From an optimization exercise on the open Yosys and OpenROAD flow, aimed at small area and a short achievable clock period; shortcuts taken in it are not production practice. RTL that was checked went through simulation tests only; none was proved equivalent to the original. Not every run is shown, and edits may drop behaviour that the tests do not exercise. Function not checked in runs 2 to 4: the RTL went through the layout flow alone.

===== design/flow/run.sh =====
#!/bin/bash
# synth_recipe.tcl (not shown) runs the flow's synth.tcl, then flattens the netlist and writes it again
# the make line also repeats each setting of config.mk as NAME=value (left out here)
make -C /OpenROAD-flow-scripts/flow DESIGN_CONFIG=/design/flow/config.mk WORK_HOME=/design/flow/orfs CLKGATE_MAP_FILE= SYNTH_SCRIPT=/design/flow/synth_recipe.tcl finish

===== design/flow/config.mk =====
export PLATFORM = sky130hd
export DESIGN_NAME = FFT64
export DESIGN_NICKNAME = FFT64
export VERILOG_FILES = /design/flow/design.v
export SDC_FILE = /design/flow/constraint.sdc
export NUM_CORES = 8
export LEC_CHECK = 0
export CAP_MARGIN = 20
export CORE_MARGIN = 2
export CORE_UTILIZATION = 40
export SLEW_MARGIN = 20

===== design/flow/constraint.sdc =====
create_clock -name core_clock -period 11.0 [get_ports {clk}]
set_input_delay 2.2000 -clock core_clock [delete_from_list [all_inputs] [get_ports {clk}]]
set_output_delay 2.2000 -clock core_clock [all_outputs]
set_load 0.01 [all_outputs]

===== design/flow/design.v =====
module butterfly #(
    parameter WIDTH = 16
) (
    input       signed [WIDTH-1:0] d0_re,
    input       signed [WIDTH-1:0] d0_img,
    input       signed [WIDTH-1:0] d1_re,
    input       signed [WIDTH-1:0] d1_img,
    output  reg signed [WIDTH-1:0] out0_re,
    output  reg signed [WIDTH-1:0] out0_img,
    output  reg signed [WIDTH-1:0] out1_re,
    output  reg signed [WIDTH-1:0] out1_img
);
    always @(*) begin
        out0_re = d1_re - d0_re;
        out0_img = d1_img - d0_img;
        out1_re = d1_re + d0_re;
        out1_img = d1_img + d0_img;
    end
endmodule
module delaybuffer#(
    parameter depth = 32,
               width = 16
) (
    input             clk,
    input [width-1:0] in_re,
    input [width-1:0] in_img,
    output [width-1:0] out_re,
    output [width-1:0] out_img
);
reg [width-1:0] shift_re [depth-1:0];
reg [width-1:0] shift_img [depth-1:0];
assign out_re = shift_re[depth-1];
assign out_img = shift_img[depth-1];
integer i;
always @(posedge clk) begin
    for(i = depth-1; i > 0; i = i -1) begin
        shift_re[i] <= shift_re[i-1];
        shift_img[i] <= shift_img[i-1];
    end
    shift_re[0] <= in_re;
    shift_img[0] <= in_img;
end
endmodule
module multiply#(
    parameter width = 16,
              scaling = 8
) (
    input signed [width-1:0] a_re,
    input signed [width-1:0] a_img,
    input signed [width-1:0] b_re,
    input signed [width-1:0] b_img,
    output signed [width-1:0] c_re,
    output signed [width-1:0] c_img
);
wire signed [width*2-1:0] temp1, temp2, temp3, temp4; 
wire signed [width-1:0] sc_temp1, sc_temp2, sc_temp3, sc_temp4;
assign temp1 = a_re * b_re;
assign temp2 = a_img * b_img;
assign temp3 = a_re * b_img;
assign temp4 = a_img * b_re;
assign sc_temp1 = temp1 >>> scaling;
assign sc_temp2 = temp2 >>> scaling;
assign sc_temp3 = temp3 >>> scaling;
assign sc_temp4 = temp4 >>> scaling;
assign c_re = sc_temp1 - sc_temp2;
assign c_img = sc_temp3 + sc_temp4;
endmodule
module twiddle (
    input [4:0] addr,
    output signed [15:0] tw_re,
    output signed [15:0] tw_img
);
wire  [15:0] wn_re [31:0];
wire  [15:0] wn_img [31:0];
assign tw_re = $signed(wn_re[addr]);
assign tw_img = $signed(wn_img[addr]);
assign wn_re[ 0] = 16'h0100;     assign wn_img[ 0] = 16'h0000;    
assign wn_re[ 1] = 16'h00FF;     assign wn_img[ 1] = 16'hFFE7;    
assign wn_re[ 2] = 16'h00FB;     assign wn_img[ 2] = 16'hFFCE;    
assign wn_re[ 3] = 16'h00F5;     assign wn_img[ 3] = 16'hFFB6;    
assign wn_re[ 4] = 16'h00ED;     assign wn_img[ 4] = 16'hFF9E;    
assign wn_re[ 5] = 16'h00E2;     assign wn_img[ 5] = 16'hFF87;    
assign wn_re[ 6] = 16'h00D5;     assign wn_img[ 6] = 16'hFF72;    
assign wn_re[ 7] = 16'h00C6;     assign wn_img[ 7] = 16'hFF5E;    
assign wn_re[ 8] = 16'h00B5;     assign wn_img[ 8] = 16'hFF4B;    
assign wn_re[ 9] = 16'h00A2;     assign wn_img[ 9] = 16'hFF3A;    
assign wn_re[10] = 16'h008E;     assign wn_img[10] = 16'hFF2B;    
assign wn_re[11] = 16'h0079;     assign wn_img[11] = 16'hFF1E;    
assign wn_re[12] = 16'h0062;     assign wn_img[12] = 16'hFF13;    
assign wn_re[13] = 16'h004A;     assign wn_img[13] = 16'hFF0B;    
assign wn_re[14] = 16'h0032;     assign wn_img[14] = 16'hFF05;    
assign wn_re[15] = 16'h0019;     assign wn_img[15] = 16'hFF01;    
assign wn_re[16] = 16'h0000;     assign wn_img[16] = 16'hFF00;    
assign wn_re[17] = 16'hFFE7;     assign wn_img[17] = 16'hFF01;    
assign wn_re[18] = 16'hFFCE;     assign wn_img[18] = 16'hFF05;    
assign wn_re[19] = 16'hFFB6;     assign wn_img[19] = 16'hFF0B;    
assign wn_re[20] = 16'hFF9E;     assign wn_img[20] = 16'hFF13;    
assign wn_re[21] = 16'hFF87;     assign wn_img[21] = 16'hFF1E;    
assign wn_re[22] = 16'hFF72;     assign wn_img[22] = 16'hFF2B;    
assign wn_re[23] = 16'hFF5E;     assign wn_img[23] = 16'hFF3A;    
assign wn_re[24] = 16'hFF4B;     assign wn_img[24] = 16'hFF4B;    
assign wn_re[25] = 16'hFF3A;     assign wn_img[25] = 16'hFF5E;    
assign wn_re[26] = 16'hFF2B;     assign wn_img[26] = 16'hFF72;    
assign wn_re[27] = 16'hFF1E;     assign wn_img[27] = 16'hFF87;    
assign wn_re[28] = 16'hFF13;     assign wn_img[28] = 16'hFF9E;    
assign wn_re[29] = 16'hFF0B;     assign wn_img[29] = 16'hFFB6;    
assign wn_re[30] = 16'hFF05;     assign wn_img[30] = 16'hFFCE;    
assign wn_re[31] = 16'hFF01;     assign wn_img[31] = 16'hFFE7;    
endmodule
module sdfunit #(
        parameter N = 64,
                  M = 1,
                  width = 16
) (
    input                           clk,
    input                           rst_n,
    input                           di_en,
    input       signed  [width-1:0] di_re,
    input       signed  [width-1:0] di_img,
    output reg                      sdf_out_en,
    output reg  signed  [width-1:0] sdf_out_re,
    output reg  signed  [width-1:0] sdf_out_img
);
function integer log2;
    input integer x;
    integer value;
    begin
        value = x-1;
        for (log2=0; value>0; log2=log2+1)
            value = value>>1;
    end
endfunction
localparam  LOG_N = log2(N);     
localparam IDLE = 2'b00,
           S1   = 2'b01,  
           S2   = 2'b10,  
           S3   = 2'b11;  
reg         [1:0]       state;
reg         [1:0]       n_state;
reg                     data_en;
wire        [4:0]       tw_addr;
wire                    tw_weight;
reg                     temp_en;
reg  signed [width-1:0] temp_re;
reg  signed [width-1:0] temp_img;
reg         [LOG_N-1:0] do_counter;
reg  signed [width-1:0] data_in_re;
reg  signed [width-1:0] data_in_img ;
reg         [LOG_N-1:0] di_count;  
reg  signed [width-1:0] db_in_re;  
reg  signed [width-1:0] db_in_img; 
reg  signed [width-1:0] bf_in0_re;  
reg  signed [width-1:0] bf_in0_img;
wire signed [width-1:0] bf_out0_re;  
wire signed [width-1:0] bf_out0_img;
reg  signed [width-1:0] bf_in1_re;  
reg  signed [width-1:0] bf_in1_img;
wire signed [width-1:0] bf_out1_re;  
wire signed [width-1:0] bf_out1_img;
reg  signed [width-1:0] mul_in0_re;
reg  signed [width-1:0] mul_in0_img;
wire signed [width-1:0] mul_in1_re;
wire signed [width-1:0] mul_in1_img;
wire signed [width-1:0] mul_out_re;
wire signed [width-1:0] mul_out_img;
wire signed [width-1:0] db_out_re;
wire signed [width-1:0] db_out_img;
butterfly u1(   
    .d0_re(bf_in0_re), 
    .d0_img(bf_in0_img), 
    .d1_re(bf_in1_re), 
    .d1_img(bf_in1_img), 
    .out0_re(bf_out0_re), 
    .out0_img(bf_out0_img), 
    .out1_re(bf_out1_re), 
    .out1_img(bf_out1_img)
);
delaybuffer #(.depth(N >> 1)) u2(
    .clk (clk),
    .in_re(db_in_re),
    .in_img(db_in_img),
    .out_re(db_out_re),
    .out_img(db_out_img)
);
multiply u3(
    .a_re  (mul_in0_re),
    .a_img (mul_in0_img),
    .b_re  (mul_in1_re),
    .b_img (mul_in1_img),
    .c_re  (mul_out_re),
    .c_img (mul_out_img)
);
twiddle u4(
    .addr   (tw_addr),
    .tw_re  (mul_in1_re),
    .tw_img (mul_in1_img)
);
always@(posedge clk or negedge rst_n) begin
    if(!rst_n) begin
        data_in_re <= {width{1'b0}};
        data_in_img <= {width{1'b0}};
    end
    else begin
        data_in_re <= di_re;
        data_in_img <= di_img;
    end
end
always @(posedge clk or negedge rst_n) begin
    if (!rst_n)
        data_en <= 1'b0;
    else
        data_en <= di_en;
end
always @(posedge clk or negedge rst_n) begin
    if(!rst_n)
        state <= IDLE;
    else
        state <= n_state;
end
always@(*) begin
    case(state)
        IDLE: if(di_en)
                n_state = S1;
              else
                n_state = IDLE;
        S1  : if(di_count == (N >> 1) - 1'b1)
                n_state = S2;
              else
                n_state = S1;
        S2  : if(di_count == {LOG_N{1'b1}})
                n_state = S3;
              else
                n_state = S2;
        S3  : if(di_count == (N >> 1) - 1'b1)
                n_state = S2;
              else
                n_state = S3;
        default: n_state = IDLE;
    endcase
end
always @(posedge clk or negedge rst_n) begin
    if(!rst_n) begin
        di_count <= {LOG_N{1'b0}};
    end
    else begin
        di_count <= (data_en || state == S3)? (di_count + 1'b1) : {LOG_N{1'b0}};
    end
end
always@(*) begin
    if(state == S1 || state == S3) begin
        db_in_re = data_in_re;
        db_in_img = data_in_img; 
    end
    else if(state == S2) begin
        db_in_re = bf_out0_re;
        db_in_img = bf_out0_img;
    end
    else begin
        db_in_re = {width{1'b0}};
        db_in_img = {width{1'b0}};
    end
end
always @(*) begin
    if(state == S2) begin
        bf_in0_re = data_in_re;
        bf_in0_img = data_in_img;
        bf_in1_re = db_out_re;
        bf_in1_img = db_out_img;
    end
    else begin
        bf_in0_re = {width{1'b0}};
        bf_in0_img = {width{1'b0}};
        bf_in1_re = {width{1'b0}};
        bf_in1_img = {width{1'b0}};
    end
end
always @(*) begin
    if (state == S3) begin
        mul_in0_re = db_out_re;
        mul_in0_img = db_out_img;
    end
    else begin
        mul_in0_re = {width{1'b0}};
        mul_in0_img = {width{1'b0}};
    end
end
assign tw_addr = di_count * M;  
always @(*) begin
    if(state == S2) begin
        temp_re = bf_out1_re;
        temp_img = bf_out1_img;
    end
    else if (state == S3 && tw_addr == 0) begin
        temp_re = db_out_re;
        temp_img = db_out_img;
    end
    else if (state == 3) begin
        temp_re = mul_out_re;
        temp_img = mul_out_img;        
    end
    else begin
        temp_re = {width{1'b0}};
        temp_img = {width{1'b0}};
    end
end
always @(*) begin
    if (state == S3 || state == S2) begin
        temp_en = 1'b1;
    end
    else begin
        temp_en = 1'b0;
    end
end
always @(posedge clk or negedge rst_n) begin
    if (!rst_n) begin
        sdf_out_re <= {width{1'b0}};
        sdf_out_img <= {width{1'b0}};
    end
    else begin
        sdf_out_re <= temp_re;
        sdf_out_img <= temp_img;
    end
end
always @(posedge clk or negedge rst_n) begin
    if (!rst_n) begin
        sdf_out_en <= 1'b0;
    end
    else begin
        sdf_out_en <= temp_en;
    end
end
endmodule
module FFT64 #(
    parameter width = 16
) (
    input                           clk,
    input                           rst_n,
    input                           di_en,
    input       signed  [width-1:0] di_re,
    input       signed  [width-1:0] di_img,
    output                          do_en,
    output  reg signed  [width-1:0] do_re,
    output  reg signed  [width-1:0] do_img
);
reg             [width-1:0]   fft_re [63:0];
reg             [width-1:0]   fft_img [63:0];
reg             [width-1:0]   temp_re [63:0];
reg             [width-1:0]   temp_img [63:0];
reg             [5:0]         i;
reg             [5:0]         j;
wire                          sdf1_out_en;
wire  signed    [width-1:0]   sdf1_out_re;
wire  signed    [width-1:0]   sdf1_out_img;
wire                          sdf2_out_en;
wire  signed    [width-1:0]   sdf2_out_re;
wire  signed    [width-1:0]   sdf2_out_img;
wire                          sdf3_out_en;
wire  signed    [width-1:0]   sdf3_out_re;
wire  signed    [width-1:0]   sdf3_out_img;
wire                          sdf4_out_en;
wire  signed    [width-1:0]   sdf4_out_re;
wire  signed    [width-1:0]   sdf4_out_img;
wire                          sdf5_out_en;
wire  signed    [width-1:0]   sdf5_out_re;
wire  signed    [width-1:0]   sdf5_out_img;
wire                          sdf6_out_en;
wire  signed    [width-1:0]   sdf6_out_re;
wire  signed    [width-1:0]   sdf6_out_img;
wire            [5:0]         order[63:0];
sdfunit #(.N(64), .M(1), .width(width)) u1(
    .clk            (clk),
    .rst_n          (rst_n),
    .di_en          (di_en),
    .di_re          (di_re),
    .di_img         (di_img),
    .sdf_out_en     (sdf1_out_en),
    .sdf_out_re     (sdf1_out_re),
    .sdf_out_img    (sdf1_out_img)
);
sdfunit #(.N(32), .M(2), .width(width)) u2(
    .clk            (clk),
    .rst_n          (rst_n),
    .di_en          (sdf1_out_en),
    .di_re          (sdf1_out_re),
    .di_img         (sdf1_out_img),
    .sdf_out_en     (sdf2_out_en),
    .sdf_out_re     (sdf2_out_re),
    .sdf_out_img    (sdf2_out_img)
);
sdfunit #(.N(16), .M(4), .width(width))u3(
    .clk            (clk),
    .rst_n          (rst_n),
    .di_en          (sdf2_out_en),
    .di_re          (sdf2_out_re),
    .di_img         (sdf2_out_img),
    .sdf_out_en     (sdf3_out_en),
    .sdf_out_re     (sdf3_out_re),
    .sdf_out_img    (sdf3_out_img)
);
sdfunit #(.N(8), .M(8), .width(width)) u4(
    .clk            (clk),
    .rst_n          (rst_n),
    .di_en          (sdf3_out_en),
    .di_re          (sdf3_out_re),
    .di_img         (sdf3_out_img),
    .sdf_out_en     (sdf4_out_en),
    .sdf_out_re     (sdf4_out_re),
    .sdf_out_img    (sdf4_out_img)
);
sdfunit #(.N(4), .M(16), .width(width)) u5(
    .clk            (clk),
    .rst_n          (rst_n),
    .di_en          (sdf4_out_en),
    .di_re          (sdf4_out_re),
    .di_img         (sdf4_out_img),
    .sdf_out_en     (sdf5_out_en),
    .sdf_out_re     (sdf5_out_re),
    .sdf_out_img    (sdf5_out_img)
);
sdfunit #(.N(2), .M(32), .width(width)) u6(
    .clk            (clk),
    .rst_n          (rst_n),
    .di_en          (sdf5_out_en),
    .di_re          (sdf5_out_re),
    .di_img         (sdf5_out_img),
    .sdf_out_en     (sdf6_out_en),
    .sdf_out_re     (sdf6_out_re),
    .sdf_out_img    (sdf6_out_img)
);
assign order[0] = 0;    assign order[1] = 32;   assign order[2] = 16;   assign order[3] = 48;
assign order[4] = 8;    assign order[5] = 40;   assign order[6] = 24;   assign order[7] = 56;
assign order[8] = 4;    assign order[9] = 36;   assign order[10] = 20;  assign order[11] = 52;
assign order[12] = 12;  assign order[13] = 44;  assign order[14] = 28;  assign order[15] = 60;
assign order[16] = 2;   assign order[17] = 34;  assign order[18] = 18;  assign order[19] = 50;
assign order[20] = 10;  assign order[21] = 42;  assign order[22] = 26;  assign order[23] = 58;
assign order[24] = 6;   assign order[25] = 38;  assign order[26] = 22;  assign order[27] = 54;
assign order[28] = 14;  assign order[29] = 46;  assign order[30] = 30;  assign order[31] = 62;
assign order[32] = 1;   assign order[33] = 33;  assign order[34] = 17;  assign order[35] = 49;
assign order[36] = 9;   assign order[37] = 41;  assign order[38] = 25;  assign order[39] = 57;
assign order[40] = 5;   assign order[41] = 37;  assign order[42] = 21;  assign order[43] = 53;
assign order[44] = 13;  assign order[45] = 45;  assign order[46] = 29;  assign order[47] = 61;
assign order[48] = 3;   assign order[49] = 35;  assign order[50] = 19;  assign order[51] = 51;
assign order[52] = 11;  assign order[53] = 43;  assign order[54] = 27;  assign order[55] = 59;
assign order[56] = 7;   assign order[57] = 39;  assign order[58] = 23;  assign order[59] = 55;
assign order[60] = 15;  assign order[61] = 47;  assign order[62] = 31;  assign order[63] = 63;
assign do_en = (j != 0)? 1'b1 : 1'b0;
always @(posedge clk or negedge rst_n) begin
    if (!rst_n)
        i <= 0;
    else if(sdf6_out_en)
        i <= i + 1;
    else
        i <= i;
end
always @(posedge clk) begin
    if(sdf6_out_en) begin
        fft_re[order[i]] <= sdf6_out_re;
        fft_img[order[i]] <= sdf6_out_img;
    end
    else begin
        fft_re[order[i]] <= {width{1'b0}};
        fft_img[order[i]] <= {width{1'b0}};
    end
end
always @(posedge clk or negedge rst_n) begin
    if (!rst_n)
        j <= 0;
    else
        j <= (i == 63 && j != 6'd63)? j + 1 : j;
end
integer k ;
always @(posedge clk) begin
    if (i == 63 && sdf6_out_en) begin
        for(k = 0; k < 64; k = k+1) begin
            temp_re[k] <= (k == 63) ? sdf6_out_re : fft_re[k];
            temp_img[k] <= (k == 63) ? sdf6_out_img : fft_img[k];
        end
    end
end
always @(*) begin
    if (do_en == 1 ) begin
        do_re = temp_re[i];
        do_img = temp_img[i];
    end
    else begin
        do_re = {width{1'b0}};
        do_img = {width{1'b0}};
    end
end
endmodule

Fig. 1: run 1, placement density heat map
23 x 23 tiles, from dark purple (low) to yellow (high), 0 to 100% covered.
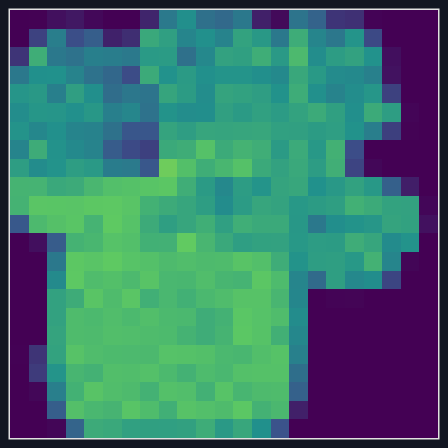
mean over tiles: 43%
fullest tile: 78%
emptiest ninth of the die: bottom right
nearly empty tiles: 22%
Initial Utilization: 40.08%
Final Core Density: 44.95%
core footprint: 815,800 um^2

Fig. 2: run 1, full-chip view from the flow's report step
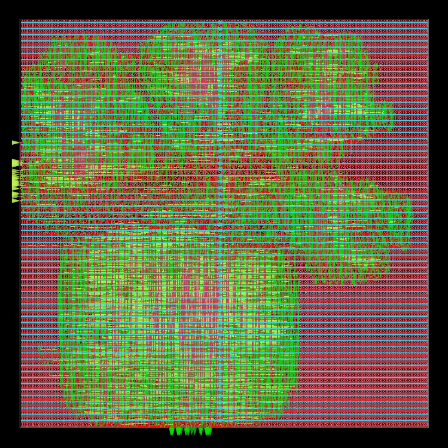
non-filler cells, final: 37.46k
Die H: 908.2 um

Fig. 3: run 1, wires at chosen ports, followed through buffers
Bar = 200 um.
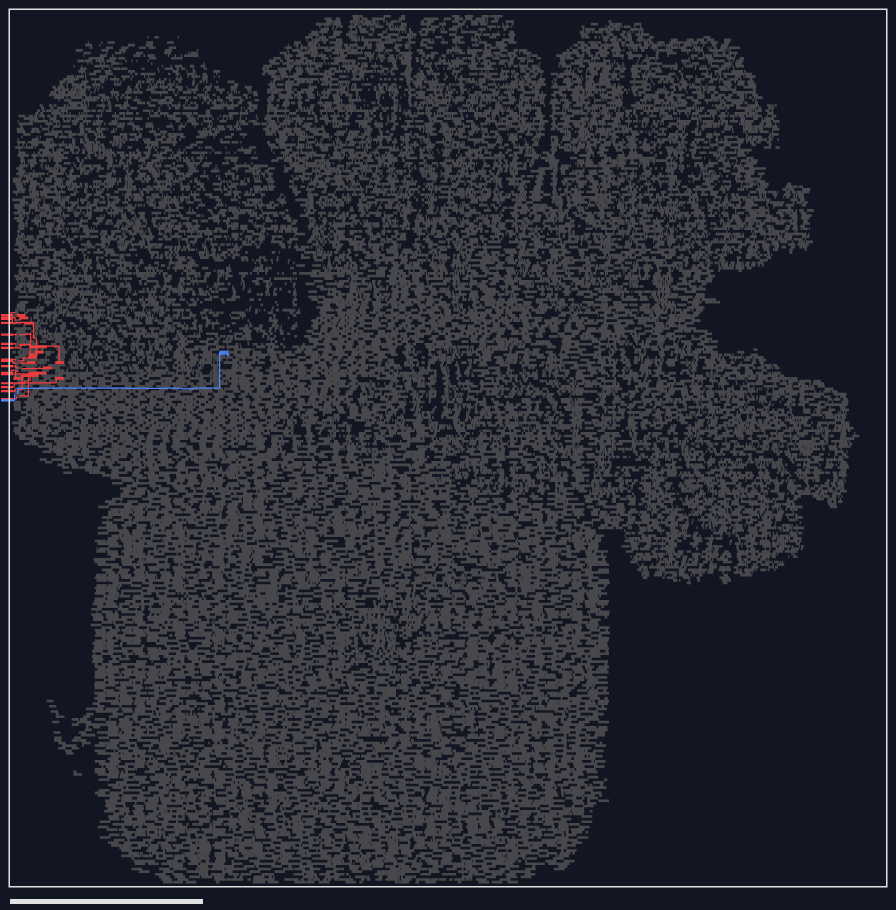
legend:
  di_en:
    color: blue
    bits: 1
    direction: input
    edge: left
    end_cells: 2
    buffers: 1
    wire: 277 um
  di_re:
    color: red
    bits: 16
    direction: input
    edge: left
    end_cells: 16
    buffers: 16
    wire: 500 um

==> out/results.tsv, run 1 <==
metric	value	unit
Place WS	0.6213	ns
largest net degree at the start of global routing	187	
most frequent cells in the layout	inv_1 (4,195), edfxtp_1 (4,064), fa_1 (2,907)	
Critical Path End Type	flip-flop	
htree depth	6	
Top Usage Layer GRT	met2	
Worst R2R End	u2.sdf_out_re[15]$_DFF_PN0_	
Compound-Gate Fraction of Synth Area	6.497	%
met3 routed WL	99.59	mm
DIE WIDTH	908.2	um
1st-pass router iterations	6	
Synth Area in Simple Gates	6.906	%
Die ar.	824800	um^2
clk_skew	0.1226	ns
Yosys cell types	111	
Post-DP HPWL	696.3	mm
FFs & Latches	6521	
clk buf depth	4	
# diodes	21	
post-synthesis mux area share	0.09948	%
Placer Congestion	0.9382	
fraction of area in multi-input gates	37.07	%
Largest regs	temp_img: 1024 flops, temp_re: 1024 flops	
cell with the most instances after synthesis	inv_1	
Port-buffer cells	67	
period utilization	92.56	%
Hold Slack	0.2532	ns
worst skew pair latency	1.16	ns
GR Util met3	4.396	%
max-slew headroom at the worst pin	16.04	%
final setup fails	0	
# fillers	73610	
final setup margin	0.8186	ns
status	finished clean	
DP Area	345900	um^2
Clk pin slew, worst setup/hold paths	0.06	ns
Repair and plain buffers	862	
postcts setup bufs	0	
Reg2Reg Depth	35	
Root Buffer	clkbuf_16	
hold path depth	0	
io pins	68	
met2 routed WL	448.6	mm
first-pass GRT wire length	1432	mm
final-stage net count	30890	
ys async rst share	6.763	%
GR Util met2	37.26	%
register-to-register setup slack	0.82	ns
Total Routed Length	1001	mm
Hold Crit Class	flip-flop to flip-flop	
Arrival @ worst endpoint	11.08	ns
CTS Sinks	6521	
critical path required time	11.90	ns
Critical Path Source	u2.di_count[0]$_DFF_PN0_	
fmax	98.22	MHz
Synth Warn #	29	
clk tree area frac	5.646	%
layout cells sized above 1	7.781	%
largest class	flip-flops and latches	
Mapped Area	327000	um^2
Tmin final	10.18	ns
global route overflow	0	
EDFF count, synth	4064	
commonest non-fill, non-tap cell in the layout	inv_1	
clock buffers	823	
Post-Layout Inst Area	366700	um^2
Area growth syn-to-layout	12.14	%
top post-synthesis cells by area	edfxtp_1 (37%), fa_1 (18%), dfxtp_1 (12%), ha_1 (7.2%), inv_1 (4.8%)	
sequential-to-total area share from yosys stat	53.03	%
Inverters excl. clock	4201	
Yosys top cell area share	37.32	%
FF+latch area	173500	um^2
Hold EP	u4.u2.shift_img[1][4]$_DFF_P_	
Post-Syn Instances	25390	
cts hold-fix bufs	0	
initial antenna violation count	71	
RSZ-0062 raised after global routing	false	
CTS tree	yes	
Worst Tran Pin Value	1.256	ns
gr usage total	23.93	%
vias in the first global route	200500	
Max Cap Violations	0	
register share of the cell area	47.30	%
vias per cell	5.328	
RR Startpoint	u2.di_count[0]$_DFF_PN0_	
multi-input logic cell count	13850	
main combinational cell family by area after synthesis	adder cells	
CP Max Fanout	16	
--- run 2 (changed files replaced; the others as in run 1) ---
==> design/flow/design.v <==
module butterfly #(
    parameter WIDTH = 16
) (
    input  [WIDTH-1:0] d0_re,
    input  [WIDTH-1:0] d0_img,
    input  [WIDTH-1:0] d1_re,
    input  [WIDTH-1:0] d1_img,
    output [WIDTH-1:0] out0_re,
    output [WIDTH-1:0] out0_img,
    output [WIDTH-1:0] out1_re,
    output [WIDTH-1:0] out1_img
);
assign out0_re  = d1_re - d0_re;
assign out0_img = d1_img - d0_img;
assign out1_re  = d1_re + d0_re;
assign out1_img = d1_img + d0_img;
endmodule
module delaybuffer #(
    parameter depth = 32,
              width = 16,
              TAP   = 0
) (
    input              clk,
    input  [width-1:0] in_re,
    input  [width-1:0] in_img,
    output [width-1:0] out_re,
    output [width-1:0] out_img,
    output [width-1:0] tap_re,
    output [width-1:0] tap_img
);
reg [width-1:0] shift_re  [depth-1:0];
reg [width-1:0] shift_img [depth-1:0];
assign out_re  = shift_re[depth-1];
assign out_img = shift_img[depth-1];
assign tap_re  = shift_re[depth-1-TAP];
assign tap_img = shift_img[depth-1-TAP];
integer i;
always @(posedge clk) begin
    for (i = depth-1; i > 0; i = i-1) begin
        shift_re[i]  <= shift_re[i-1];
        shift_img[i] <= shift_img[i-1];
    end
    shift_re[0]  <= in_re;
    shift_img[0] <= in_img;
end
endmodule
module multiply (
    input                    clk,
    input             [4:0]  addr,
    input      signed [15:0] a_re,
    input      signed [15:0] a_img,
    output reg signed [15:0] c_re,
    output reg signed [15:0] c_img
);
wire signed [8:0] w_re, w_im;
twiddle u_tw(.addr(addr), .tw_re(w_re), .tw_img(w_im));
wire signed [24:0] p1 = a_re * w_re;
wire signed [24:0] p2 = a_img * w_im;
wire signed [24:0] p3 = a_re * w_im;
wire signed [24:0] p4 = a_img * w_re;
reg [15:0] q1, q2, q3, q4;
always @(posedge clk) begin
    q1 <= p1[23:8];
    q2 <= p2[23:8];
    q3 <= p3[23:8];
    q4 <= p4[23:8];
    c_re  <= q1 - q2;
    c_img <= q3 + q4;
end
endmodule
module twiddle (
    input      [4:0] addr,
    output reg [8:0] tw_re,
    output reg [8:0] tw_img
);
always @(*) begin
    case (addr)
        5'd0 : begin tw_re = 9'h000; tw_img = 9'h000; end  
        5'd1 : begin tw_re = 9'h0FF; tw_img = 9'h1E7; end
        5'd2 : begin tw_re = 9'h0FB; tw_img = 9'h1CE; end
        5'd3 : begin tw_re = 9'h0F5; tw_img = 9'h1B6; end
        5'd4 : begin tw_re = 9'h0ED; tw_img = 9'h19E; end
        5'd5 : begin tw_re = 9'h0E2; tw_img = 9'h187; end
        5'd6 : begin tw_re = 9'h0D5; tw_img = 9'h172; end
        5'd7 : begin tw_re = 9'h0C6; tw_img = 9'h15E; end
        5'd8 : begin tw_re = 9'h0B5; tw_img = 9'h14B; end
        5'd9 : begin tw_re = 9'h0A2; tw_img = 9'h13A; end
        5'd10: begin tw_re = 9'h08E; tw_img = 9'h12B; end
        5'd11: begin tw_re = 9'h079; tw_img = 9'h11E; end
        5'd12: begin tw_re = 9'h062; tw_img = 9'h113; end
        5'd13: begin tw_re = 9'h04A; tw_img = 9'h10B; end
        5'd14: begin tw_re = 9'h032; tw_img = 9'h105; end
        5'd15: begin tw_re = 9'h019; tw_img = 9'h101; end
        5'd16: begin tw_re = 9'h000; tw_img = 9'h100; end
        5'd17: begin tw_re = 9'h1E7; tw_img = 9'h101; end
        5'd18: begin tw_re = 9'h1CE; tw_img = 9'h105; end
        5'd19: begin tw_re = 9'h1B6; tw_img = 9'h10B; end
        5'd20: begin tw_re = 9'h19E; tw_img = 9'h113; end
        5'd21: begin tw_re = 9'h187; tw_img = 9'h11E; end
        5'd22: begin tw_re = 9'h172; tw_img = 9'h12B; end
        5'd23: begin tw_re = 9'h15E; tw_img = 9'h13A; end
        5'd24: begin tw_re = 9'h14B; tw_img = 9'h14B; end
        5'd25: begin tw_re = 9'h13A; tw_img = 9'h15E; end
        5'd26: begin tw_re = 9'h12B; tw_img = 9'h172; end
        5'd27: begin tw_re = 9'h11E; tw_img = 9'h187; end
        5'd28: begin tw_re = 9'h113; tw_img = 9'h19E; end
        5'd29: begin tw_re = 9'h10B; tw_img = 9'h1B6; end
        5'd30: begin tw_re = 9'h105; tw_img = 9'h1CE; end
        default: begin tw_re = 9'h101; tw_img = 9'h1E7; end
    endcase
end
endmodule
module sdfunit #(
    parameter D    = 32,
              LD   = 5,       
              M    = 1,       
              OFF  = 0,
              KIND = 0
) (
    input                    clk,
    input             [5:0]  cnt,
    input             [15:0] di_re,
    input             [15:0] di_img,
    output reg        [15:0] do_re,
    output reg        [15:0] do_img
);
wire [5:0]  u6 = cnt - OFF;
wire [LD:0] ph = u6[LD:0];
wire        p2 = ph[LD];
wire [15:0] db_re, db_img, tap_re, tap_img;
wire [15:0] dif_re, dif_img, sum_re, sum_img;
butterfly bf (
    .d0_re(di_re), .d0_img(di_img), .d1_re(db_re), .d1_img(db_img),
    .out0_re(dif_re), .out0_img(dif_img), .out1_re(sum_re), .out1_img(sum_img)
);
delaybuffer #(.depth(D), .width(16), .TAP(KIND == 0 ? 2 : 0)) dl (
    .clk(clk),
    .in_re (p2 ? dif_re  : di_re),
    .in_img(p2 ? dif_img : di_img),
    .out_re(db_re), .out_img(db_img),
    .tap_re(tap_re), .tap_img(tap_img)
);
wire [15:0] pr_re, pr_img;
generate
if (KIND == 0) begin : g_mul
    wire [LD:0] mt = ph + 2'd2;           
    wire [4:0]  addr = mt[LD-1:0] * M;
    wire [15:0] c_re, c_img;
    multiply mul (.clk(clk), .addr(addr), .a_re(tap_re), .a_img(tap_img),
                  .c_re(c_re), .c_img(c_img));
    wire m0 = (ph[LD-1:0] == 0);
    assign pr_re  = m0 ? db_re  : c_re;
    assign pr_img = m0 ? db_img : c_img;
end else if (KIND == 1) begin : g_j
    assign pr_re  = ph[0] ? db_img : db_re;
    assign pr_img = ph[0] ? (16'd0 - db_re) : db_img;
end else begin : g_none
    assign pr_re  = db_re;
    assign pr_img = db_img;
end
endgenerate
always @(posedge clk) begin
    do_re  <= p2 ? sum_re  : pr_re;
    do_img <= p2 ? sum_img : pr_img;
end
endmodule
module FFT64 #(
    parameter width = 16
) (
    input                           clk,
    input                           rst_n,
    input                           di_en,
    input       signed  [width-1:0] di_re,
    input       signed  [width-1:0] di_img,
    output reg                      do_en,
    output reg  signed  [width-1:0] do_re,
    output reg  signed  [width-1:0] do_img
);
localparam O1 = 0, O2 = O1 + 33, O3 = O2 + 17, O4 = O3 + 9, O5 = O4 + 5,
           O6 = O5 + 3, O7 = O6 + 2;           
localparam OA = O7, OB = OA + 31, OC = OB + 14, OD = OC + 4;  
localparam OUT0 = OD + 1;                      
reg        started, f1;
reg [5:0]  cnt;
always @(posedge clk or negedge rst_n) begin
    if (!rst_n) begin
        started <= 1'b0;
        cnt     <= 6'd0;
        f1      <= 1'b0;
        do_en   <= 1'b0;
    end else begin
        started <= started | di_en;
        if (started) cnt <= cnt + 6'd1;
        if (started && cnt == 6'd63) f1 <= 1'b1;
        if (f1 && cnt == (OUT0 - 65)) do_en <= 1'b1;
    end
end
reg [15:0] in_re, in_img;
always @(posedge clk) begin
    in_re  <= di_re;
    in_img <= di_img;
end
wire [15:0] s1_re, s1_im, s2_re, s2_im, s3_re, s3_im, s4_re, s4_im,
            s5_re, s5_im, s6_re, s6_im;
sdfunit #(.D(32), .LD(5), .M(1),  .OFF(O1), .KIND(0)) u1 (.clk(clk), .cnt(cnt),
    .di_re(in_re), .di_img(in_img), .do_re(s1_re), .do_img(s1_im));
sdfunit #(.D(16), .LD(4), .M(2),  .OFF(O2), .KIND(0)) u2 (.clk(clk), .cnt(cnt),
    .di_re(s1_re), .di_img(s1_im), .do_re(s2_re), .do_img(s2_im));
sdfunit #(.D(8),  .LD(3), .M(4),  .OFF(O3), .KIND(0)) u3 (.clk(clk), .cnt(cnt),
    .di_re(s2_re), .di_img(s2_im), .do_re(s3_re), .do_img(s3_im));
sdfunit #(.D(4),  .LD(2), .M(8),  .OFF(O4), .KIND(0)) u4 (.clk(clk), .cnt(cnt),
    .di_re(s3_re), .di_img(s3_im), .do_re(s4_re), .do_img(s4_im));
sdfunit #(.D(2),  .LD(1), .M(16), .OFF(O5), .KIND(1)) u5 (.clk(clk), .cnt(cnt),
    .di_re(s4_re), .di_img(s4_im), .do_re(s5_re), .do_img(s5_im));
sdfunit #(.D(1),  .LD(0), .M(32), .OFF(O6), .KIND(2)) u6 (.clk(clk), .cnt(cnt),
    .di_re(s5_re), .di_img(s5_im), .do_re(s6_re), .do_img(s6_im));
wire [5:0] ua = cnt - OA, ub = cnt - OB, uc = cnt - OC;
wire sa = ua[5] & ~ua[0];
wire sb = ub[4] & ~ub[1];
wire sc = uc[3] & ~uc[2];
wire [15:0] la_re, la_im, lb_re, lb_im, lc_re, lc_im, unused0, unused1;
wire [15:0] ra_re = sa ? s6_re : la_re;
wire [15:0] ra_im = sa ? s6_im : la_im;
wire [15:0] rb_re = sb ? ra_re : lb_re;
wire [15:0] rb_im = sb ? ra_im : lb_im;
wire [15:0] rc_re = sc ? rb_re : lc_re;
wire [15:0] rc_im = sc ? rb_im : lc_im;
delaybuffer #(.depth(31), .width(16)) dla (.clk(clk),
    .in_re(sa ? la_re : s6_re), .in_img(sa ? la_im : s6_im),
    .out_re(la_re), .out_img(la_im), .tap_re(), .tap_img());
delaybuffer #(.depth(14), .width(16)) dlb (.clk(clk),
    .in_re(sb ? lb_re : ra_re), .in_img(sb ? lb_im : ra_im),
    .out_re(lb_re), .out_img(lb_im), .tap_re(), .tap_img());
delaybuffer #(.depth(4), .width(16)) dlc (.clk(clk),
    .in_re(sc ? lc_re : rb_re), .in_img(sc ? lc_im : rb_im),
    .out_re(lc_re), .out_img(lc_im), .tap_re(), .tap_img());
always @(posedge clk) begin
    do_re  <= rc_re;
    do_img <= rc_im;
end
endmodule
==> run 2 against run 1 <==
The layout now fails its checks (max-capacitance violations, max-slew violations). First-iteration DRC count fell by 76%. Global-route usage fell by 7.2 points. Final cell count fell by 39%. Clock-buffer cell count shrank 288. Utilization rose by 0.12 points. Critical path type unchanged. Highest routed layer unchanged.
==> out/results.tsv, run 2 <==
metric	value	unit	change
register share of the cell area	41.33	%	-6.0 points
Post-Layout Inst Area	205200	um^2	-44%
ys async rst share	0.2126	%	-6.6 points
CTS tree	yes		
Max Cap Violations	1		+1
Clk pin slew, worst setup/hold paths	0.06	ns	about the same
vias in the first global route	108200		-46%
Area growth syn-to-layout	12.44	%	
Initial Utilization	40.09	%	about the same
final-stage net count	19500		-37%
main combinational cell family by area after synthesis	adder cells		
global route overflow	0		unchanged
Total Routed Length	382.2	mm	-62%
Worst Tran Pin Value	1.517	ns	+0.2610 ns
1st-pass router iterations	6		unchanged
initial antenna violation count	25		-65%
max-slew headroom at the worst pin	-2.227	%	-18 points
commonest non-fill, non-tap cell in the layout	dfxtp_1		
Tmin final	9.532	ns	-0.6498 ns
Reg2Reg Depth	29		-17%
SO Faults	max-capacitance violations, max-slew violations		
core footprint	455200	um^2	-44%
worst skew pair latency	1.03	ns	-0.13 ns
register-to-register setup slack	1.47	ns	+0.65 ns
non-filler cells, final	22830		-39%
status	complete, but fails checks		
Placer Congestion	0.8461		-9.8%
Yosys cell types	89		-20%
most frequent cells in the layout	dfxtp_1 (4,224), inv_1 (2,162), fa_1 (1,673)		
Worst R2R End	u2.g_mul.mul.q1[15]$_DFF_P_		
Hold EP	dla.shift_re[10][4]$_DFF_P_		
sequential-to-total area share from yosys stat	46.47	%	-6.6 points
clk_skew	0.08731	ns	-0.03529 ns
Repair and plain buffers	229		-73%
Die ar.	461600	um^2	-44%
clk buf depth	4		unchanged
fmax	104.9	MHz	+6.8%
max-slew violation count	2		
met3 routed WL	15.79	mm	-84%
htree depth	5		-1
Hold Slack	0.2477	ns	-0.005480 ns
Critical Path Source	cnt[0]$_DFFE_PN0P_		
clk tree area frac	7.219	%	+1.6 points
CP Max Fanout	48		+32
critical path required time	11.86	ns	-0.04 ns
Largest regs	u1.dl.shift_img: 512 flops, u1.dl.shift_re: 512 flops		
first-pass GRT wire length	609.2	mm	-57%
largest class	multi-input combinational cells		
DP Area	190300	um^2	-45%
RR Startpoint	cnt[0]$_DFFE_PN0P_		
Fig. 4: run 2, placement density heat map
34 x 34 tiles, from dark purple (low) to yellow (high), 0 to 100% covered.
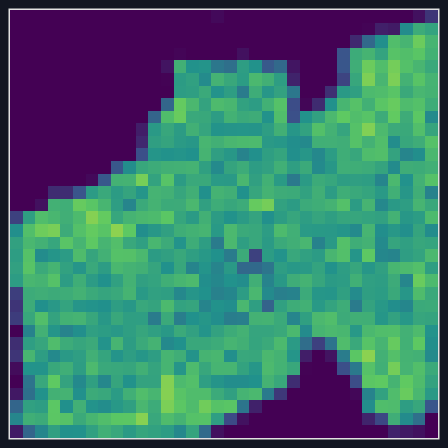
fullest tile: 82%
tiles over 75% full: 2.7%
mean over tiles: 43%
emptiest ninth of the die: top left
nearly empty tiles: 24%

Fig. 5: run 2, sequential cells grouped by signal name
Bar = 200 um. Other sequential cells in the stronger gray, the rest of the logic in the fainter gray.
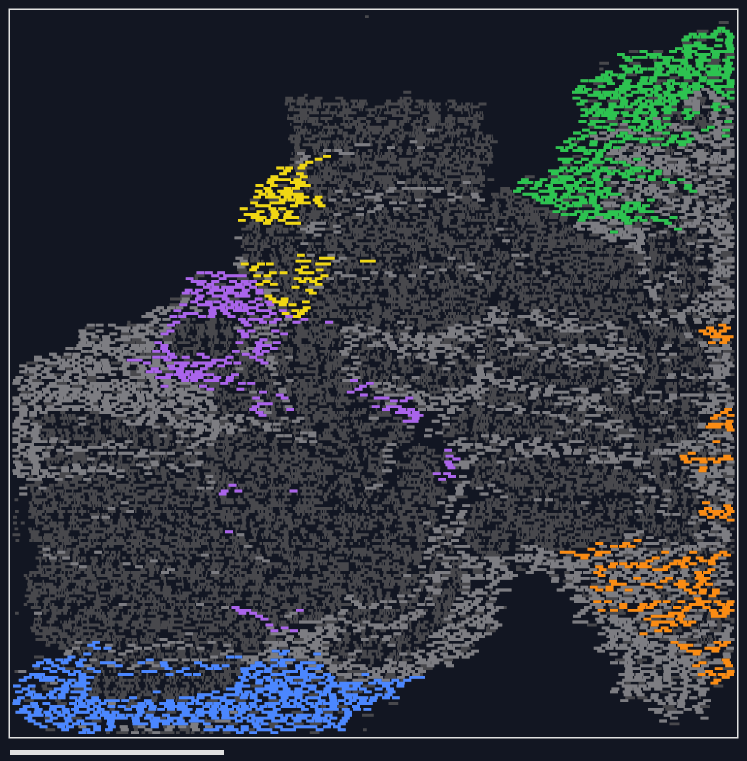
legend:
  dlb.shift_re:
    color: orange
    sequential_cells: 224
    where: bottom right
  dla.shift_img:
    color: green
    sequential_cells: 496
    where: top right
  u2.dl.shift_re:
    color: purple
    sequential_cells: 256
  u3.dl.shift_re:
    color: yellow
    sequential_cells: 128
  u1.dl.shift_img:
    color: blue
    sequential_cells: 512

Fig. 6: run 2, wires at chosen ports, followed through buffers
Bar = 200 um.
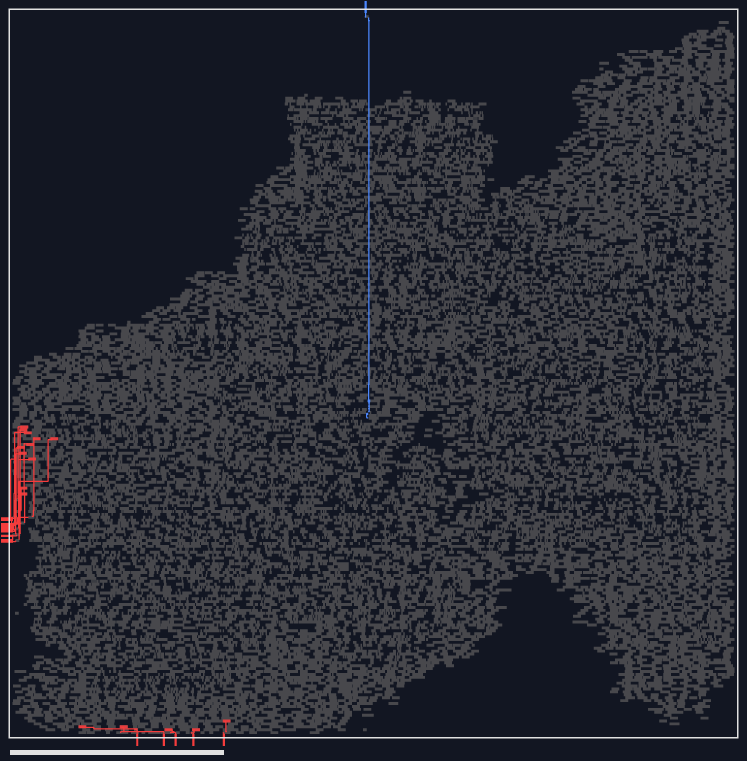
legend:
  di_en:
    color: blue
    bits: 1
    direction: input
    edge: top
    end_cells: 1
    buffers: 1
    wire: 386 um
  di_re:
    color: red
    bits: 16
    direction: input
    edge: 11 left, 5 bottom
    end_cells: 16
    buffers: 16
    wire: 1,100 um

Fig. 7: run 2, routing congestion
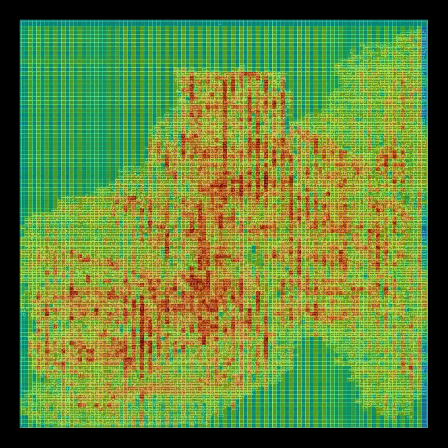
GR Util met2: 27.97%
GR Util met3: 2.233%
gr usage total: 16.70%

--- run 3: outline of the changes from run 2 ---
design/flow/design.v: 241 -> 1294 lines; modules unchanged: 1
  delaybuffer: edited, 29 -> 38 lines
  multiply: edited, 24 -> 991 lines
  fa: new, 10 lines
  twiddle: edited, 42 -> 42 lines
  sdfunit: edited, 54 -> 52 lines
  FFT64: edited, 75 -> 144 lines
==> module delaybuffer as of run 3 <==
module delaybuffer #(
    parameter depth = 32,
              width = 16,
              INS   = 0,       
              TAP   = 0
) (
    input              clk,
    input  [width-1:0] in_re,
    input  [width-1:0] in_img,
    input              ins,
    input  [width-1:0] ins_re,
    input  [width-1:0] ins_img,
    output [width-1:0] out_re,
    output [width-1:0] out_img,
    output [width-1:0] tap_re,
    output [width-1:0] tap_img
);
reg [width-1:0] shift_re  [depth-1:0];
reg [width-1:0] shift_img [depth-1:0];
assign out_re  = shift_re[depth-1];
assign out_img = shift_img[depth-1];
assign tap_re  = shift_re[TAP];
assign tap_img = shift_img[TAP];
integer i;
always @(posedge clk) begin
    for (i = depth-1; i > 0; i = i-1) begin
        if (INS != 0 && i == INS && ins) begin
            shift_re[i]  <= ins_re;
            shift_img[i] <= ins_img;
        end else begin
            shift_re[i]  <= shift_re[i-1];
            shift_img[i] <= shift_img[i-1];
        end
    end
    shift_re[0]  <= in_re;
    shift_img[0] <= in_img;
end
endmodule
==> module FFT64 as of run 3 <==
module FFT64 #(
    parameter width = 16
) (
    input                           clk,
    input                           rst_n,
    input                           di_en,
    input       signed  [width-1:0] di_re,
    input       signed  [width-1:0] di_img,
    output reg                      do_en,
    output reg  signed  [width-1:0] do_re,
    output reg  signed  [width-1:0] do_img
);
localparam O1 = 0, O2 = O1 + 33, O3 = O2 + 17, O4 = O3 + 9, O5 = O4 + 5,
           O6 = O5 + 3, O7 = O6 + 2;
localparam OA = O7, OB = OA + 31, OC = OB + 14, OUT0 = OC + 4 + 1;
reg        started, f1;
reg [5:0]  cnt;
always @(posedge clk or negedge rst_n) begin
    if (!rst_n) begin
        started <= 1'b0;
        cnt     <= 6'd0;
        f1      <= 1'b0;
        do_en   <= 1'b0;
    end else begin
        started <= started | di_en;
        if (started) cnt <= cnt + 6'd1;
        if (started && cnt == 6'd63) f1 <= 1'b1;
        if (f1 && cnt == OUT0 - 65) do_en <= 1'b1;
    end
end
reg [15:0] in_re, in_img;
always @(posedge clk) begin
    in_re  <= di_re;
    in_img <= di_img;
end
wire [5:0] ph1 = cnt - O1, ph2 = cnt - O2, ph3 = cnt - O3, ph4 = cnt - O4,
           ph5 = cnt - O5, ph6 = cnt - O6;
wire p2_1 = ph1[5], p2_2 = ph2[4], p2_3 = ph3[3], p2_4 = ph4[2], p2_5 = ph5[1],
     p2_6 = ph6[0];
wire [5:0] n   = cnt + 6'd1;
wire [5:0] n18 = n - 6'd18;
wire [5:0] n33 = n - 6'd33;
wire [3:0] n11 = n[3:0] - 4'd11;
wire [3:0] n2  = n[3:0] - 4'd2;
wire [3:0] n8  = n[3:0] - 4'd8;
wire x1  = (n >= 6'd34) || (n == 6'd0);
wire x2e = (n >= 6'd1)  && (n <= 6'd15);
wire x2o = (n >= 6'd19) && (n <= 6'd33);
wire [4:0] kx = x1 ? n33[4:0] : x2e ? {n[3:0], 1'b0} : {n18[3:0], 1'b0};
wire y3  = (n11 >= 4'd1) && (n11 <= 4'd7);
wire y4e = (n2  >= 4'd1) && (n2  <= 4'd3);
wire y4o = (n8  >= 4'd1) && (n8  <= 4'd3);
wire [4:0] ky = y3 ? {n11[2:0], 2'b00} : y4e ? {n2[1:0], 3'b000} : {n8[1:0], 3'b000};
wire [8:0] wrx, wix, wry, wiy;
twiddle twx (.addr(kx), .tw_re(wrx), .tw_img(wix));
twiddle twy (.addr(ky), .tw_re(wry), .tw_img(wiy));
wire [15:0] s1_re, s1_im, s2_re, s2_im, s3_re, s3_im, s4_re, s4_im,
            s5_re, s5_im, s6_re, s6_im;
wire [15:0] d1_re, d1_im, d2_re, d2_im, d3_re, d3_im, d4_re, d4_im;
wire [15:0] t2_re, t2_im, t4_re, t4_im;
wire [15:0] mx_re, mx_im, my_re, my_im;
reg [15:0] ax_re, ax_im, ay_re, ay_im;      
reg [8:0]  rx, ix, ry, iy;                  
reg        x1_q, x2e_q, x2o_q, y3_q, y4e_q, y4o_q;
reg        x1_qq, x2e_qq, x2o_qq, y3_qq, y4e_qq, y4o_qq;
always @(posedge clk) begin
    ax_re <= x1 ? d1_re : x2e ? t2_re : d2_re;
    ax_im <= x1 ? d1_im : x2e ? t2_im : d2_im;
    ay_re <= y3 ? d3_re : y4e ? t4_re : d4_re;
    ay_im <= y3 ? d3_im : y4e ? t4_im : d4_im;
    rx <= wrx; ix <= wix; ry <= wry; iy <= wiy;
    x1_q <= x1; x2e_q <= x2e; x2o_q <= x2o;
    y3_q <= y3; y4e_q <= y4e; y4o_q <= y4o;
    x1_qq <= x1_q; x2e_qq <= x2e_q; x2o_qq <= x2o_q;
    y3_qq <= y3_q; y4e_qq <= y4e_q; y4o_qq <= y4o_q;
end
multiply mulx (.clk(clk), .A(ax_re), .B(ax_im), .R(rx), .I(ix),
               .c_re(mx_re), .c_img(mx_im));
multiply muly (.clk(clk), .A(ay_re), .B(ay_im), .R(ry), .I(iy),
               .c_re(my_re), .c_img(my_im));
sdfunit #(.D(32), .INS(2)) u1 (.clk(clk), .p2(p2_1),
    .ins(x1_qq), .post(1'b0), .jrot(1'b0),
    .di_re(in_re), .di_img(in_img), .ins_re(mx_re), .ins_img(mx_im),
    .post_re(16'd0), .post_img(16'd0),
    .dif_re(d1_re), .dif_img(d1_im), .tap_re(), .tap_img(),
    .do_re(s1_re), .do_img(s1_im));
sdfunit #(.D(16), .INS(2), .TAP(13)) u2 (.clk(clk), .p2(p2_2),
    .ins(x2o_qq), .post(x2e_qq), .jrot(1'b0),
    .di_re(s1_re), .di_img(s1_im), .ins_re(mx_re), .ins_img(mx_im),
    .post_re(mx_re), .post_img(mx_im),
    .dif_re(d2_re), .dif_img(d2_im), .tap_re(t2_re), .tap_img(t2_im),
    .do_re(s2_re), .do_img(s2_im));
sdfunit #(.D(8), .INS(2)) u3 (.clk(clk), .p2(p2_3),
    .ins(y3_qq), .post(1'b0), .jrot(1'b0),
    .di_re(s2_re), .di_img(s2_im), .ins_re(my_re), .ins_img(my_im),
    .post_re(16'd0), .post_img(16'd0),
    .dif_re(d3_re), .dif_img(d3_im), .tap_re(), .tap_img(),
    .do_re(s3_re), .do_img(s3_im));
sdfunit #(.D(4), .INS(2), .TAP(1)) u4 (.clk(clk), .p2(p2_4),
    .ins(y4o_qq), .post(y4e_qq), .jrot(1'b0),
    .di_re(s3_re), .di_img(s3_im), .ins_re(my_re), .ins_img(my_im),
    .post_re(my_re), .post_img(my_im),
    .dif_re(d4_re), .dif_img(d4_im), .tap_re(t4_re), .tap_img(t4_im),
    .do_re(s4_re), .do_img(s4_im));
sdfunit #(.D(2), .KIND(1)) u5 (.clk(clk), .p2(p2_5),
    .ins(1'b0), .post(1'b0), .jrot(~ph5[1] & ph5[0]),
    .di_re(s4_re), .di_img(s4_im), .ins_re(16'd0), .ins_img(16'd0),
    .post_re(16'd0), .post_img(16'd0),
    .dif_re(), .dif_img(), .tap_re(), .tap_img(),
    .do_re(s5_re), .do_img(s5_im));
sdfunit #(.D(1)) u6 (.clk(clk), .p2(p2_6),
    .ins(1'b0), .post(1'b0), .jrot(1'b0),
    .di_re(s5_re), .di_img(s5_im), .ins_re(16'd0), .ins_img(16'd0),
    .post_re(16'd0), .post_img(16'd0),
    .dif_re(), .dif_img(), .tap_re(), .tap_img(),
    .do_re(s6_re), .do_img(s6_im));
wire [5:0] ua = cnt - OA, ub = cnt - OB, uc = cnt - OC;
wire sa = ua[5] & ~ua[0];
wire sb = ub[4] & ~ub[1];
wire sc = uc[3] & ~uc[2];
wire [15:0] la_re, la_im, lb_re, lb_im, lc_re, lc_im;
wire [15:0] ra_re = sa ? s6_re : la_re;
wire [15:0] ra_im = sa ? s6_im : la_im;
wire [15:0] rb_re = sb ? ra_re : lb_re;
wire [15:0] rb_im = sb ? ra_im : lb_im;
wire [15:0] rc_re = sc ? rb_re : lc_re;
wire [15:0] rc_im = sc ? rb_im : lc_im;
delaybuffer #(.depth(31), .width(16)) dla (.clk(clk),
    .in_re(sa ? la_re : s6_re), .in_img(sa ? la_im : s6_im),
    .ins(1'b0), .ins_re(16'd0), .ins_img(16'd0),
    .out_re(la_re), .out_img(la_im), .tap_re(), .tap_img());
delaybuffer #(.depth(14), .width(16)) dlb (.clk(clk),
    .in_re(sb ? lb_re : ra_re), .in_img(sb ? lb_im : ra_im),
    .ins(1'b0), .ins_re(16'd0), .ins_img(16'd0),
    .out_re(lb_re), .out_img(lb_im), .tap_re(), .tap_img());
delaybuffer #(.depth(4), .width(16)) dlc (.clk(clk),
    .in_re(sc ? lc_re : rb_re), .in_img(sc ? lc_im : rb_im),
    .ins(1'b0), .ins_re(16'd0), .ins_img(16'd0),
    .out_re(lc_re), .out_img(lc_im), .tap_re(), .tap_img());
always @(posedge clk) begin
    do_re  <= rc_re;
    do_img <= rc_im;
end
endmodule
==> module twiddle as of run 3 <==
module twiddle (
    input      [4:0] addr,
    output reg [8:0] tw_re,
    output reg [8:0] tw_img
);
always @(*) begin
    case (addr)
        5'd1 : begin tw_re = 9'h0FF; tw_img = 9'h1E7; end
        5'd2 : begin tw_re = 9'h0FB; tw_img = 9'h1CE; end
        5'd3 : begin tw_re = 9'h0F5; tw_img = 9'h1B6; end
        5'd4 : begin tw_re = 9'h0ED; tw_img = 9'h19E; end
        5'd5 : begin tw_re = 9'h0E2; tw_img = 9'h187; end
        5'd6 : begin tw_re = 9'h0D5; tw_img = 9'h172; end
        5'd7 : begin tw_re = 9'h0C6; tw_img = 9'h15E; end
        5'd8 : begin tw_re = 9'h0B5; tw_img = 9'h14B; end
        5'd9 : begin tw_re = 9'h0A2; tw_img = 9'h13A; end
        5'd10: begin tw_re = 9'h08E; tw_img = 9'h12B; end
        5'd11: begin tw_re = 9'h079; tw_img = 9'h11E; end
        5'd12: begin tw_re = 9'h062; tw_img = 9'h113; end
        5'd13: begin tw_re = 9'h04A; tw_img = 9'h10B; end
        5'd14: begin tw_re = 9'h032; tw_img = 9'h105; end
        5'd15: begin tw_re = 9'h019; tw_img = 9'h101; end
        5'd16: begin tw_re = 9'h000; tw_img = 9'h100; end
        5'd17: begin tw_re = 9'h1E7; tw_img = 9'h101; end
        5'd18: begin tw_re = 9'h1CE; tw_img = 9'h105; end
        5'd19: begin tw_re = 9'h1B6; tw_img = 9'h10B; end
        5'd20: begin tw_re = 9'h19E; tw_img = 9'h113; end
        5'd21: begin tw_re = 9'h187; tw_img = 9'h11E; end
        5'd22: begin tw_re = 9'h172; tw_img = 9'h12B; end
        5'd23: begin tw_re = 9'h15E; tw_img = 9'h13A; end
        5'd24: begin tw_re = 9'h14B; tw_img = 9'h14B; end
        5'd25: begin tw_re = 9'h13A; tw_img = 9'h15E; end
        5'd26: begin tw_re = 9'h12B; tw_img = 9'h172; end
        5'd27: begin tw_re = 9'h11E; tw_img = 9'h187; end
        5'd28: begin tw_re = 9'h113; tw_img = 9'h19E; end
        5'd29: begin tw_re = 9'h10B; tw_img = 9'h1B6; end
        5'd30: begin tw_re = 9'h105; tw_img = 9'h1CE; end
        5'd31: begin tw_re = 9'h101; tw_img = 9'h1E7; end
        default: begin tw_re = 9'h000; tw_img = 9'h000; end
    endcase
end
endmodule
==> module fa as of run 3 <==
module fa (
    input  a,
    input  b,
    input  ci,
    output s,
    output co
);
assign s  = a ^ b ^ ci;
assign co = (a & b) | (a & ci) | (b & ci);
endmodule
==> module sdfunit as of run 3 <==
module sdfunit #(
    parameter D    = 32,
              INS  = 0,
              TAP  = 0,
              KIND = 0
) (
    input         clk,
    input         p2,
    input         ins,
    input         post,
    input         jrot,
    input  [15:0] di_re,
    input  [15:0] di_img,
    input  [15:0] ins_re,
    input  [15:0] ins_img,
    input  [15:0] post_re,
    input  [15:0] post_img,
    output [15:0] dif_re,
    output [15:0] dif_img,
    output [15:0] tap_re,
    output [15:0] tap_img,
    output reg [15:0] do_re,
    output reg [15:0] do_img
);
wire [15:0] db_re, db_img, sum_re, sum_img;
butterfly bf (
    .d0_re(di_re), .d0_img(di_img), .d1_re(db_re), .d1_img(db_img),
    .out0_re(dif_re), .out0_img(dif_img), .out1_re(sum_re), .out1_img(sum_img)
);
delaybuffer #(.depth(D), .width(16), .INS(INS), .TAP(TAP)) dl (
    .clk(clk),
    .in_re (p2 ? dif_re  : di_re),
    .in_img(p2 ? dif_img : di_img),
    .ins(ins), .ins_re(ins_re), .ins_img(ins_img),
    .out_re(db_re), .out_img(db_img),
    .tap_re(tap_re), .tap_img(tap_img)
);
wire [15:0] w_re, w_img;
generate
if (KIND == 1) begin : g_j
    assign w_re  = jrot ? db_img : db_re;
    assign w_img = jrot ? (16'd0 - db_re) : db_img;
end else begin : g_n
    assign w_re  = post ? post_re  : db_re;
    assign w_img = post ? post_img : db_img;
end
endgenerate
always @(posedge clk) begin
    do_re  <= p2 ? sum_re  : w_re;
    do_img <= p2 ? sum_img : w_img;
end
endmodule
--- a/design/flow/config.mk
+++ b/design/flow/config.mk
@@ -10,2 +10,4 @@
 export CORE_UTILIZATION = 40
 export SLEW_MARGIN = 20
+export SYNTH_HIERARCHICAL = 1
+export SYNTH_MINIMUM_KEEP_SIZE = 0
==> run 3 against run 2 <==
Now clean on timing, DRC and antenna. Sequential cell count is 148 lower. Critical endpoint is now iy[4]$_DFF_P_. Register-to-register slack better by 4.3 ns. Sequential share of layout area increased by 9.0 points. Synthesized cell count shrank 30%.
==> out/results.tsv, run 3 <==
metric	value	unit	change
Tmin final	5.200	ns	-4.331 ns
largest class	flip-flops and latches		
Repair and plain buffers	140		-39%
global route overflow	0		unchanged
Worst R2R End	iy[4]$_DFF_P_		
Post-Layout Inst Area	162700	um^2	-21%
register-to-register setup slack	5.80	ns	+4.33 ns
non-filler cells, final	16700		-27%
worst skew pair latency	0.94	ns	-0.09 ns
final-stage net count	13060		-33%
Hold Slack	0.2781	ns	+0.03033 ns
clk buf depth	4		unchanged
status	finished clean		
DP Area	149600	um^2	-21%
Reg2Reg Depth	14		-52%
Critical Path Source	cnt[0]$_DFFE_PN0P_		
Clk pin slew, worst setup/hold paths	0.07	ns	about the same
CP Max Fanout	68		+42%
CP Class	flip-flop to flip-flop		
first-pass GRT wire length	458.3	mm	-25%
vias in the first global route	79700		-26%
Total Routed Length	289.2	mm	-24%
Area growth syn-to-layout	12.20	%	
htree depth	5		unchanged
core footprint	361700	um^2	-21%
Worst Tran Pin Value	1.256	ns	-0.2616 ns
Largest regs	u1.dl.shift_img: 512 flops, u1.dl.shift_re: 512 flops		
met3 routed WL	12.92	mm	-18%
Placer Congestion	0.8643		+2.2%
initial antenna violation count	12		-52%
most frequent cells in the layout	dfxtp_1 (4,057), nand2_1 (1,225), fa_1 (984)		
max-slew violation count	0		-2
fmax	192.3	MHz	+83%
commonest non-fill, non-tap cell in the layout	dfxtp_1		
Initial Utilization	40.10	%	about the same
RR Startpoint	cnt[0]$_DFFE_PN0P_		
Fig. 8: run 3, signal wires on met2
Bar = 200 um.
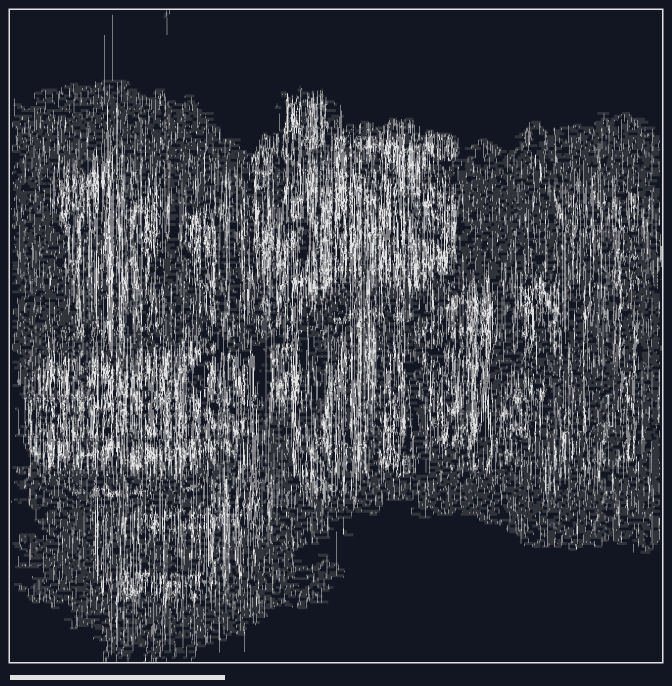
nets with wire on the layer: 10,822
share of all routed wire: 45%
wire length on this layer: 130 mm

Fig. 9: run 3, sequential cells grouped by signal name
Bar = 200 um. Other sequential cells in the stronger gray, the rest of the logic in the fainter gray.
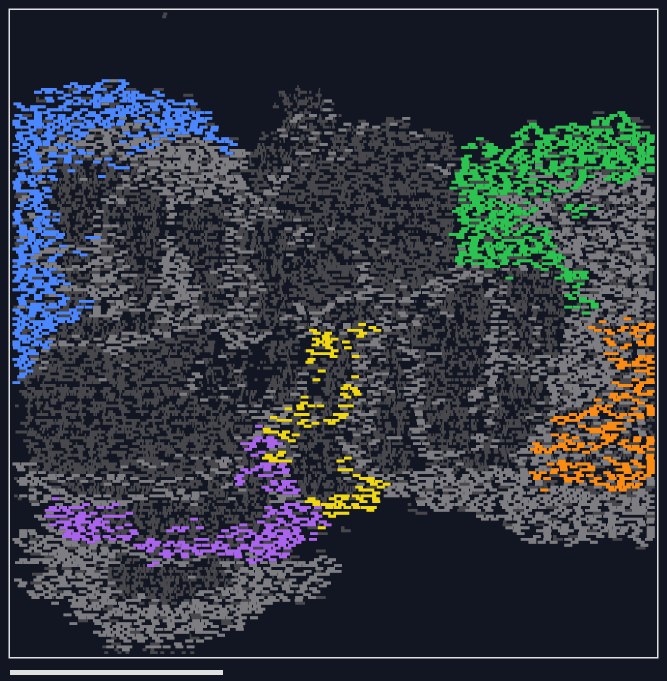
legend:
  dla.shift_img:
    color: green
    sequential_cells: 496
    where: top right
  u2.dl.shift_re:
    color: purple
    sequential_cells: 256
  dlb.shift_re:
    color: orange
    sequential_cells: 224
  u3.dl.shift_re:
    color: yellow
    sequential_cells: 128
  u1.dl.shift_img:
    color: blue
    sequential_cells: 512
    where: top left
Final Core Density: 44.99%
register share of the cell area: 50.31%
FF+latch area: 81,850 um^2

Fig. 10: run 3, routing congestion
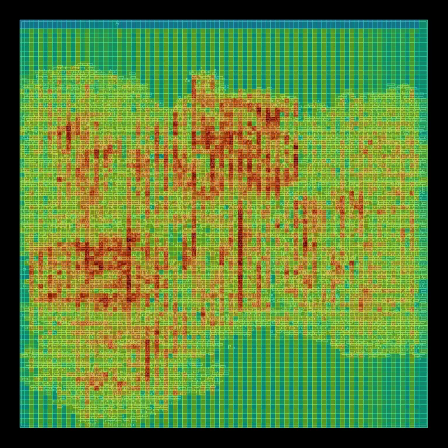
gr usage total: 15.76%
routed length per instance: 17.32 um
met1 global-route usage: 22.03%
GR Util met3: 2.175%
GR Util met2: 25.19%

Fig. 11: run 3, full-chip view from the flow's report step
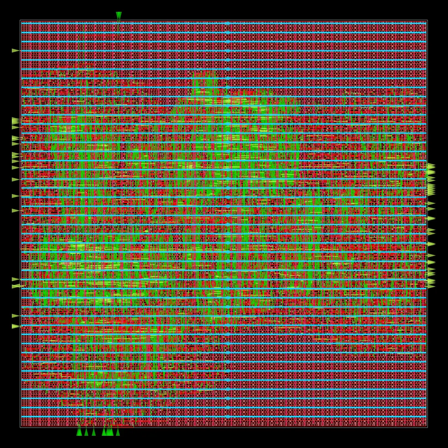
Die ar.: 367,400 um^2
DIE WIDTH: 606.1 um
num rows: 221
io pins: 68

## Run 4: large edit since run 3, in outline
design/flow/design.v: 1294 -> 4452 lines; modules unchanged: 1
  FFT64: edited, 144 -> 4442 lines
  removed: butterfly, delaybuffer, multiply, twiddle, sdfunit
==> run 4 against run 3 <==
Utilization grew 0.63 points. Synthesized area shrank 5.0%. Clock skew grew 0.019 ns. Still clean on timing, DRC and antenna. Critical path type unchanged. Critical path depth shrank 6. Die area shrank 5.0%. Global-route usage grew 1.1 points. Worst hold slack lost 0.029 ns. Via count shrank 5.9%.
==> out/results.tsv, run 4 <==
metric	value	unit	change
fmax	215.8	MHz	+12%
Die ar.	349000	um^2	-5.0%
Tmin final	4.633	ns	-0.5669 ns
vias in the first global route	78250		-1.8%
largest class	flip-flops and latches		
slowest CP cell	dfxtp_1		
area of the multi-input gates	51880	um^2	
cell with the most instances after synthesis	dfxtp_1		
Post-Syn Instances	10740		
Max Cap Violations	0		
CP top delay family	adder cells		
Clk pin slew, worst setup/hold paths	0.07	ns	about the same
Post-DP HPWL	203.9	mm	
max-slew violation count	0		unchanged
CP Max Fanout	14		-79%
first-pass GRT wire length	459.9	mm	+0.34%
register-to-register setup slack	6.37	ns	+0.57 ns
commonest non-fill, non-tap cell in the layout	dfxtp_1		
biggest area consumer among synthesized cells	dfxtp_1		
Critical Path Source	ay_im[5]$_DFF_P_		
Synth top cells by count	dfxtp_1 (4,082), nand2_1 (1,190), fa_1 (1,152), inv_1 (603), ha_1 (451)		
Placer Congestion	0.8607		-0.42%
Setup crit start kind	flip-flop		
core footprint	342700	um^2	-5.2%
RR Startpoint	ay_im[5]$_DFF_P_		
status	finished clean		
Initial Utilization	40.18	%	+0.087 points
CTS tree	yes		
buffer share of cell area	0.8370	%	
CTS Sinks	4091		
Compound-Gate Fraction of Synth Area	5.275	%	
ys async rst share	0.2200	%	
clk tree area frac	8.436	%	
io pins	68		unchanged
global route overflow	0		unchanged
Hold Slack	0.2486	ns	-0.02946 ns
Tapcell Cnt	4557		
FFs & Latches	4091		
multi-input logic cell count	5636		
Area growth syn-to-layout	13.54	%	
Repair and plain buffers	152		+8.6%
max layer used	met5		
critical path endpoint	my_im_c8_0$_DFF_P_		
Inverters excl. clock	606		
clock buffers	541		
most frequent cells in the layout	dfxtp_1 (4,064), nand2_1 (1,189), fa_1 (1,152)		
FF+latch area	81980	um^2	+0.16%
Largest regs	l1_im: 512 flops, l1_re: 512 flops		
Fin Setup TNS	0	ns	
RSZ-0062 raised after global routing	false		
CP Class	flip-flop to flip-flop		
main combinational cell family by area after synthesis	adder cells		
DP Area	143200	um^2	-4.3%
Worst Tran Pin Value	1.066	ns	-0.1893 ns
register share of the cell area	52.43	%	+2.1 points
routed length per instance	18.61	um	+7.5%
Hold Vio Cnt, Final	0		
clk buf depth	4		unchanged
Hold EP	l2_im[12][14]$_DFF_P_		
final-stage net count	12510		-4.2%
initial antenna violation count	13		+1
largest net degree at the start of global routing	87		
final setup margin	6.367	ns	
FF+latch count, synth	4091		
worst path cell trace	nand2_1 -> fa_1 -> fa_1 -> fa_1 -> fa_1 -> fa_1 -> fa_1 -> fa_1		
Worst R2R End	my_im_c8_0$_DFF_P_		
met3 routed WL	13.85	mm	+7.2%
Reg2Reg Depth	8		-6
Hold Crit Start	l2_im[11][14]$_DFF_P_		
worst skew pair latency	0.96	ns	+0.02 ns
postcts setup bufs	0		
Root Buffer	clkbuf_16		
top post-synthesis cells by area	dfxtp_1 (59%), fa_1 (17%), ha_1 (4.1%), nand2_1 (3.2%), inv_1 (1.6%)		
EDFF count, synth	0		
htree depth	5		unchanged
Total Routed Length	292.9	mm	+1.3%
Fig. 12: run 4, full-chip view from the flow's report step
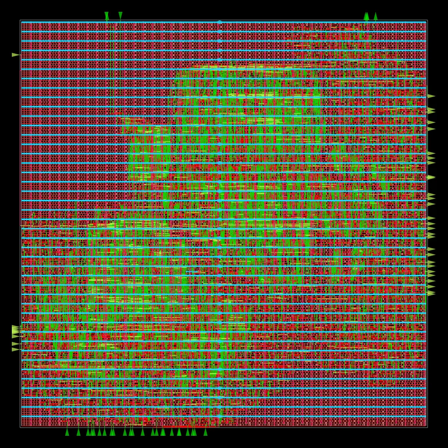
num rows: 215
DIE WIDTH: 590.8 um
Final Core Density: 45.62%
non-filler cells, final: 15.74k
Post-Layout Inst Area: 156,400 um^2

Fig. 13: run 4, routing congestion
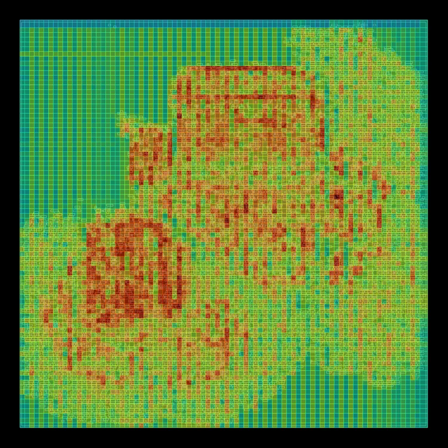
GR Util met2: 28.06%
gr usage total: 16.88%
Top Usage Layer GRT: met2
GR Util met3: 2.686%
met1 global-route usage: 22.33%

Fig. 14: run 4, sequential cells grouped by signal name
Bar = 200 um. Other sequential cells in the stronger gray, the rest of the logic in the fainter gray.
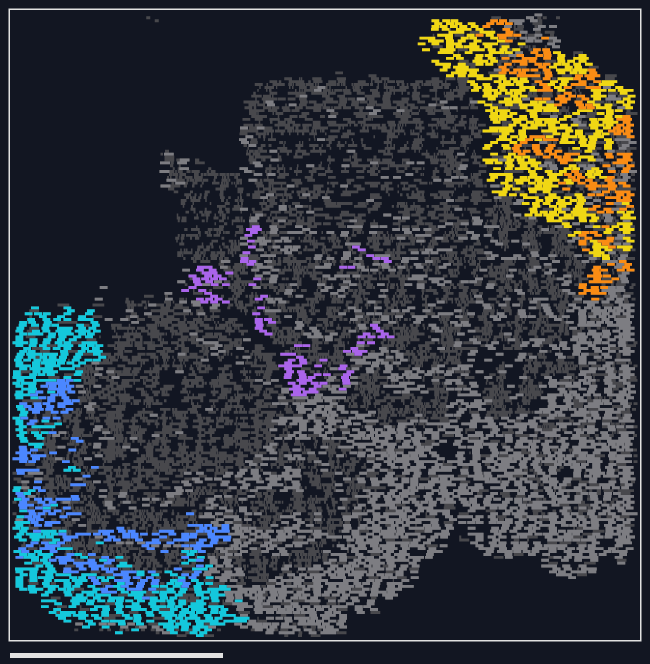
legend:
  ba_re:
    color: yellow
    sequential_cells: 496
    where: top right
  l3_im:
    color: purple
    sequential_cells: 128
    where: middle
  bb_re:
    color: orange
    sequential_cells: 224
    where: top right
  l1_im:
    color: cyan
    sequential_cells: 512
  l2_im:
    color: blue
    sequential_cells: 256
    where: bottom left
not colored: 2,475

Fig. 15: run 4, wires at chosen ports, followed through buffers
Bar = 200 um.
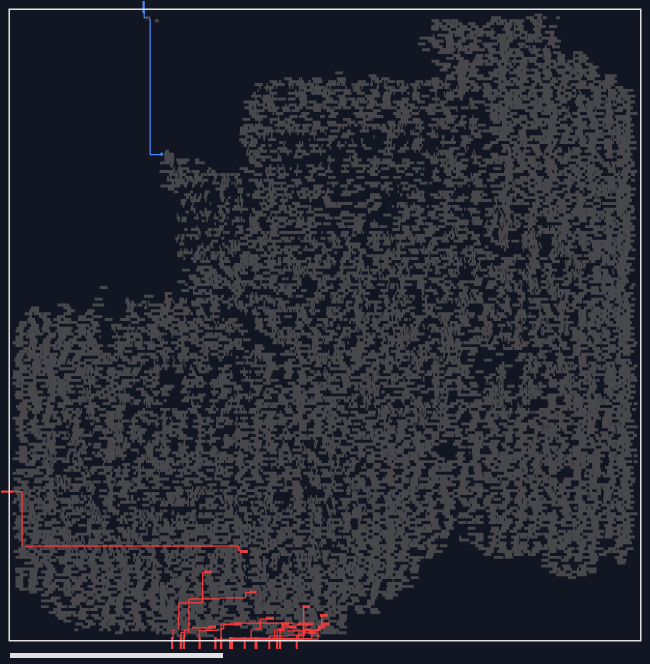
legend:
  di_en:
    color: blue
    bits: 1
    direction: input
    edge: top
    end_cells: 1
    buffers: 1
    wire: 147 um
  di_re:
    color: red
    bits: 16
    direction: input
    edge: 15 bottom, 1 left
    end_cells: 16
    buffers: 16
    wire: 1,200 um
Port-buffer cells: 67


## Gallery

Signal wires on met2.
Bar = 200 um.
(a)
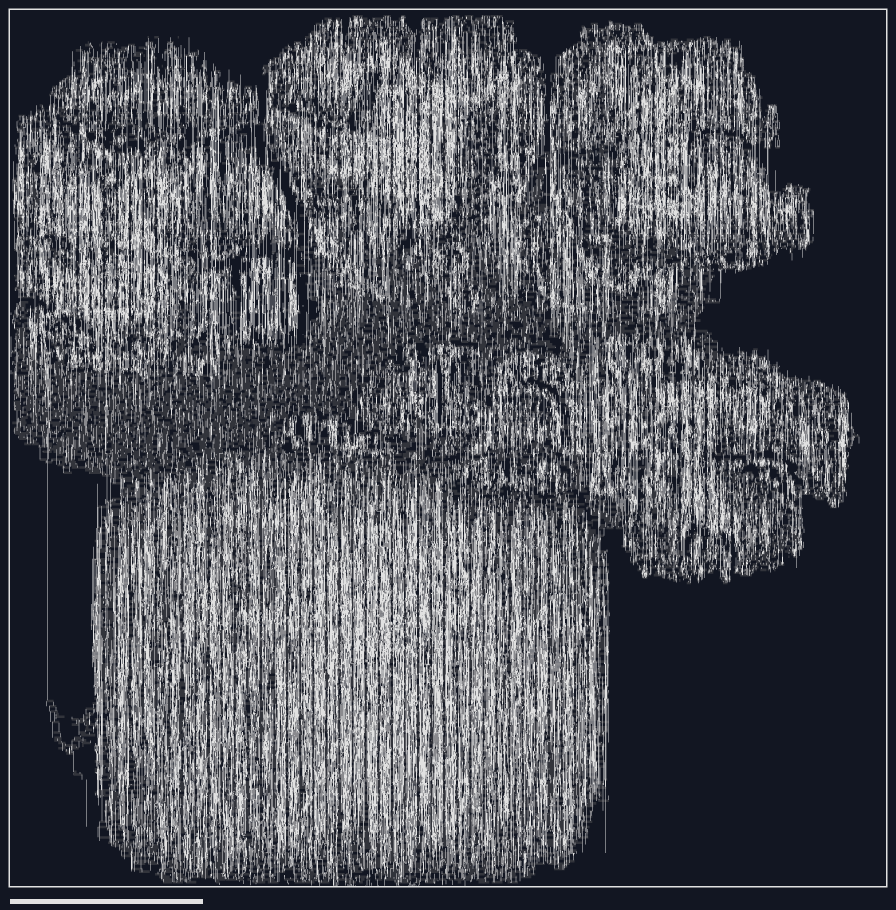
(b)
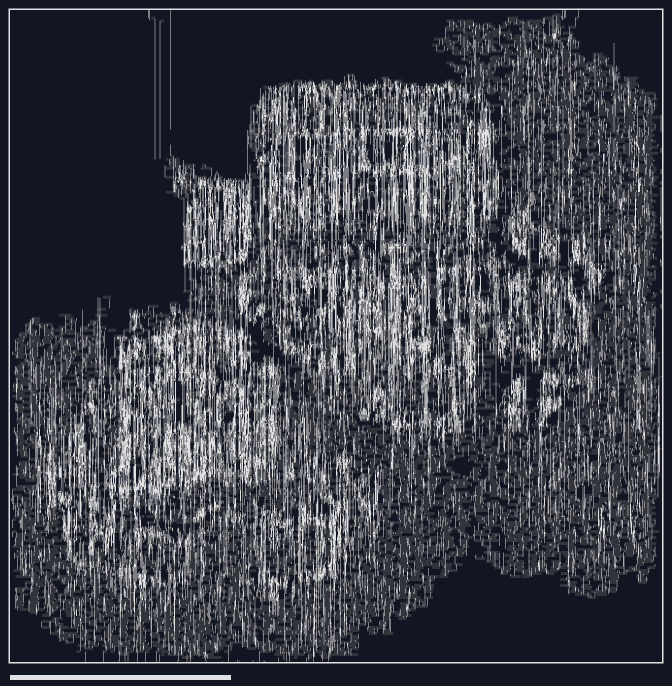
(c)
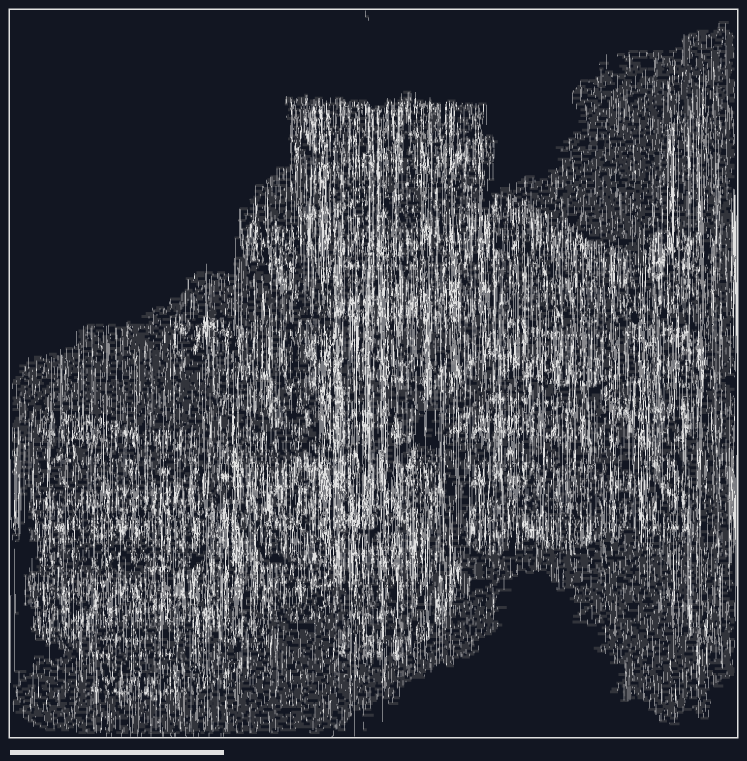
(b) comes from run 4.
(a) comes from run 1.
(c) comes from run 2.

Key to (a):
nets with wire on the layer: 26,032
wire length on this layer: 449 mm
share of all routed wire: 45%

## what the ideal ports hide
The flow's constraints put no driver on any port. The routed layouts listed below were extracted and timed again, unchanged, in two steps. Step 1 sets driving cells, clkbuf_16 on the clock port and buf_2 on the other inputs (assumed; they add their load-dependent delay and slew). Step 2 times the ports against the registers' clock, not the clock port: input delays grow and output delays shrink by t, the midpoint of the rising clock arrivals with the driver on. Three values: ideal ports, drivers, drivers and shift; two values: the first two.
| run | t (ns) | setup slack, ns | hold slack, ns | worst register clock-pin slew, ns | pins driven straight from the clock port |
|---|---|---|---|---|---|
| run 1 | 1.197 | 0.819 / 0.798 / 0.819 | 0.253 / 0.253 / 0.253 | 0.09 / 0.09 | 1 |
| run 2 | 1.068 | 1.468 / 1.468 / 1.468 | 0.248 / 0.248 / 0.248 | 0.08 / 0.08 | 1 |
| run 3 | 1.008 | 5.800 / 5.800 / 5.800 | 0.278 / 0.278 / 0.278 | 0.08 / 0.08 | 1 |
| run 4 | 1.012 | 6.367 / 6.367 / 6.367 | 0.249 / 0.249 / 0.249 | 0.07 / 0.07 | 1 |
